Background: an optimization exercise with open tools, aiming at small area. Do not read the settings as production practice. Only simulation tests tie the RTL to the original design; equivalence was not proved. Some runs may be left out. An edit can pass the tests and still lose a function that they never use. Power and IR drop assume default switching activity.

`flow/run.sh`:
```
#!/bin/bash
# synth_recipe.tcl (not shown) runs the flow's synth.tcl, then flattens the netlist and writes it again
# the make line also repeats each setting of config.mk as NAME=value (left out here)
make -C /OpenROAD-flow-scripts/flow DESIGN_CONFIG=/design/flow/config.mk WORK_HOME=/design/flow/orfs CLKGATE_MAP_FILE= SYNTH_SCRIPT=/design/flow/synth_recipe.tcl finish
```
`flow/constraint.sdc`:
```
create_clock -name core_clock -period 10.0 [get_ports {clk}]
set_input_delay 2.0000 -clock core_clock [delete_from_list [all_inputs] [get_ports {clk}]]
set_output_delay 2.0000 -clock core_clock [all_outputs]
set_load 0.01 [all_outputs]
```
`flow/design.v`:
```
package ed_mc_axi_if_pkg;
  typedef struct packed {
    logic         ssd_rq_valid;
    logic         ssd_rq_type;   
    logic[63:0]   ssd_rq_addr;
    logic[63:0]   ssd_rq_hash;
    logic[11:0]   ssd_rq_fe_id;     
    logic         ssd_cp_ready;
    logic         ssd_bf_ready;
    logic         ssd_ack_valid;
    logic [11:0]  ssd_ack_be_id;
    logic         ssd_rl_valid;
    logic [11:0]  ssd_rl_be_id;
  } t_to_nvme_axi4;
  typedef struct packed {
    logic         ssd_rq_ready;
    logic         ssd_cp_valid;
    logic [63:0]  ssd_cp_addr;       
    logic [11:0]  ssd_cp_fe_id;      
    logic [11:0]  ssd_cp_be_id;
    logic         ssd_bf_valid;
    logic [63:0]  ssd_bf_addr;   
    logic [11:0]  ssd_bf_be_id;
    logic [11:0]  ssd_bf_fe_id;
    logic         ssd_ack_ready;
    logic         ssd_rl_ready;
  } t_from_nvme_axi4;
endpackage
module fifo #(
  parameter DATA_WIDTH = 64,
  parameter FIFO_DEPTH = 64
)(
  input logic [DATA_WIDTH-1:0] data,
  input logic wrreq,
  input logic rdreq,
  input logic wrclk,
  input logic rdclk,
  input logic rst_n,
  output logic [DATA_WIDTH-1:0] q,
  output logic rdempty,
  output logic wrfull
);
logic [(DATA_WIDTH-1):0] fifo_mem [0:(FIFO_DEPTH-1)];
logic [$clog2(FIFO_DEPTH):0] wr_ptr, rd_ptr;
assign rdempty = (wr_ptr == rd_ptr);
assign wrfull  = ((wr_ptr - rd_ptr) == FIFO_DEPTH);
always_ff @(posedge wrclk) begin
  if (!rst_n) begin
    wr_ptr <= '0;
    rd_ptr <= '0;
  end else begin
  if (wrreq && !wrfull) begin
    fifo_mem[wr_ptr[$clog2(FIFO_DEPTH)-1:0]] <= data;
    wr_ptr <= wr_ptr + 1;
  end
  if (rdreq && !rdempty) begin
    q <= fifo_mem[rd_ptr[$clog2(FIFO_DEPTH)-1:0]];
    rd_ptr <= rd_ptr + 1;
  end
  end
end
endmodule
module cust_cam #(
    parameter DEPTH = 16,
    parameter ADDR_WIDTH = $clog2(DEPTH),
    parameter DATA_WIDTH = 64
)
(
    input  logic         clk,
    input  logic         rst_n,
    input  logic [ADDR_WIDTH-1:0]   wr_addr,
    input  logic [DATA_WIDTH-1:0]   wr_data,
    input  logic                    wr_req,
    input logic [ADDR_WIDTH-1:0]    rd_addr,
    input logic                     rd_req,
    output logic [DATA_WIDTH-1:0]   rd_data
);
logic [DATA_WIDTH-1:0] mem [0:DEPTH-1];
always_ff @(posedge clk) begin
    if (!rst_n) begin
        rd_data <= '0;
    end else begin
        if (rd_req) begin
            rd_data <= mem[rd_addr];
        end
        if (wr_req) begin
            mem[wr_addr] <= wr_data;
        end
    end
end
endmodule : cust_cam
import ed_mc_axi_if_pkg::*;
module back_end
#(
    parameter BE_CH                 = 1,  
    parameter BE_IDX                = $clog2(BE_CH),
    parameter RW_CH                 = 2,  
    parameter CH_ID                 = 0,
    parameter BUF_ID                = 8,  
    parameter BUF_IDX               = $clog2(BUF_ID),
    parameter arid_rd_cq = 3,
    parameter awid_wr_sq = 3,
    parameter arid_rd_sq = 4
)
(
    input logic axi4_mm_clk,
    input logic axi4_mm_rst_n,
    input logic [63:0]  i_sq_addr,    
    input logic [63:0]  i_cq_addr,    
    input logic [63:0]  i_sq_tail,
    input logic [63:0]  i_cq_head,
    input logic         i_update,
    input logic         i_end_proc,
    input logic [63:0]  i_rdma_local_key,
    input logic [63:0]  i_rdma_local_addr,
    input logic [63:0]  i_rdma_remote_key,
    input logic [63:0]  i_rdma_remote_addr,
    input logic [63:0]  i_rdma_qpn_ds,
    input logic         i_host_buf_addr_valid,       
    input logic [63:0]  i_host_buf_addr,             
    input logic [63:0]  i_block_index_offset,
    output logic            pio_sqdb_valid,
    output logic [63:0]     pio_sqdb_tail,
    input logic             pio_sqdb_ready,
    output logic            pio_cqdb_valid,
    output logic [63:0]     pio_cqdb_head,
    input logic             pio_cqdb_ready,
    input  ed_mc_axi_if_pkg::t_to_nvme_axi4         nvme_to_be_axi4,
    output ed_mc_axi_if_pkg::t_from_nvme_axi4       be_to_nvme_axi4,
    input logic rready,
    input logic rvalid,
    input logic rlast,
    input logic [511:0] rdata,
    input logic [1:0] rresp,
    input logic [11:0] rid,
    input logic [RW_CH-1:0] arready,
    output logic [RW_CH-1:0][63:0] araddr,
    output logic [RW_CH-1:0] arvalid,
    output logic [RW_CH-1:0][11:0] arid,
    output logic [RW_CH-1:0][5:0] aruser,
    input logic [RW_CH-1:0] wready,
    output logic [RW_CH-1:0] wvalid,
    output logic [RW_CH-1:0][511:0] wdata,
    output logic [RW_CH-1:0] wlast,
    output logic [RW_CH-1:0][(512/8)-1:0] wstrb,
    input logic [RW_CH-1:0] awready,
    output logic [RW_CH-1:0] awvalid,
    output logic [RW_CH-1:0][11:0] awid,
    output logic [RW_CH-1:0][5:0] awuser,
    output logic [RW_CH-1:0][63:0] awaddr,
    input logic bvalid,
    input logic [1:0] bresp,
    input logic bready,
    input logic [11:0] bid,
    output logic [31:0] pf_pio_sq_db,
    output logic [31:0] pf_pio_cq_db
);
    enum logic [4:0] {
        STATE_IDLE,
        STATE_CHECK,
        STATE_CHECK_DONE,
        STATE_WRITE_SQ,
        STATE_WRITE_SQ_DONE,
        STATE_READ_SQ,
        STATE_READ_SQ_DONE,
        STATE_READ_CQ,
        STATE_READ_CQ_DONE,
        STATE_WAIT_SQDB,
        STATE_WAIT_SQDB_DONE,
        STATE_WAIT_CQDB,
        STATE_WAIT_CQDB_DONE,
        STATE_FINISH,
        STATE_STALL,
        STATE_RD_BUF,  
        STATE_RL_BUF   
    } sq_state, next_sq_state,
      cq_state, next_cq_state;
    logic [63:0] sq_tail;
    logic [63:0] cq_head;
    logic [63:0] sq_addr;
    logic [63:0] cq_addr;
    logic [63:0] rdma_local_key;
    logic [63:0] rdma_local_addr;
    logic [63:0] rdma_remote_key;
    logic [63:0] rdma_remote_addr;
    logic [63:0] rdma_qpn_ds;
    ed_mc_axi_if_pkg::t_to_nvme_axi4 nvme_to_be_axi4_sq_reg;
    logic [BUF_IDX-1:0] buffer_idx;  
    logic [15:0]    sq_cid;  
    logic [15:0]    cq_cid;
    logic [8:0]     cq_cid_index;
    logic [8:0]     cq_phase_index;
    logic [12:0]    cq_fe_id;
    logic           cq_fe_type;
    logic [63:0]    ssd_logic_block_index;
    logic in_proc_cmd;  
    logic [63:0] host_buf_fifo_data;
    logic        host_buf_fifo_wrreq;
    logic        host_buf_fifo_rdreq;
    logic [63:0] host_buf_fifo_q;
    logic        host_buf_fifo_rdempty;
    logic        host_buf_fifo_wrfull;
    logic [63:0] release_host_buf_addr;  
    logic        release_host_buf_addr_valid;
    logic [BUF_IDX-1:0] host_buf_array_wraddr;
    logic [63:0]        host_buf_array_wrdata;
    logic               host_buf_array_wrreq;
    logic               host_buf_array_rdreq;
    logic [BUF_IDX-1:0] host_buf_array_rdaddr;
    logic [63:0]        host_buf_array_rddata;
    logic               proc_array_wrreq;
    logic [BUF_IDX-1:0] proc_array_wraddr;
    logic [12:0]        proc_array_wrdata;
    logic               proc_array_rdreq;
    logic [BUF_IDX-1:0] proc_array_rdaddr;
    logic [12:0]        proc_array_rddata;
    function automatic logic [31:0] swap32(input logic [31:0] x);
        swap32 = { x[7:0], x[15:8], x[23:16], x[31:24] };
    endfunction
    function automatic logic [63:0] swap64(input logic [63:0] x);
        swap64 = { x[7:0],  x[15:8],  x[23:16],  x[31:24],
                x[39:32], x[47:40], x[55:48], x[63:56] };
    endfunction
    assign pio_sqdb_tail = {54'b0, sq_tail[9:0]};
    assign pio_cqdb_head = {54'b0, cq_head[9:0]};
    assign cq_cid_index =   {cq_head[1:0],7'b1101111};  
    assign cq_phase_index = {cq_head[1:0],7'b1110000};  
    assign ssd_logic_block_index = i_block_index_offset + nvme_to_be_axi4_sq_reg.ssd_rq_addr[36:9];
    assign in_proc_cmd = sq_tail != cq_head;
    assign host_buf_array_rdaddr = cq_cid[BUF_IDX-1:0];
    assign proc_array_rdaddr = cq_cid[BUF_IDX-1:0];
    assign cq_fe_id = proc_array_rddata[11:0];
    assign cq_fe_type = proc_array_rddata[12];
    logic phase_bit;
    assign phase_bit = rdata[cq_phase_index];
    (* preserve_for_debug *) logic [31:0] sq_cid_0        ;
    (* preserve_for_debug *) logic [31:0] sq_cid_1        ;
    fifo host_buf_fifo_inst (
        .data       (host_buf_fifo_data),
        .wrreq      (host_buf_fifo_wrreq),
        .rdreq      (host_buf_fifo_rdreq),
        .wrclk      (axi4_mm_clk),
        .rdclk      (axi4_mm_clk),
        .rst_n      (axi4_mm_rst_n),
        .q          (host_buf_fifo_q),
        .rdempty    (host_buf_fifo_rdempty),
        .wrfull     (host_buf_fifo_wrfull)
    );
    cust_cam #(
        .DEPTH     (BUF_ID)
    ) host_buf_array_inst (
        .clk       (axi4_mm_clk),
        .rst_n     (axi4_mm_rst_n),
        .wr_addr   (host_buf_array_wraddr),
        .wr_data   (host_buf_array_wrdata),
        .wr_req    (host_buf_array_wrreq),
        .rd_addr   (host_buf_array_rdaddr),
        .rd_req    (host_buf_array_rdreq),
        .rd_data   (host_buf_array_rddata)
    );
    cust_cam #(
        .DEPTH      (BUF_ID),
        .DATA_WIDTH (13)   
    ) proc_array_inst (
        .clk       (axi4_mm_clk),
        .rst_n     (axi4_mm_rst_n),
        .wr_addr   (proc_array_wraddr),
        .wr_data   (proc_array_wrdata),
        .wr_req    (proc_array_wrreq),
        .rd_addr   (proc_array_rdaddr),
        .rd_req    (proc_array_rdreq),
        .rd_data   (proc_array_rddata)
    );
    always_ff @(posedge axi4_mm_clk) begin
        if (!axi4_mm_rst_n) begin
            sq_state <= STATE_IDLE;
            cq_state <= STATE_IDLE;
            sq_tail <= '0;
            cq_head <= '0;
            sq_addr <= '0;
            cq_addr <= '0;
            sq_cid <= 16'h1001;
            rdma_local_key <= '0;
            rdma_local_addr <= '0;
            rdma_remote_key <= '0;
            rdma_remote_addr <= '0;
            rdma_qpn_ds <= '0;
            buffer_idx <= '0;
            host_buf_array_wraddr <= '1;
            proc_array_wraddr <= '0;
            host_buf_fifo_wrreq <= 1'b0;
            host_buf_array_wrreq <= 1'b0;
            proc_array_wrreq <= 1'b0;
        end
        else begin
            sq_state <= next_sq_state;
            cq_state <= next_cq_state;
            if (i_update) begin
                sq_tail <= i_sq_tail;
                cq_head <= i_cq_head;
                sq_addr <= i_sq_addr;
                cq_addr <= i_cq_addr;
                rdma_local_key <= i_rdma_local_key;
                rdma_local_addr <= i_rdma_local_addr;
                rdma_remote_key <= i_rdma_remote_key;
                rdma_remote_addr <= i_rdma_remote_addr;
                rdma_qpn_ds <= i_rdma_qpn_ds;
            end
            if (i_host_buf_addr_valid) begin
                host_buf_fifo_data <= {{(8-BE_IDX){1'b0}}, buffer_idx, i_host_buf_addr[55:0]};  
                host_buf_fifo_wrreq <= 1'b1;
                host_buf_array_wrdata <= {{(8-BE_IDX){1'b0}}, buffer_idx, i_host_buf_addr[55:0]};
                host_buf_array_wrreq  <= 1'b1;
                buffer_idx <= buffer_idx + 1;  
                host_buf_array_wraddr <= host_buf_array_wraddr + 1;
            end
            else if (release_host_buf_addr_valid) begin
                host_buf_fifo_data <= release_host_buf_addr;
                host_buf_fifo_wrreq <= 1'b1;
                host_buf_array_wrreq <= 1'b0;
            end
            else begin
                host_buf_fifo_wrreq <= 1'b0;
                host_buf_array_wrreq <= 1'b0;
            end
            unique case (sq_state)
                STATE_IDLE: begin
                    proc_array_wrreq <= 1'b0;
                    if (nvme_to_be_axi4.ssd_rq_valid && be_to_nvme_axi4.ssd_rq_ready) begin
                        nvme_to_be_axi4_sq_reg <= nvme_to_be_axi4;
                    end
                end
                STATE_CHECK: begin
                end
                STATE_CHECK_DONE: begin
                end
                STATE_WRITE_SQ: begin
                end
                STATE_WRITE_SQ_DONE: begin
                end
                STATE_READ_SQ: begin
                    if (arvalid[0] & arready[0]) begin
                        sq_tail <= sq_tail + 64'd1;
                    end
                end
                STATE_READ_SQ_DONE: begin
                    if (rvalid & rready) begin
                        if (rid == arid_rd_sq) begin
                            sq_cid_0 <= rdata[31:16];
                            sq_cid_1 <= sq_cid_0;
                        end
                    end
                end
                STATE_WAIT_SQDB: begin
                end
                STATE_WAIT_SQDB_DONE: begin
                    if (!pio_sqdb_ready) begin  
                        proc_array_wraddr <= host_buf_fifo_q[BUF_ID-1+56:56];  
                        proc_array_wrdata <= {nvme_to_be_axi4_sq_reg.ssd_rq_type, nvme_to_be_axi4_sq_reg.ssd_rq_fe_id};
                        proc_array_wrreq <= 1'b1;
                    end
                end
                default: begin
                end
            endcase
            unique case (cq_state) 
                STATE_IDLE: begin
                end
                STATE_READ_CQ: begin
                end
                STATE_READ_CQ_DONE: begin
                    if (rvalid & rready) begin
                        if (rid == arid_rd_cq) begin
                            if (rdata[cq_phase_index] != cq_head[10]) begin  
                                cq_head <= cq_head + 64'd1;
                                cq_cid <= rdata[cq_cid_index-:16];
                            end
                        end
                    end
                end
                STATE_WAIT_CQDB: begin
                end
                STATE_WAIT_CQDB_DONE: begin
                end
                STATE_RD_BUF: begin
                end
                STATE_FINISH: begin
                end
                default: begin
                end
            endcase
        end
    end
    always_comb begin
        for (int i=0; i<RW_CH; i++) begin
            arvalid[i] = 1'b0;
            araddr[i] = 64'b0;
            arid[i] = 12'b0;
            aruser[i] = 6'b0;
            awvalid[i] = 1'b0;
            awaddr[i] = 64'b0;
            awid[i] = 12'b0;
            awuser[i] = 6'b0;
            wvalid[i] = 1'b0;
            wdata[i] = 512'b0;
            wstrb[i] = 64'b0;
            wlast[i] = 1'b0;
        end
        pio_sqdb_valid = 1'b0;
        pio_cqdb_valid = 1'b0;
        be_to_nvme_axi4.ssd_rq_ready = 1'b0;
        be_to_nvme_axi4.ssd_cp_valid = 1'b0;
        be_to_nvme_axi4.ssd_cp_addr  = 64'b0;
        be_to_nvme_axi4.ssd_cp_fe_id = 12'b0;
        be_to_nvme_axi4.ssd_cp_be_id = 12'b0;
        be_to_nvme_axi4.ssd_bf_valid = 1'b0;
        be_to_nvme_axi4.ssd_bf_addr  = 64'b0;
        be_to_nvme_axi4.ssd_bf_be_id = 12'b0;
        be_to_nvme_axi4.ssd_bf_fe_id = 12'b0;
        be_to_nvme_axi4.ssd_ack_ready = 1'b0;
        be_to_nvme_axi4.ssd_rl_ready = 1'b0;
        host_buf_fifo_rdreq = 1'b0;
        host_buf_array_rdreq = 1'b0;
        release_host_buf_addr_valid = 1'b0;
        release_host_buf_addr = host_buf_array_rddata;
        proc_array_rdreq = 1'b0;
        unique case (sq_state)
            STATE_IDLE: begin
                be_to_nvme_axi4.ssd_rq_ready = !host_buf_fifo_rdempty;  
                if (nvme_to_be_axi4.ssd_rq_valid && be_to_nvme_axi4.ssd_rq_ready) begin
                    host_buf_fifo_rdreq = 1'b1;
                end
            end
            STATE_CHECK: begin
                if (nvme_to_be_axi4_sq_reg.ssd_rq_type == 1'b0) begin  
                end
                else begin   
                    be_to_nvme_axi4.ssd_bf_valid = 1'b1;
                    be_to_nvme_axi4.ssd_bf_addr  = host_buf_fifo_q;   
                    be_to_nvme_axi4.ssd_bf_be_id = {{(8-BE_IDX){1'b0}}, sq_tail[3:0], CH_ID[BE_IDX-1:0]};
                    be_to_nvme_axi4.ssd_bf_fe_id = nvme_to_be_axi4_sq_reg.ssd_rq_fe_id;
                end
            end
            STATE_CHECK_DONE: begin
                if (nvme_to_be_axi4_sq_reg.ssd_rq_type == 1'b0) begin  
                end
                else begin  
                    be_to_nvme_axi4.ssd_ack_ready = 1'b1;
                end
            end
            STATE_WRITE_SQ: begin
                awaddr[0] = sq_addr + {48'b0,sq_tail[9:0],6'b0};
                awvalid[0] = 1'b1;
                awid[0] = awid_wr_sq;
                awuser[0] = 6'b000000;  
                wvalid[0] = 1'b1;
                if (nvme_to_be_axi4_sq_reg.ssd_rq_type == 1'b0) begin  
                    wdata[0] = {64'h0,
                            64'h0000000000000000,
                            ssd_logic_block_index,              
                            64'h0,
                            {8'b0, host_buf_fifo_q[55:0]},
                            64'h0,
                            64'h0,
                            {16'h0000,16'h0001,nvme_to_be_axi4_sq_reg.ssd_rq_fe_id[7:0],host_buf_fifo_q[63:56],16'h0002}};   
                end
                else begin   
                    wdata[0] = {
                        32'h08000000,                                
                        swap32(rdma_qpn_ds[31:0]),                     
                        8'b0,                                         
                        16'b0,                                        
                        8'h08,                                        
                        32'b0,                                       
                        swap64(rdma_remote_addr),                     
                        swap32(rdma_remote_key[31:0]),                
                        32'b0,                                       
                        32'h00020000,                                
                        swap32(rdma_local_key[31:0]),                
                        swap64(rdma_local_addr),                     
                        128'b0                                       
                    };
                end
                wstrb[0] = 64'hffffffffffffffff;
                wlast[0] = 1'b1;
            end
            STATE_WRITE_SQ_DONE: begin
            end
            STATE_READ_SQ: begin
                arvalid[0] = 1'b1;
                araddr[0] = sq_addr + {48'b0,sq_tail[9:0],6'b0};
                arid[0] = arid_rd_sq;
                aruser[0] = 6'b000000;  
            end
            STATE_READ_SQ_DONE: begin
            end
            STATE_WAIT_SQDB: begin
                pio_sqdb_valid = 1'b1;
            end
            STATE_WAIT_SQDB_DONE: begin
            end
            default: begin
            end
        endcase
        unique case (cq_state)
            STATE_IDLE: begin
            end
            STATE_READ_CQ: begin
                arvalid[1] = 1'b1;
                araddr[1] = cq_addr + {50'b0,cq_head[9:2],6'b0};
                arid[1] = arid_rd_cq;
                aruser[1] = 6'b000000;  
            end
            STATE_READ_CQ_DONE: begin
            end
            STATE_WAIT_CQDB: begin
                pio_cqdb_valid = 1'b1;
            end
            STATE_WAIT_CQDB_DONE: begin
            end
            STATE_RD_BUF: begin
                host_buf_array_rdreq = 1'b1;
                proc_array_rdreq = 1'b1;
            end
            STATE_FINISH: begin
                be_to_nvme_axi4.ssd_cp_valid = 1'b1;
                be_to_nvme_axi4.ssd_cp_addr = {8'b0, host_buf_array_rddata};  
                be_to_nvme_axi4.ssd_cp_fe_id = cq_fe_id;
                be_to_nvme_axi4.ssd_cp_be_id = {{(8-BE_IDX){1'b0}}, sq_tail[3:0], CH_ID[BE_IDX-1:0]};
            end
            STATE_STALL: begin
                be_to_nvme_axi4.ssd_rl_ready = 1'b1;
            end
            STATE_RL_BUF: begin
                release_host_buf_addr_valid = 1'b1;
            end
            default: begin
            end
        endcase
    end
    always_comb begin
        unique case (sq_state)
            STATE_IDLE: begin
                if (nvme_to_be_axi4.ssd_rq_valid && be_to_nvme_axi4.ssd_rq_ready) begin
                    next_sq_state = STATE_CHECK;
                end
                else begin
                    next_sq_state = STATE_IDLE;
                end
            end
            STATE_CHECK: begin
                if (nvme_to_be_axi4_sq_reg.ssd_rq_type == 1'b0) begin
                    next_sq_state = STATE_CHECK_DONE;
                end
                else begin
                    if (be_to_nvme_axi4.ssd_bf_valid && nvme_to_be_axi4.ssd_bf_ready) begin
                        next_sq_state = STATE_CHECK_DONE;
                    end
                    else begin
                        next_sq_state = STATE_CHECK;
                    end
                end
            end
            STATE_CHECK_DONE: begin
                if (nvme_to_be_axi4_sq_reg.ssd_rq_type == 1'b0) begin
                    next_sq_state = STATE_WRITE_SQ;
                end
                else begin
                    if (nvme_to_be_axi4.ssd_ack_valid && be_to_nvme_axi4.ssd_ack_ready) begin
                        next_sq_state = STATE_WRITE_SQ;
                    end
                    else begin
                        next_sq_state = STATE_CHECK_DONE;
                    end
                end
            end
            STATE_WRITE_SQ: begin
                if (awvalid[0] && awready[0]) begin
                    next_sq_state = STATE_WRITE_SQ_DONE;
                end 
                else begin
                    next_sq_state = STATE_WRITE_SQ;
                end
            end
            STATE_WRITE_SQ_DONE: begin
                if (bvalid && bready) begin
                    if (bid == awid_wr_sq) begin
                        next_sq_state = STATE_READ_SQ;
                    end
                    else begin
                        next_sq_state = STATE_WRITE_SQ_DONE;
                    end
                end
                else begin
                    next_sq_state = STATE_WRITE_SQ_DONE;
                end
            end
            STATE_READ_SQ: begin
                if (arvalid[0] & arready[0]) begin
                    next_sq_state = STATE_READ_SQ_DONE;
                end
                else begin
                    next_sq_state = STATE_READ_SQ;
                end
            end
            STATE_READ_SQ_DONE: begin
                if (rvalid & rready) begin
                    if (rid == arid_rd_sq) begin
                        next_sq_state = STATE_WAIT_SQDB;
                    end
                    else begin
                        next_sq_state = STATE_READ_SQ_DONE;
                    end
                end
                else begin
                    next_sq_state = STATE_READ_SQ_DONE;
                end
            end
            STATE_WAIT_SQDB: begin
                if (pio_sqdb_valid & pio_sqdb_ready) begin
                    next_sq_state = STATE_WAIT_SQDB_DONE;
                end
                else begin
                    next_sq_state = STATE_WAIT_SQDB;
                end
            end
            STATE_WAIT_SQDB_DONE: begin
                if (!pio_sqdb_ready) begin  
                    next_sq_state = STATE_IDLE; 
                end
                else begin
                    next_sq_state = STATE_WAIT_SQDB_DONE;
                end
            end
            default: begin
                next_sq_state = STATE_IDLE;
            end
        endcase
        unique case (cq_state)
            STATE_IDLE: begin
                if (in_proc_cmd) begin
                    next_cq_state = STATE_READ_CQ;
                end
                else begin
                    next_cq_state = STATE_IDLE;
                end
            end
            STATE_READ_CQ: begin
                if (arvalid[1] & arready[1]) begin
                    next_cq_state = STATE_READ_CQ_DONE;
                end
                else begin
                    next_cq_state = STATE_READ_CQ;
                end
            end
            STATE_READ_CQ_DONE: begin
                if (rvalid & rready) begin
                    if (rid == arid_rd_cq) begin
                        if (rdata[cq_phase_index] != cq_head[10]) begin  
                            next_cq_state = STATE_WAIT_CQDB;
                        end
                        else begin   
                            next_cq_state = STATE_READ_CQ;
                        end
                    end
                    else begin
                        next_cq_state = STATE_READ_CQ_DONE;
                    end
                end
                else begin
                    next_cq_state = STATE_READ_CQ_DONE;
                end
            end
            STATE_WAIT_CQDB: begin
                if (pio_cqdb_valid & pio_cqdb_ready) begin
                    next_cq_state = STATE_WAIT_CQDB_DONE;
                end
                else begin
                    next_cq_state = STATE_WAIT_CQDB;
                end
            end
            STATE_WAIT_CQDB_DONE: begin
                if (!pio_cqdb_ready) begin
                    next_cq_state = STATE_RD_BUF;
                end
                else begin
                    next_cq_state = STATE_WAIT_CQDB_DONE;
                end
            end
            STATE_RD_BUF: begin  
                next_cq_state = STATE_FINISH;
            end
            STATE_FINISH: begin
                if (be_to_nvme_axi4.ssd_cp_valid && nvme_to_be_axi4.ssd_cp_ready) begin
                    if (cq_fe_type == 1'b0) begin   
                        next_cq_state = STATE_STALL;
                    end
                    else begin   
                        next_cq_state = STATE_RL_BUF;
                    end
                end
                else begin
                    next_cq_state = STATE_FINISH;
                end
            end
            STATE_STALL: begin
                if (nvme_to_be_axi4.ssd_rl_valid && be_to_nvme_axi4.ssd_rl_ready) begin
                    next_cq_state = STATE_RL_BUF;
                end
                else begin
                    next_cq_state = STATE_STALL;
                end
            end
            STATE_RL_BUF: begin
                next_cq_state = STATE_IDLE;
            end
            default: begin
                next_cq_state = STATE_IDLE;
            end
        endcase
    end       
    (* preserve_for_debug *) logic [31:0] pc_back_end_hanshake;
    always_ff @(posedge axi4_mm_clk) begin
        if (!axi4_mm_rst_n) begin
            pc_back_end_hanshake <= '0;
            pf_pio_sq_db <= '0;
            pf_pio_cq_db <= '0;
        end
        else begin
            if (nvme_to_be_axi4.ssd_rq_valid && be_to_nvme_axi4.ssd_rq_ready) begin
                pc_back_end_hanshake <= pc_back_end_hanshake + 1;
            end
            if (pio_sqdb_valid && pio_sqdb_ready) begin
                pf_pio_sq_db <= pf_pio_sq_db + 1;
            end
            if (pio_cqdb_valid && pio_cqdb_ready) begin
                pf_pio_cq_db <= pf_pio_cq_db + 1;
            end
        end
    end
endmodule
module nvme_be_top (
    input  logic         clk,
    input  logic         rst_n,
    input  logic [63:0]  i_sq_addr,
    input  logic [63:0]  i_cq_addr,
    input  logic [63:0]  i_sq_tail,
    input  logic [63:0]  i_cq_head,
    input  logic         i_update,
    input  logic [63:0]  i_rdma_local_key,
    input  logic [63:0]  i_rdma_local_addr,
    input  logic [63:0]  i_rdma_remote_key,
    input  logic [63:0]  i_rdma_remote_addr,
    input  logic [63:0]  i_rdma_qpn_ds,
    input  logic         i_host_buf_addr_valid,
    input  logic [63:0]  i_host_buf_addr,
    input  logic [63:0]  i_block_index_offset,
    output logic         pio_sqdb_valid,
    output logic [63:0]  pio_sqdb_tail,
    input  logic         pio_sqdb_ready,
    output logic         pio_cqdb_valid,
    output logic [63:0]  pio_cqdb_head,
    input  logic         pio_cqdb_ready,
    input  logic         ssd_rq_valid,
    input  logic         ssd_rq_type,
    input  logic [63:0]  ssd_rq_addr,
    input  logic [11:0]  ssd_rq_fe_id,
    output logic         ssd_rq_ready,
    output logic         ssd_bf_valid,
    output logic [63:0]  ssd_bf_addr,
    output logic [11:0]  ssd_bf_be_id,
    output logic [11:0]  ssd_bf_fe_id,
    input  logic         ssd_bf_ready,
    input  logic         ssd_ack_valid,
    output logic         ssd_ack_ready,
    output logic         ssd_cp_valid,
    output logic [63:0]  ssd_cp_addr,
    output logic [11:0]  ssd_cp_fe_id,
    output logic [11:0]  ssd_cp_be_id,
    input  logic         ssd_cp_ready,
    input  logic         ssd_rl_valid,
    output logic         ssd_rl_ready,
    input  logic         rready,
    input  logic         rvalid,
    input  logic [511:0] rdata,
    input  logic [11:0]  rid,
    input  logic         bvalid,
    input  logic         bready,
    input  logic [11:0]  bid,
    input  logic         arready0,
    output logic         arvalid0,
    output logic [63:0]  araddr0,
    output logic [11:0]  arid0,
    input  logic         awready0,
    output logic         awvalid0,
    output logic [63:0]  awaddr0,
    output logic [11:0]  awid0,
    output logic         wvalid0,
    output logic [511:0] wdata0,
    output logic         wlast0,
    input  logic         arready1,
    output logic         arvalid1,
    output logic [63:0]  araddr1,
    output logic [11:0]  arid1,
    output logic [31:0]  pf_pio_sq_db,
    output logic [31:0]  pf_pio_cq_db
);
    ed_mc_axi_if_pkg::t_to_nvme_axi4   nvme_to_be;
    ed_mc_axi_if_pkg::t_from_nvme_axi4 be_to_nvme;
    always_comb begin
        nvme_to_be = '0;
        nvme_to_be.ssd_rq_valid  = ssd_rq_valid;
        nvme_to_be.ssd_rq_type   = ssd_rq_type;
        nvme_to_be.ssd_rq_addr   = ssd_rq_addr;
        nvme_to_be.ssd_rq_fe_id  = ssd_rq_fe_id;
        nvme_to_be.ssd_cp_ready  = ssd_cp_ready;
        nvme_to_be.ssd_bf_ready  = ssd_bf_ready;
        nvme_to_be.ssd_ack_valid = ssd_ack_valid;
        nvme_to_be.ssd_rl_valid  = ssd_rl_valid;
    end
    assign ssd_rq_ready  = be_to_nvme.ssd_rq_ready;
    assign ssd_cp_valid  = be_to_nvme.ssd_cp_valid;
    assign ssd_cp_addr   = be_to_nvme.ssd_cp_addr;
    assign ssd_cp_fe_id  = be_to_nvme.ssd_cp_fe_id;
    assign ssd_cp_be_id  = be_to_nvme.ssd_cp_be_id;
    assign ssd_bf_valid  = be_to_nvme.ssd_bf_valid;
    assign ssd_bf_addr   = be_to_nvme.ssd_bf_addr;
    assign ssd_bf_be_id  = be_to_nvme.ssd_bf_be_id;
    assign ssd_bf_fe_id  = be_to_nvme.ssd_bf_fe_id;
    assign ssd_ack_ready = be_to_nvme.ssd_ack_ready;
    assign ssd_rl_ready  = be_to_nvme.ssd_rl_ready;
    logic [1:0] arready_a;
    logic [1:0][63:0] araddr_a;
    logic [1:0] arvalid_a;
    logic [1:0][11:0] arid_a;
    logic [1:0][5:0] aruser_a;
    logic [1:0] wready_a;
    logic [1:0] wvalid_a;
    logic [1:0][511:0] wdata_a;
    logic [1:0] wlast_a;
    logic [1:0][63:0] wstrb_a;
    logic [1:0] awready_a;
    logic [1:0] awvalid_a;
    logic [1:0][11:0] awid_a;
    logic [1:0][5:0] awuser_a;
    logic [1:0][63:0] awaddr_a;
    assign arready_a[0] = arready0;
    assign arready_a[1] = arready1;
    assign awready_a[0] = awready0;
    assign awready_a[1] = 1'b0;
    assign wready_a[0]  = 1'b1;
    assign wready_a[1]  = 1'b1;
    assign arvalid0 = arvalid_a[0];
    assign araddr0  = araddr_a[0];
    assign arid0    = arid_a[0];
    assign arvalid1 = arvalid_a[1];
    assign araddr1  = araddr_a[1];
    assign arid1    = arid_a[1];
    assign awvalid0 = awvalid_a[0];
    assign awaddr0  = awaddr_a[0];
    assign awid0    = awid_a[0];
    assign wvalid0  = wvalid_a[0];
    assign wdata0   = wdata_a[0];
    assign wlast0   = wlast_a[0];
    back_end #(
        .BE_CH      (8),
        .RW_CH      (2),
        .CH_ID      (3),
        .BUF_ID     (4),
        .arid_rd_cq ({3'd3, 9'd0}),
        .arid_rd_sq ({3'd3, 9'd1}),
        .awid_wr_sq ({3'd3, 9'd0})
    ) u_back_end (
        .axi4_mm_clk            (clk),
        .axi4_mm_rst_n          (rst_n),
        .i_sq_addr              (i_sq_addr),
        .i_cq_addr              (i_cq_addr),
        .i_sq_tail              (i_sq_tail),
        .i_cq_head              (i_cq_head),
        .i_update               (i_update),
        .i_end_proc             (1'b0),
        .i_rdma_local_key       (i_rdma_local_key),
        .i_rdma_local_addr      (i_rdma_local_addr),
        .i_rdma_remote_key      (i_rdma_remote_key),
        .i_rdma_remote_addr     (i_rdma_remote_addr),
        .i_rdma_qpn_ds          (i_rdma_qpn_ds),
        .i_host_buf_addr_valid  (i_host_buf_addr_valid),
        .i_host_buf_addr        (i_host_buf_addr),
        .i_block_index_offset   (i_block_index_offset),
        .pio_sqdb_valid         (pio_sqdb_valid),
        .pio_sqdb_tail          (pio_sqdb_tail),
        .pio_sqdb_ready         (pio_sqdb_ready),
        .pio_cqdb_valid         (pio_cqdb_valid),
        .pio_cqdb_head          (pio_cqdb_head),
        .pio_cqdb_ready         (pio_cqdb_ready),
        .nvme_to_be_axi4        (nvme_to_be),
        .be_to_nvme_axi4        (be_to_nvme),
        .rready                 (rready),
        .rvalid                 (rvalid),
        .rlast                  (1'b1),
        .rdata                  (rdata),
        .rresp                  (2'b00),
        .rid                    (rid),
        .arready                (arready_a),
        .araddr                 (araddr_a),
        .arvalid                (arvalid_a),
        .arid                   (arid_a),
        .aruser                 (aruser_a),
        .wready                 (wready_a),
        .wvalid                 (wvalid_a),
        .wdata                  (wdata_a),
        .wlast                  (wlast_a),
        .wstrb                  (wstrb_a),
        .awready                (awready_a),
        .awvalid                (awvalid_a),
        .awid                   (awid_a),
        .awuser                 (awuser_a),
        .awaddr                 (awaddr_a),
        .bvalid                 (bvalid),
        .bresp                  (2'b00),
        .bready                 (bready),
        .bid                    (bid),
        .pf_pio_sq_db           (pf_pio_sq_db),
        .pf_pio_cq_db           (pf_pio_cq_db)
    );
endmodule
```
`flow/config.mk`:
```
export PLATFORM = sky130hd
export DESIGN_NAME = nvme_be_top
export DESIGN_NICKNAME = nvme_be_top
export VERILOG_FILES = /design/flow/design.v
export SDC_FILE = /design/flow/constraint.sdc
export NUM_CORES = 4
export LEC_CHECK = 0
export CAP_MARGIN = 20
export CORE_AREA = 10 10 850 850
export DIE_AREA = 0 0 860 860
export PLACE_DENSITY = 0.6
export SLEW_MARGIN = 20
```
==> run_1/closeup.png <==
Window x 418 to 443, y 246 to 271 um. Cells in grey, sequential cells in the stronger grey; small squares are vias.
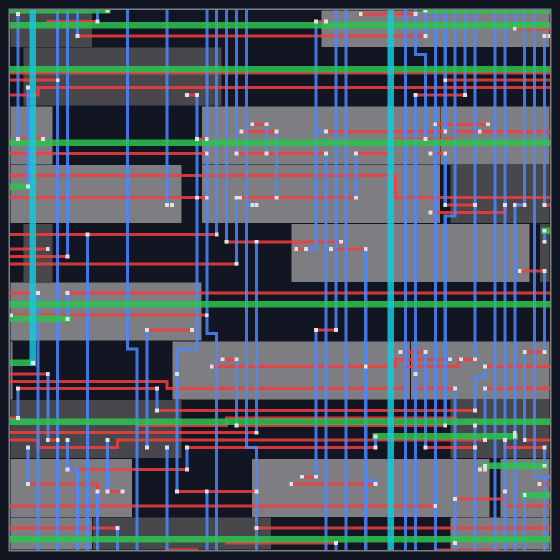
red -> M1
green -> M3
blue -> M2
cyan -> M4
cells with their middle in the window = 16
most frequent = edfxtp_1 (10), mux4_2 (4)
netlist names of flops here include = u_back_end.host_buf_fifo_inst.fifo_mem (10)
sequential cells in the window = 10

==> run_1/ff_map.png <==
Scale: 1 px per um.
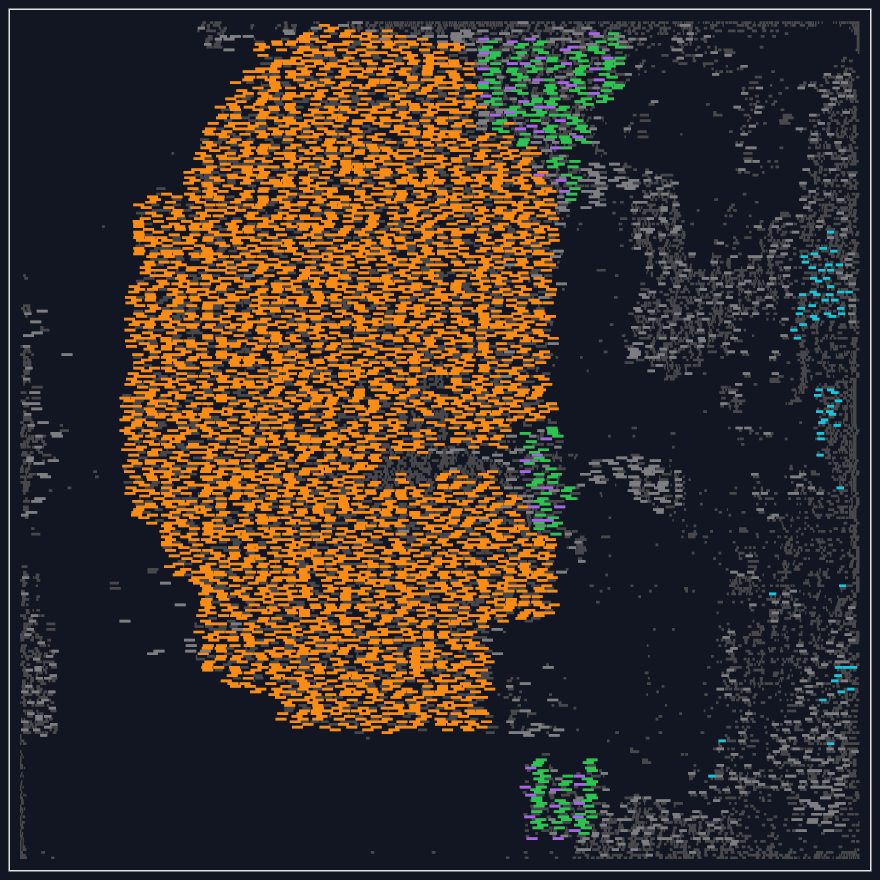
green -> u_back_end.host_buf_array_inst.mem  # sequential cells 232
cyan -> u_back_end.sq_addr  # sequential cells 64
purple -> u_back_end.host_buf_array_wrdata  # sequential cells 58, where a vertical strip down the middle
orange -> u_back_end.host_buf_fifo_inst.fifo_mem  # sequential cells 3,712

==> run_1/route_heat.png <==
22 x 22 tiles, from dark blue (low) to red (high), scaled to the fullest tile. Values are wire area over tile area, all layers added.
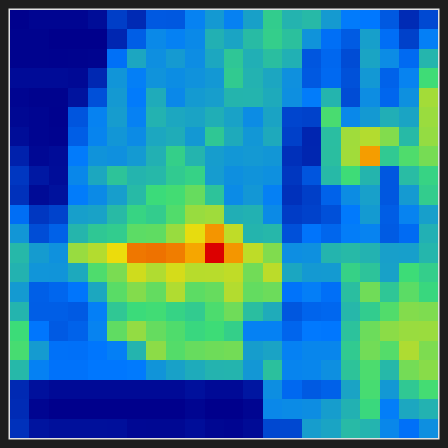
emptiest ninth of the die = north-west
fullest tile = 0.66
densest ninth of the die = centre
tiles over half the peak = 18%
mean over tiles = 0.21

## run 1: through the flow
step                hold slack [ns]  setup slack, ns
floorplan                     0.417             3.52
global placement              0.456             1.13
detailed placement            0.459             1.50
CTS                           0.466             1.48
global route                  0.483             1.17
finish                        0.460             1.37
## run 1: tightest hold or removal path, cell delays in order, from the launching register on
cell      delay [ns]
dfxtp_1         0.30
nand2_1         0.04
a21boi_0        0.06
## run 1: layout make-up
| class | count | area share |
|---|---|---|
| well taps | 9300 | 0.0481 |
| flip-flops and latches | 4873 | 0.578 |
| clock inverters | 277 | 0.0122 |
| repair buffers | 1753 | 0.0683 |
| diodes | 273 | 0.00282 |
| inverters | 72 | 0.00122 |
| multi-input cells | 5455 | 0.230 |
| clock buffers | 681 | 0.0594 |
## run 1: power by group through the flow
stage / clock, mW / sequential [mW] / combinational (mW)
after CTS: 20.1 / 22.5 / 4.23
after floorplan: 0 / 22.9 / 2.71
after detailed placement: 0 / 23.0 / 4.22
after global placement: 0 / 23.0 / 4.20
final: 19.8 / 22.5 / 4.18
after global routing: 20.9 / 22.5 / 4.44
==> flow_summary.toml, run 1 <==
[status]
outcome = "timing/DRC/antenna clean"

[power]
clockPowerShare = 0.425
ir_drop_mv = 0.192
power.total_mw = 46.5
power.leakage_nw = 76.9
switching_share = 0.241
p_sw_mw = 11.2
power.share.combinational = 0.090
p_int_mw = 35.3
powerDensity_nw_per_um2 = 192
power_frac_seq = 0.485

[final_layout]
largest_register_ffs = 3712
drive_above_1_share = 0.209
postLayoutCoreUtil = 0.344
fill_cells = 66800
area_growth_pct = 21.3
fin_cells = 22700
final_cell_mix = "4,226 x edfxtp_1, 1,292 x mux4_2, 1,260 x clkdlybuf4s50_1, 641 x dfxtp_1, 547 x clkbuf_16"
nets = 14100
final_cell_area_sq_um = 242000
multi_input_area_sq_um = 55600
final_common_cell = "edfxtp_1"

[route]
wl_met1_um = 311000
viasPerCell = 5.04
drt_iter0_drc = 13800
wl_met2_um = 407000
wirelength_um = 891000
wl_met3_um = 127000
drc = 0
firstDrtPassIters = 7
top_layer_used = "met5"
wl_per_cell_um = 39.3

[synth]
synth_top_family_by_area = "multiplexers"
yosysTopAreaCell = "edfxtp_1"
synthArstFlopShare = 0
synth_flop_cell = "edfxtp_1"
synth_commonest_cells = "4,226 x edfxtp_1, 1,292 x mux4_2, 647 x dfxtp_1, 451 x buf_4, 447 x nor2_1"
synth.area.top_cells = "edfxtp_1 64%, mux4_2 15%, dfxtp_1 6.5%"
syn_inst = 11100
ys_types = 87
yosys.area_share.xor_xnor = 0.0128
synth_top_area_frac = 0.636
synth_area_per_cell_sq_um = 18.0
synth_edf_count = 4226
synth_mux_area_frac = 0.169
post-synth-top-count-cell = "edfxtp_1"
yosysWarningCount = 5
yosys.area_share.simple = 0.0601
synth-adder-area-share = 0.00425
synthesis.area_sq_um = 199000
synth_compound_area_frac = 0.0217
ys_ff_latch = 4873
yosysSeqAreaShare = 0.701

[timing]
hold_viol_final = 0
min_period_over_period = 0.863
tns_ns = 0
timing.fmax_mhz = 116
clock_skew_ns = 0.0945
rsz0062_at_grt = "no"
worst_pin_slew_ns = 1.49
slew_headroom = 0.00421
finalMaxSlewViolations = 0

[setup_path]
max_stage_delay_ns = 0.84
regToRegEndpoint = "u_back_end.host_buf_fifo_inst.q[17]$_DFFE_PP_"
crit_start = "i_block_index_offset[0]"
path_depth = 13
worstPathArrival_ns = 6.63
crit_slowest_cell = "o21ai_1"
crit_type = "input port to primary output"
end_kind = "primary output"
worstSetupEndpoint = "wdata0[372]"
reg2regPathDepth = 7
crit_chain = "clkdlybuf4s50_1 -> ha_1 -> fa_1 -> a21o_1 -> a31oi_1 -> o2111a_1 -> a2111oi_0 -> or3_1 -> nand3_1 -> nor2_1 -> xnor2_1 -> o21ai_1 -> buf_4"
r2r-start = "u_back_end.host_buf_fifo_inst.rd_ptr[1]$_SDFFE_PN0P_"
crit_buf_inv = 2
cp_max_fo = 13
critical-path-top-delay-family = "compound AO/OA/AOI/OAI gates"
cp.required_ns = 8.00
crit_path_start_kind = "input port"

[cts]
clk_pin_slew_ns = 0.05
postCtsSetupBuffers = 0
cts-buffers-inserted = 542
insertion_delay_ns = 1.14
ctsHoldBuffers = 0
cts.sinks = 4873
cts_resized = 0
cts_buffer_depth = 4
h-tree-depth = 6
cts-root-buf = "clkbuf_16"

[run]
drv_cap = 0

[global_route]
grt_pass1_wl_um = 1130000
grt_pass1_vias = 110000
top_usage_layer = "met2"
antenna_found_initial = 249
use_met2 = 0.359
grtUsageMet1 = 0.262

[worst_hold_path]
whs_endpoint = "u_back_end.proc_array_inst.rd_data[7]$_SDFFE_PN0P_"
worstHoldStart = "u_back_end.proc_array_inst.rd_data[7]$_SDFFE_PN0P_"
worstHoldPathCells = 2
hold_path_class = "flop to flop"

[placement]
gp_congestion = 0.934
post-place-cells = 21500
place.port_buffers = 1403

[floorplanning]
start_util = 0.284
core_sq_um = 703000
die_w_um = 860
ios = 2455
fp.dieH_um = 860
dieArea_sq_um = 740000
==> run 2: a larger rewrite; changed files in full <==
removed: flow/run.sh
==> flow/design.v <==
module nvme_be_top (
    input  logic         clk,
    input  logic         rst_n,
    input  logic [63:0]  i_sq_addr,
    input  logic [63:0]  i_cq_addr,
    input  logic [63:0]  i_sq_tail,
    input  logic [63:0]  i_cq_head,
    input  logic         i_update,
    input  logic [63:0]  i_rdma_local_key,
    input  logic [63:0]  i_rdma_local_addr,
    input  logic [63:0]  i_rdma_remote_key,
    input  logic [63:0]  i_rdma_remote_addr,
    input  logic [63:0]  i_rdma_qpn_ds,
    input  logic         i_host_buf_addr_valid,
    input  logic [63:0]  i_host_buf_addr,
    input  logic [63:0]  i_block_index_offset,
    output logic         pio_sqdb_valid,
    output logic [63:0]  pio_sqdb_tail,
    input  logic         pio_sqdb_ready,
    output logic         pio_cqdb_valid,
    output logic [63:0]  pio_cqdb_head,
    input  logic         pio_cqdb_ready,
    input  logic         ssd_rq_valid,
    input  logic         ssd_rq_type,
    input  logic [63:0]  ssd_rq_addr,
    input  logic [11:0]  ssd_rq_fe_id,
    output logic         ssd_rq_ready,
    output logic         ssd_bf_valid,
    output logic [63:0]  ssd_bf_addr,
    output logic [11:0]  ssd_bf_be_id,
    output logic [11:0]  ssd_bf_fe_id,
    input  logic         ssd_bf_ready,
    input  logic         ssd_ack_valid,
    output logic         ssd_ack_ready,
    output logic         ssd_cp_valid,
    output logic [63:0]  ssd_cp_addr,
    output logic [11:0]  ssd_cp_fe_id,
    output logic [11:0]  ssd_cp_be_id,
    input  logic         ssd_cp_ready,
    input  logic         ssd_rl_valid,
    output logic         ssd_rl_ready,
    input  logic         rready,
    input  logic         rvalid,
    input  logic [511:0] rdata,
    input  logic [11:0]  rid,
    input  logic         bvalid,
    input  logic         bready,
    input  logic [11:0]  bid,
    input  logic         arready0,
    output logic         arvalid0,
    output logic [63:0]  araddr0,
    output logic [11:0]  arid0,
    input  logic         awready0,
    output logic         awvalid0,
    output logic [63:0]  awaddr0,
    output logic [11:0]  awid0,
    output logic         wvalid0,
    output logic [511:0] wdata0,
    output logic         wlast0,
    input  logic         arready1,
    output logic         arvalid1,
    output logic [63:0]  araddr1,
    output logic [11:0]  arid1,
    output logic [31:0]  pf_pio_sq_db,
    output logic [31:0]  pf_pio_cq_db
);
    localparam logic [11:0] ID_CQ = 12'h600;    
    localparam logic [11:0] ID_SQ = 12'h601;    
    localparam logic [3:0] S_IDLE       = 4'd0,
                           S_CHECK      = 4'd1,
                           S_CHECK_DONE = 4'd2,
                           S_WRITE      = 4'd3,
                           S_WRITE_DONE = 4'd4,
                           S_READ       = 4'd5,
                           S_READ_DONE  = 4'd6,
                           S_DB         = 4'd7,
                           S_DB_DONE    = 4'd8;
    localparam logic [3:0] C_IDLE       = 4'd0,
                           C_READ       = 4'd1,
                           C_READ_DONE  = 4'd2,
                           C_DB         = 4'd3,
                           C_DB_DONE    = 4'd4,
                           C_RD_BUF     = 4'd5,
                           C_FINISH     = 4'd6,
                           C_STALL      = 4'd7,
                           C_RL_BUF     = 4'd8;
    logic [3:0]  sq_state, cq_state;
    logic [10:0] sq_tail;
    logic [2:0]  db_out;           
    logic [31:0] sq_db_cnt;
    logic [63:0] sq_addr, cq_addr;
    logic [31:0] rdma_local_key, rdma_remote_key, rdma_qpn_ds;
    logic [63:0] rdma_local_addr, rdma_remote_addr;
    logic        rq_type;
    logic [27:0] rq_blk;           
    logic [11:0] rq_fe;
    logic [3:0]  cur_oh;           
    logic [55:0] buf_addr [0:3];
    logic [12:0] proc [0:3];       
    logic [1:0]  buf_cnt;          
    logic [1:0]  fl_mem [0:3];
    logic [2:0]  fl_wr, fl_rd;
    logic        fl_push;
    logic [1:0]  fl_push_idx;
    logic        fl_empty;
    logic [3:0]  cid_oh;           
    function automatic logic [49:0] inc50(input logic [49:0] a, input logic ci);
        logic cb, c;
        cb = ci;
        for (int b = 0; b < 50; b += 8) begin
            c = cb;
            for (int i = b; i < b + 8 && i < 50; i++) begin
                inc50[i] = a[i] ^ c;
                c = c & a[i];
            end
            cb = cb & (&a[b +: 8]);
        end
    endfunction
    logic s_rq, s_bf, s_ack, s_aw, s_b, s_ar0, s_r0, s_sqdb;
    logic c_ar1, c_r1, c_new, c_cqdb, c_cp, c_rl;
    logic [1:0]  cq_e;
    logic        phase;
    logic [1:0]  cq_line_cid;
    logic [10:0] cq_head;
    logic        in_proc;
    assign fl_empty = (fl_wr == fl_rd);
    assign s_rq   = (sq_state == S_IDLE) && ssd_rq_valid && !fl_empty;
    assign s_bf   = (sq_state == S_CHECK) && ssd_bf_ready;
    assign s_ack  = (sq_state == S_CHECK_DONE) && ssd_ack_valid;
    assign s_aw   = (sq_state == S_WRITE) && awready0;
    assign s_b    = bvalid && bready && (bid == ID_CQ);
    assign s_ar0  = (sq_state == S_READ) && arready0;
    assign s_r0   = rvalid && rready && (rid == ID_SQ);
    assign s_sqdb = (sq_state == S_DB) && pio_sqdb_ready;
    assign in_proc = (sq_tail[9:0] != cq_head[9:0]);
    assign cq_e        = cq_head[1:0];
    assign phase       = rdata[{cq_e, 7'd112}];
    assign cq_line_cid = rdata[{cq_e, 7'd96} +: 2];
    assign c_ar1  = (cq_state == C_READ) && arready1;
    assign c_r1   = rvalid && rready && (rid == ID_CQ);
    assign c_new  = (cq_state == C_READ_DONE) && c_r1 && (phase != cq_head[10]);
    assign c_cqdb = (cq_state == C_DB) && pio_cqdb_ready;
    assign c_cp   = (cq_state == C_FINISH) && ssd_cp_ready;
    assign c_rl   = (cq_state == C_STALL) && ssd_rl_valid;
    logic [55:0] cur_addr, cid_addr;
    logic [12:0] cid_proc;
    logic [1:0]  cur_idx, cid_idx;
    always_comb begin
        cur_addr = '0;
        cid_addr = '0;
        cid_proc = '0;
        for (int k = 0; k < 4; k++) begin
            if (cur_oh[k]) cur_addr = cur_addr | buf_addr[k];
            if (cid_oh[k]) cid_addr = cid_addr | buf_addr[k];
            if (cid_oh[k]) cid_proc = cid_proc | proc[k];
        end
    end
    assign cur_idx = {cur_oh[3] | cur_oh[2], cur_oh[3] | cur_oh[1]};
    assign cid_idx = {cid_oh[3] | cid_oh[2], cid_oh[3] | cid_oh[1]};
    always_ff @(posedge clk) begin
        if (i_update) begin
            sq_addr          <= i_sq_addr;
            cq_addr          <= i_cq_addr;
            rdma_local_key   <= i_rdma_local_key[31:0];
            rdma_local_addr  <= i_rdma_local_addr;
            rdma_remote_key  <= i_rdma_remote_key[31:0];
            rdma_remote_addr <= i_rdma_remote_addr;
            rdma_qpn_ds      <= i_rdma_qpn_ds[31:0];
        end
        if (i_host_buf_addr_valid)
            buf_addr[buf_cnt] <= i_host_buf_addr[55:0];
        if (s_rq) begin
            rq_type <= ssd_rq_type;
            rq_blk  <= ssd_rq_addr[36:9];
            rq_fe   <= ssd_rq_fe_id;
            cur_oh  <= 4'b1 << fl_mem[fl_rd[1:0]];
        end
        if (sq_state == S_DB_DONE && !pio_sqdb_ready)
            for (int k = 0; k < 4; k++)
                if (cur_oh[k]) proc[k] <= {rq_type, rq_fe};
        if (c_new)
            cid_oh <= 4'b1 << cq_line_cid;
        if (fl_push)
            fl_mem[fl_wr[1:0]] <= fl_push_idx;
        if (i_host_buf_addr_valid)
            fl_push_idx <= buf_cnt;
        else if (cq_state == C_RL_BUF)
            fl_push_idx <= cid_idx;
    end
    always_ff @(posedge clk) begin
        if (!rst_n) begin
            sq_state  <= S_IDLE;
            cq_state  <= C_IDLE;
            sq_tail   <= '0;
            cq_head   <= '0;
            db_out    <= '0;
            sq_db_cnt <= '0;
            buf_cnt   <= '0;
            fl_wr     <= '0;
            fl_rd     <= '0;
            fl_push   <= 1'b0;
        end else begin
            if (s_ar0)
                sq_tail <= sq_tail + 11'd1;
            else if (i_update)
                sq_tail <= i_sq_tail[10:0];
            if (c_new)
                cq_head <= cq_head + 11'd1;
            else if (i_update)
                cq_head <= i_cq_head[10:0];
            if (s_sqdb && !c_cqdb)
                db_out <= db_out + 3'd1;
            else if (!s_sqdb && c_cqdb)
                db_out <= db_out - 3'd1;
            if (s_sqdb)
                sq_db_cnt <= sq_db_cnt + 32'd1;
            if (i_host_buf_addr_valid)
                buf_cnt <= buf_cnt + 2'd1;
            fl_push <= i_host_buf_addr_valid || (cq_state == C_RL_BUF);
            if (fl_push)
                fl_wr <= fl_wr + 3'd1;
            if (s_rq)
                fl_rd <= fl_rd + 3'd1;
            case (sq_state)
                S_IDLE:       if (s_rq) sq_state <= S_CHECK;
                S_CHECK:      if (!rq_type || ssd_bf_ready) sq_state <= S_CHECK_DONE;
                S_CHECK_DONE: if (!rq_type || ssd_ack_valid) sq_state <= S_WRITE;
                S_WRITE:      if (awready0) sq_state <= S_WRITE_DONE;
                S_WRITE_DONE: if (s_b) sq_state <= S_READ;
                S_READ:       if (arready0) sq_state <= S_READ_DONE;
                S_READ_DONE:  if (s_r0) sq_state <= S_DB;
                S_DB:         if (pio_sqdb_ready) sq_state <= S_DB_DONE;
                S_DB_DONE:    if (!pio_sqdb_ready) sq_state <= S_IDLE;
                default:      sq_state <= S_IDLE;
            endcase
            case (cq_state)
                C_IDLE:      if (in_proc) cq_state <= C_READ;
                C_READ:      if (arready1) cq_state <= C_READ_DONE;
                C_READ_DONE: if (c_r1) cq_state <= (phase != cq_head[10]) ? C_DB : C_READ;
                C_DB:        if (pio_cqdb_ready) cq_state <= C_DB_DONE;
                C_DB_DONE:   if (!pio_cqdb_ready) cq_state <= C_RD_BUF;
                C_RD_BUF:    cq_state <= C_FINISH;
                C_FINISH:    if (ssd_cp_ready) cq_state <= cid_proc[12] ? C_RL_BUF : C_STALL;
                C_STALL:     if (ssd_rl_valid) cq_state <= C_RL_BUF;
                C_RL_BUF:    cq_state <= C_IDLE;
                default:     cq_state <= C_IDLE;
            endcase
        end
    end
    function automatic logic [31:0] swap32(input logic [31:0] x);
        swap32 = {x[7:0], x[15:8], x[23:16], x[31:24]};
    endfunction
    function automatic logic [63:0] swap64(input logic [63:0] x);
        swap64 = {swap32(x[31:0]), swap32(x[63:32])};
    endfunction
    logic st_bf, st_write, st_read, st_cqrd, st_fin;
    logic [11:0] be_id;
    logic [57:0] sq_slot;
    logic [57:0] cq_slot;
    logic [63:0] slba;
    assign st_bf    = (sq_state == S_CHECK) && rq_type;
    assign st_write = (sq_state == S_WRITE);
    assign st_read  = (sq_state == S_READ);
    assign st_cqrd  = (cq_state == C_READ);
    assign st_fin   = (cq_state == C_FINISH);
    assign be_id   = {5'b0, sq_tail[3:0], 3'd3};
    logic [10:0] sq_lo;
    logic [8:0]  cq_lo;
    logic [49:0] sq_hi, cq_hi;
    assign sq_lo   = {1'b0, sq_addr[15:6]} + {1'b0, sq_tail[9:0]};
    assign cq_lo   = {1'b0, cq_addr[13:6]} + {1'b0, cq_head[9:2]};
    assign sq_hi   = inc50({2'b0, sq_addr[63:16]}, sq_lo[10]);
    assign cq_hi   = inc50(cq_addr[63:14], cq_lo[8]);
    assign sq_slot = {sq_hi[47:0], sq_lo[9:0]};
    assign cq_slot = {cq_hi, cq_lo[7:0]};
    assign slba    = i_block_index_offset + {36'b0, rq_blk};
    assign pio_sqdb_valid = (sq_state == S_DB);
    assign pio_sqdb_tail  = {54'b0, sq_tail[9:0]};
    assign pio_cqdb_valid = (cq_state == C_DB);
    assign pio_cqdb_head  = {54'b0, cq_head[9:0]};
    assign ssd_rq_ready  = (sq_state == S_IDLE) && !fl_empty;
    assign ssd_bf_valid  = st_bf;
    assign ssd_bf_addr   = st_bf ? {6'b0, cur_idx, cur_addr} : 64'b0;
    assign ssd_bf_be_id  = st_bf ? be_id : 12'b0;
    assign ssd_bf_fe_id  = st_bf ? rq_fe : 12'b0;
    assign ssd_ack_ready = (sq_state == S_CHECK_DONE) && rq_type;
    assign ssd_cp_valid  = st_fin;
    assign ssd_cp_addr   = st_fin ? {6'b0, cid_idx, cid_addr} : 64'b0;
    assign ssd_cp_fe_id  = st_fin ? cid_proc[11:0] : 12'b0;
    assign ssd_cp_be_id  = st_fin ? be_id : 12'b0;
    assign ssd_rl_ready  = (cq_state == C_STALL);
    assign arvalid0 = st_read;
    assign araddr0  = st_read ? {sq_slot, sq_addr[5:0]} : 64'b0;
    assign arid0    = st_read ? ID_SQ : 12'b0;
    assign awvalid0 = st_write;
    assign awaddr0  = st_write ? {sq_slot, sq_addr[5:0]} : 64'b0;
    assign awid0    = st_write ? ID_CQ : 12'b0;
    assign wvalid0  = st_write;
    assign wlast0   = st_write;
    assign arvalid1 = st_cqrd;
    assign araddr1  = st_cqrd ? {cq_slot, cq_addr[5:0]} : 64'b0;
    assign arid1    = st_cqrd ? ID_CQ : 12'b0;
    always_comb begin
        wdata0 = '0;
        if (st_write) begin
            if (!rq_type)
                wdata0 = {64'h0,
                          64'h0,
                          slba,
                          64'h0,
                          {8'b0, cur_addr},
                          64'h0,
                          64'h0,
                          {16'h0000, 16'h0001, rq_fe[7:0], 6'b0, cur_idx, 16'h0002}};
            else
                wdata0 = {32'h08000000,
                          swap32(rdma_qpn_ds),
                          8'b0, 16'b0, 8'h08, 32'b0,
                          swap64(rdma_remote_addr),
                          swap32(rdma_remote_key),
                          32'b0,
                          32'h00020000,
                          swap32(rdma_local_key),
                          swap64(rdma_local_addr),
                          128'b0};
        end
    end
    assign pf_pio_sq_db = sq_db_cnt;
    assign pf_pio_cq_db = sq_db_cnt - {29'b0, db_out};
endmodule
==> flow/flow/run.sh <==
#!/bin/bash
# Own layout flow: the standard ORFS flow (standard.sh) with these changes:
#  - port buffers use sky130_fd_sc_hd__buf_1 instead of the resizer's default pick;
#  - IO pins also use met4 on the top and bottom edges, so the die can be smaller;
#  - after global placement, nearby tie cells are merged (see ties.tcl);
#  - clock tree synthesis inserts no dummy loads and builds its leaves from
#    sky130_fd_sc_hd__clkbuf_8 with clusters of at most 15 sinks.
set -euo pipefail
W=$PWD
F=$W/flow
CTS="-sink_clustering_enable -repair_clock_nets -dont_use_dummy_load -sink_buffer_max_cap_derate 1.0 -buf_list sky130_fd_sc_hd__clkbuf_8 -sink_clustering_size 15 -sink_clustering_max_diameter 50"
bash standard.sh \
  POST_GLOBAL_PLACE_TCL=$F/ties.tcl \
  "IO_PLACER_V=met2 met4" \
  "BUFFER_PORTS_ARGS=-buffer_cell sky130_fd_sc_hd__buf_1" \
  "CTS_ARGS=$CTS" \
  finish > $W/flow_make.log 2>&1
==> flow/flow/ties.tcl <==
# POST_GLOBAL_PLACE hook. The standard flow gives every constant load its own
# tie cell. After global placement, tie cells of the same kind that sit close
# together are merged: one cell drives the loads of the whole group, the
# others are removed. Detail placement then legalizes what is left.
set tie_dist   [expr {[info exists ::env(TIE_MERGE_DIST)] ? $::env(TIE_MERGE_DIST) : 40.0}]
set tie_group  [expr {[info exists ::env(TIE_MERGE_SIZE)] ? $::env(TIE_MERGE_SIZE) : 64}]
set block [ord::get_db_block]
set dbu [$block getDbUnitsPerMicron]
set dmax [expr {int($tie_dist * $dbu)}]
set tie_master sky130_fd_sc_hd__conb_1
set removed 0
foreach port {LO HI} {
  set ties {}
  foreach inst [$block getInsts] {
    if {[[$inst getMaster] getName] ne $tie_master} { continue }
    set it [$inst findITerm $port]
    set net [$it getNet]
    if {$net eq "NULL" || $net eq ""} { continue }
    set other [$inst findITerm [expr {$port eq "LO" ? "HI" : "LO"}]]
    if {[$other getNet] ne "NULL" && [$other getNet] ne ""} { continue }
    set loc [$inst getLocation]
    lappend ties [list [lindex $loc 0] [lindex $loc 1] $inst $net]
  }
  set ties [lsort -integer -index 0 $ties]
  set n [llength $ties]
  set used [lrepeat $n 0]
  for {set i 0} {$i < $n} {incr i} {
    if {[lindex $used $i]} { continue }
    lassign [lindex $ties $i] x0 y0 keep knet
    lset used $i 1
    set count 1
    for {set j [expr {$i + 1}]} {$j < $n && $count < $tie_group} {incr j} {
      if {[lindex $used $j]} { continue }
      lassign [lindex $ties $j] x y inst net
      if {$x - $x0 > $dmax} { break }
      if {abs($y - $y0) > $dmax} { continue }
      foreach bt [$net getBTerms] { $bt connect $knet }
      foreach it [$net getITerms] {
        if {[$it getInst] eq $inst} { continue }
        $it disconnect
        $it connect $knet
      }
      odb::dbInst_destroy $inst
      odb::dbNet_destroy $net
      lset used $j 1
      incr count
      incr removed
    }
  }
}
puts "tie merge: removed $removed tie cells (distance $tie_dist um, group $tie_group)"
==> flow/standard.sh <==
#!/bin/bash
# synth_recipe.tcl (not shown) runs the flow's synth.tcl, then flattens the netlist and writes it again
# the make line also repeats each setting of config.mk as NAME=value (left out here)
make -C /OpenROAD-flow-scripts/flow DESIGN_CONFIG=/design/flow/config.mk WORK_HOME=/design/flow/orfs CLKGATE_MAP_FILE= SYNTH_SCRIPT=/design/flow/synth_recipe.tcl "${@:-finish}"
==> flow/config.mk <==
export PLATFORM = sky130hd
export DESIGN_NAME = nvme_be_top
export DESIGN_NICKNAME = nvme_be_top
export VERILOG_FILES = /design/flow/design.v
export SDC_FILE = /design/flow/constraint.sdc
export NUM_CORES = 4
export LEC_CHECK = 0
export CAP_MARGIN = 20
export CORE_AREA = 5 5 555 555
export DIE_AREA = 0 0 560 560
export PLACE_DENSITY = 0.6
export SLEW_MARGIN = 20
==> run_2/gates.png <==
Scale: 1.5 px per um.
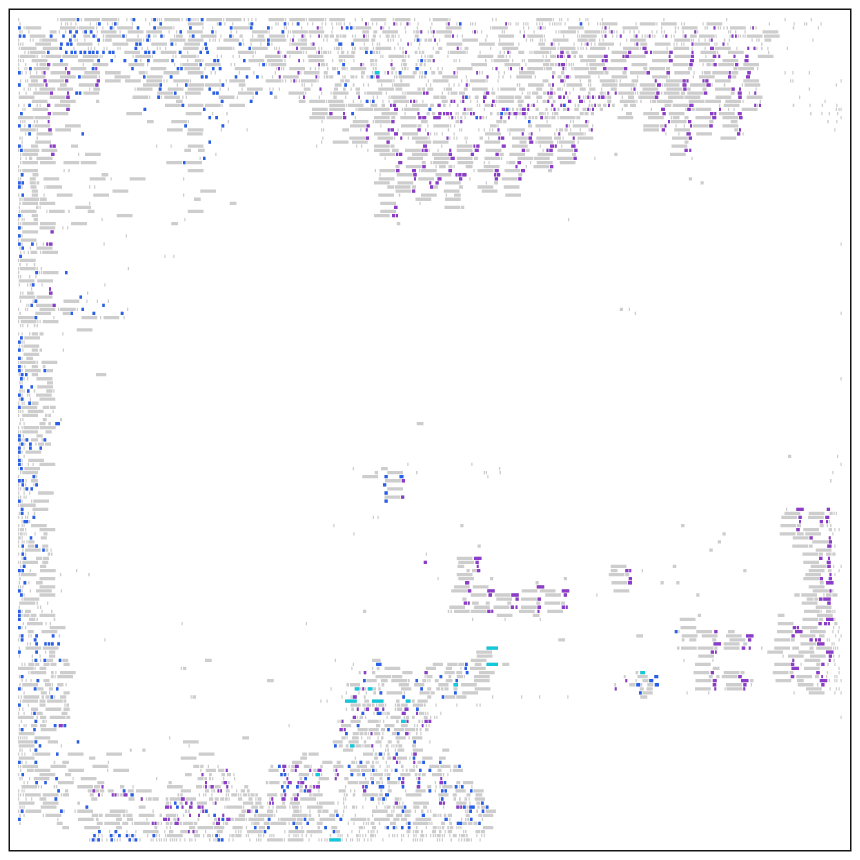
cyan -> mux cells  # cells 14, most used mux2i_1, where south
blue -> and/or cells  # cells 418, most used and2_1
purple -> aoi and oai cells  # cells 528, most used o21ai_0, where widely spread

==> run_2/route_heat.png <==
Scale: 0.5 px per um. 28 x 28 tiles, from dark blue (low) to red (high), scaled to the fullest tile. Values are wire area over tile area, all layers added.
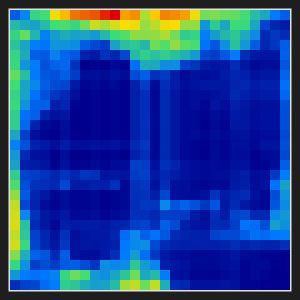
fullest tile = 0.76
nearly empty tiles = 19%
tiles over half the peak = 8.2%
mean over tiles = 0.13
densest ninth of the die = north

==> run_2/ff_map.png <==
Scale: 1 px per um.
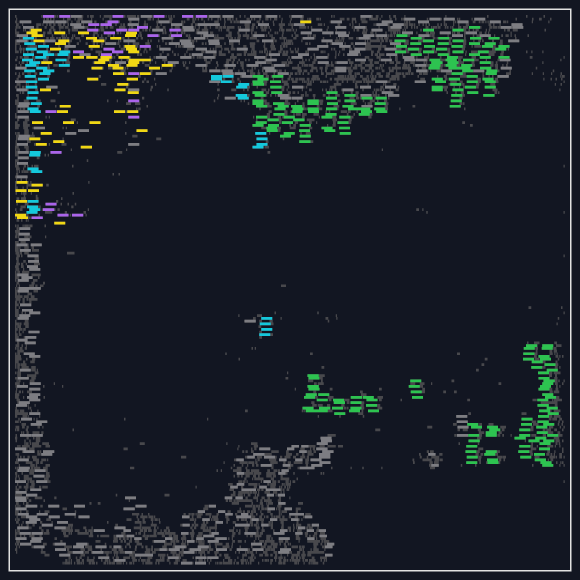
green -> buf_addr  # sequential cells 224
purple -> rdma_remote_key  # sequential cells 32
cyan -> proc  # sequential cells 52
yellow -> rdma_local_addr  # sequential cells 64, where north-west
not coloured = 390

==> run 2 against run 1 <==
Compared with the run above:
- design area shrank 80%
- worst hold slack gained 0.050 ns
- non-clock buffer count shrank 391
- cell count shrank 63%
- sequential share of layout area shrank 11 points
- total power shrank 83%
- global-route usage shrank 9.6 points
- routed wire length shrank 75%
- worst setup slack lost 0.62 ns
- synthesized area shrank 80%
- core utilization shrank 19 points
- first-iteration DRC count shrank 74%
- largest cell class unchanged
- largest power group unchanged
- highest routed layer unchanged
==> flow_summary.toml, run 2 <==
[global_route]
antenna_found_initial = 121
grtUsageMet1 = 0.155
grt_max_degree = 104
globalRoute.totalOverflow = 0
gr-usage-met3 = 0.0501
grt_pass1_wl_um = 290000
top_usage_layer = "met2"
grt_pass1_vias = 31000
use_met2 = 0.220
grt_usage = 0.136

[floorplanning]
core_sq_um = 302000
ios = 2455
start_util = 0.131
fp.dieH_um = 560
rows = 202
dieArea_sq_um = 314000
die_w_um = 560

[route]
drt_iter0_drc = 3602
wirelength_um = 225000
vias = 32000
viasPerCell = 3.86
firstDrtPassIters = 6
drc = 0
antenna_left = 0
wl_met1_um = 83800
wl_met2_um = 102000
wl_met3_um = 22800
top_layer_used = "met5"
wl_per_cell_um = 27.1

[final_layout]
multi_input_area_sq_um = 13300
postLayoutCoreUtil = 0.158
register_area_sq_um = 22100
drive_above_1_share = 0.0580
final_cell_area_sq_um = 47800
largest_register_ffs = 224
final_common_cell = "buf_1"
nets = 5747
fill_cells = 34000
area_growth_pct = 21.2
fin_cells = 8292
final_cell_mix = "1,293 x buf_1, 687 x edfxtp_1, 289 x and2_1, 195 x nor2_1, 177 x nand2_1"

[synth]
synth_flop_cell = "edfxtp_1"
yosysWarningCount = 4
ys_ff_latch = 762
synth-adder-area-share = 0.0492
syn_inst = 3392
synthArstFlopShare = 0
synth_top_area_frac = 0.523
post-synth-top-count-cell = "edfxtp_1"
yosys.area_share.simple = 0.138
synth_commonest_cells = "687 x edfxtp_1, 436 x buf_4, 297 x and2_1, 196 x nor2_1, 178 x nand2_1"
synth_edf_count = 687
synth.area.top_cells = "edfxtp_1 52%, buf_4 8.3%, and2_1 4.7%"
synth_top_family_by_area = "simple AND/OR/NAND/NOR gates"
yosys.area_share.xor_xnor = 0.0340
yosysTopAreaCell = "edfxtp_1"
synth_compound_area_frac = 0.106
ys_types = 74
synthesis.area_sq_um = 39400
synth_area_per_cell_sq_um = 11.6
synth_mux_area_frac = 0.00514
yosysSeqAreaShare = 0.561

[setup_path]
crit_type = "flop to primary output"
r2r_setup_slack_ns = 6.37
cp_max_fo = 5
crit_start = "sq_tail[1]$_SDFFE_PN0P_"
worstSetupEndpoint = "araddr0[63]"
crit_path_start_kind = "flop"
cp.required_ns = 8.00
r2r-start = "cq_head[0]$_SDFFE_PN0P_"
end_kind = "primary output"
regToRegEndpoint = "cq_head[3]$_SDFFE_PN0P_"
worstPathArrival_ns = 7.24
reg2regPathDepth = 8

[cts]
cts_buffer_depth = 4
cts-buffers-inserted = 112
postCtsSetupBuffers = 0
clk_pin_slew_ns = 0.07
ctsHoldBuffers = 0
cts_resized = 0
insertion_delay_ns = 0.96
cts.sinks = 762
h-tree-depth = 3
cts_tree = "yes"
cts-root-buf = "clkbuf_8"

[power]
p_sw_mw = 2.79
powerClk_mw = 2.19
power_frac_seq = 0.482
switching_share = 0.346
power.total_mw = 8.05
ir_drop_mv = 0.101
p_int_mw = 5.26
clockPowerShare = 0.273
power.leakage_nw = 15.9
powerDensity_nw_per_um2 = 168
top_power_group = "registers"
power.share.combinational = 0.245
pg_comb_mw = 1.97
p_seq_mw = 3.88

[worst_hold_path]
whs_endpoint = "db_out[2]$_SDFFE_PN0P_"
worstHoldPathCells = 2
hold_path_class = "flop to flop"
worstHoldStart = "db_out[2]$_SDFFE_PN0P_"

[timing]
tns_ns = 0
finalSetupViolCount = 0
whs_ns = 0.510
slew_headroom = 0.0595
rsz0062_at_grt = "no"
worst_pin_slew_ns = 1.41
layout_setup_ws_ns = 0.758
min_period_over_period = 0.924
period_minus_slack_ns = 9.24
clock_skew_ns = 0.166
finalMaxSlewViolations = 0
hold_viol_final = 0
timing.fmax_mhz = 108

[placement]
post-place-cells = 8124
dp_hpwl_um = 182000
dpl_worst_slack_ns = 1.55
place.port_buffers = 1296
placed_cell_area_sq_um = 46100

[status]
outcome = "timing/DRC/antenna clean"

[run]
drv_cap = 0
[run 2: cell count changes in the layout (fill, tap and decap cells not counted), moves of 182 or more]
cell,delta
nand2_1,-238
edfxtp_1,-3539
clkdlybuf4s50_1,-1260
nor2_1,-182
buf_1,+1293
diode_2,-217
nor2b_1,-362
conb_1,-399
mux4_2,-1287
mux2i_1,-386
buf_4,-405
dfxtp_1,-566
clkbuf_16,-547
[run 2: cell type report]
type | count | share of cell area
multi-input cells | 1960 | 0.278
flip-flops and latches | 762 | 0.463
well taps | 3978 | 0.104
diodes | 56 | 0.00293
clock buffers | 112 | 0.0323
repair buffers | 1362 | 0.114
inverters | 62 | 0.00490
[run 2: worst max-delay path, stage by stage, from the launching register on]
cell and delay (ns):
dfxtp_1 0.45, inv_1 0.46, fa_1 0.65, nor2b_1 0.13, o21ai_0 0.14, a21oi_1 0.24, o21ai_0 0.16, a21oi_1 0.25
a31oi_1 0.20, buf_4 0.22, or4b_2 0.72, nor4_1 0.66, and2_1 0.35, ha_1 0.28, ha_1 0.18, ha_1 0.14
ha_1 0.14, ha_1 0.14, ha_1 0.17, ha_1 0.16, xnor2_1 0.24, nor2_1 0.09, buf_1 0.15

[re-timing with driven ports]
The results above use ideal ports. As a check the final layouts listed here were re-extracted and re-timed, cells and wires unchanged.
Step 1 assumes that a clkbuf_16 drives the clock port and a buf_2 every other input.
Step 2, shift: input delay + t, output delay - t, t = (earliest + latest rising clock arrival at the registers) / 2. This alone moves slack from input paths to output paths.
Slacks: ideal / step 1 / step 2; pairs: ideal / step 1.
run	shift t [ns]	slack for setup (ns)	hold WS [ns]	latest minus earliest clock arrival (ns)	worst register clock-pin slew, ns
run 1	1.232	1.373 / 1.334 / 1.334	0.460 / 0.460 / 0.460	0.104 / 0.103	0.07 / 0.07
run 2	0.962	0.758 / 0.658 / 1.620	0.510 / 0.510 / 0.510	0.217 / 0.216	0.10 / 0.10
After both steps every run listed still meets setup and hold. For run 1, which loses most, drivers alone change the setup slack by -0.039 ns; drivers and shift together by -0.039 ns.
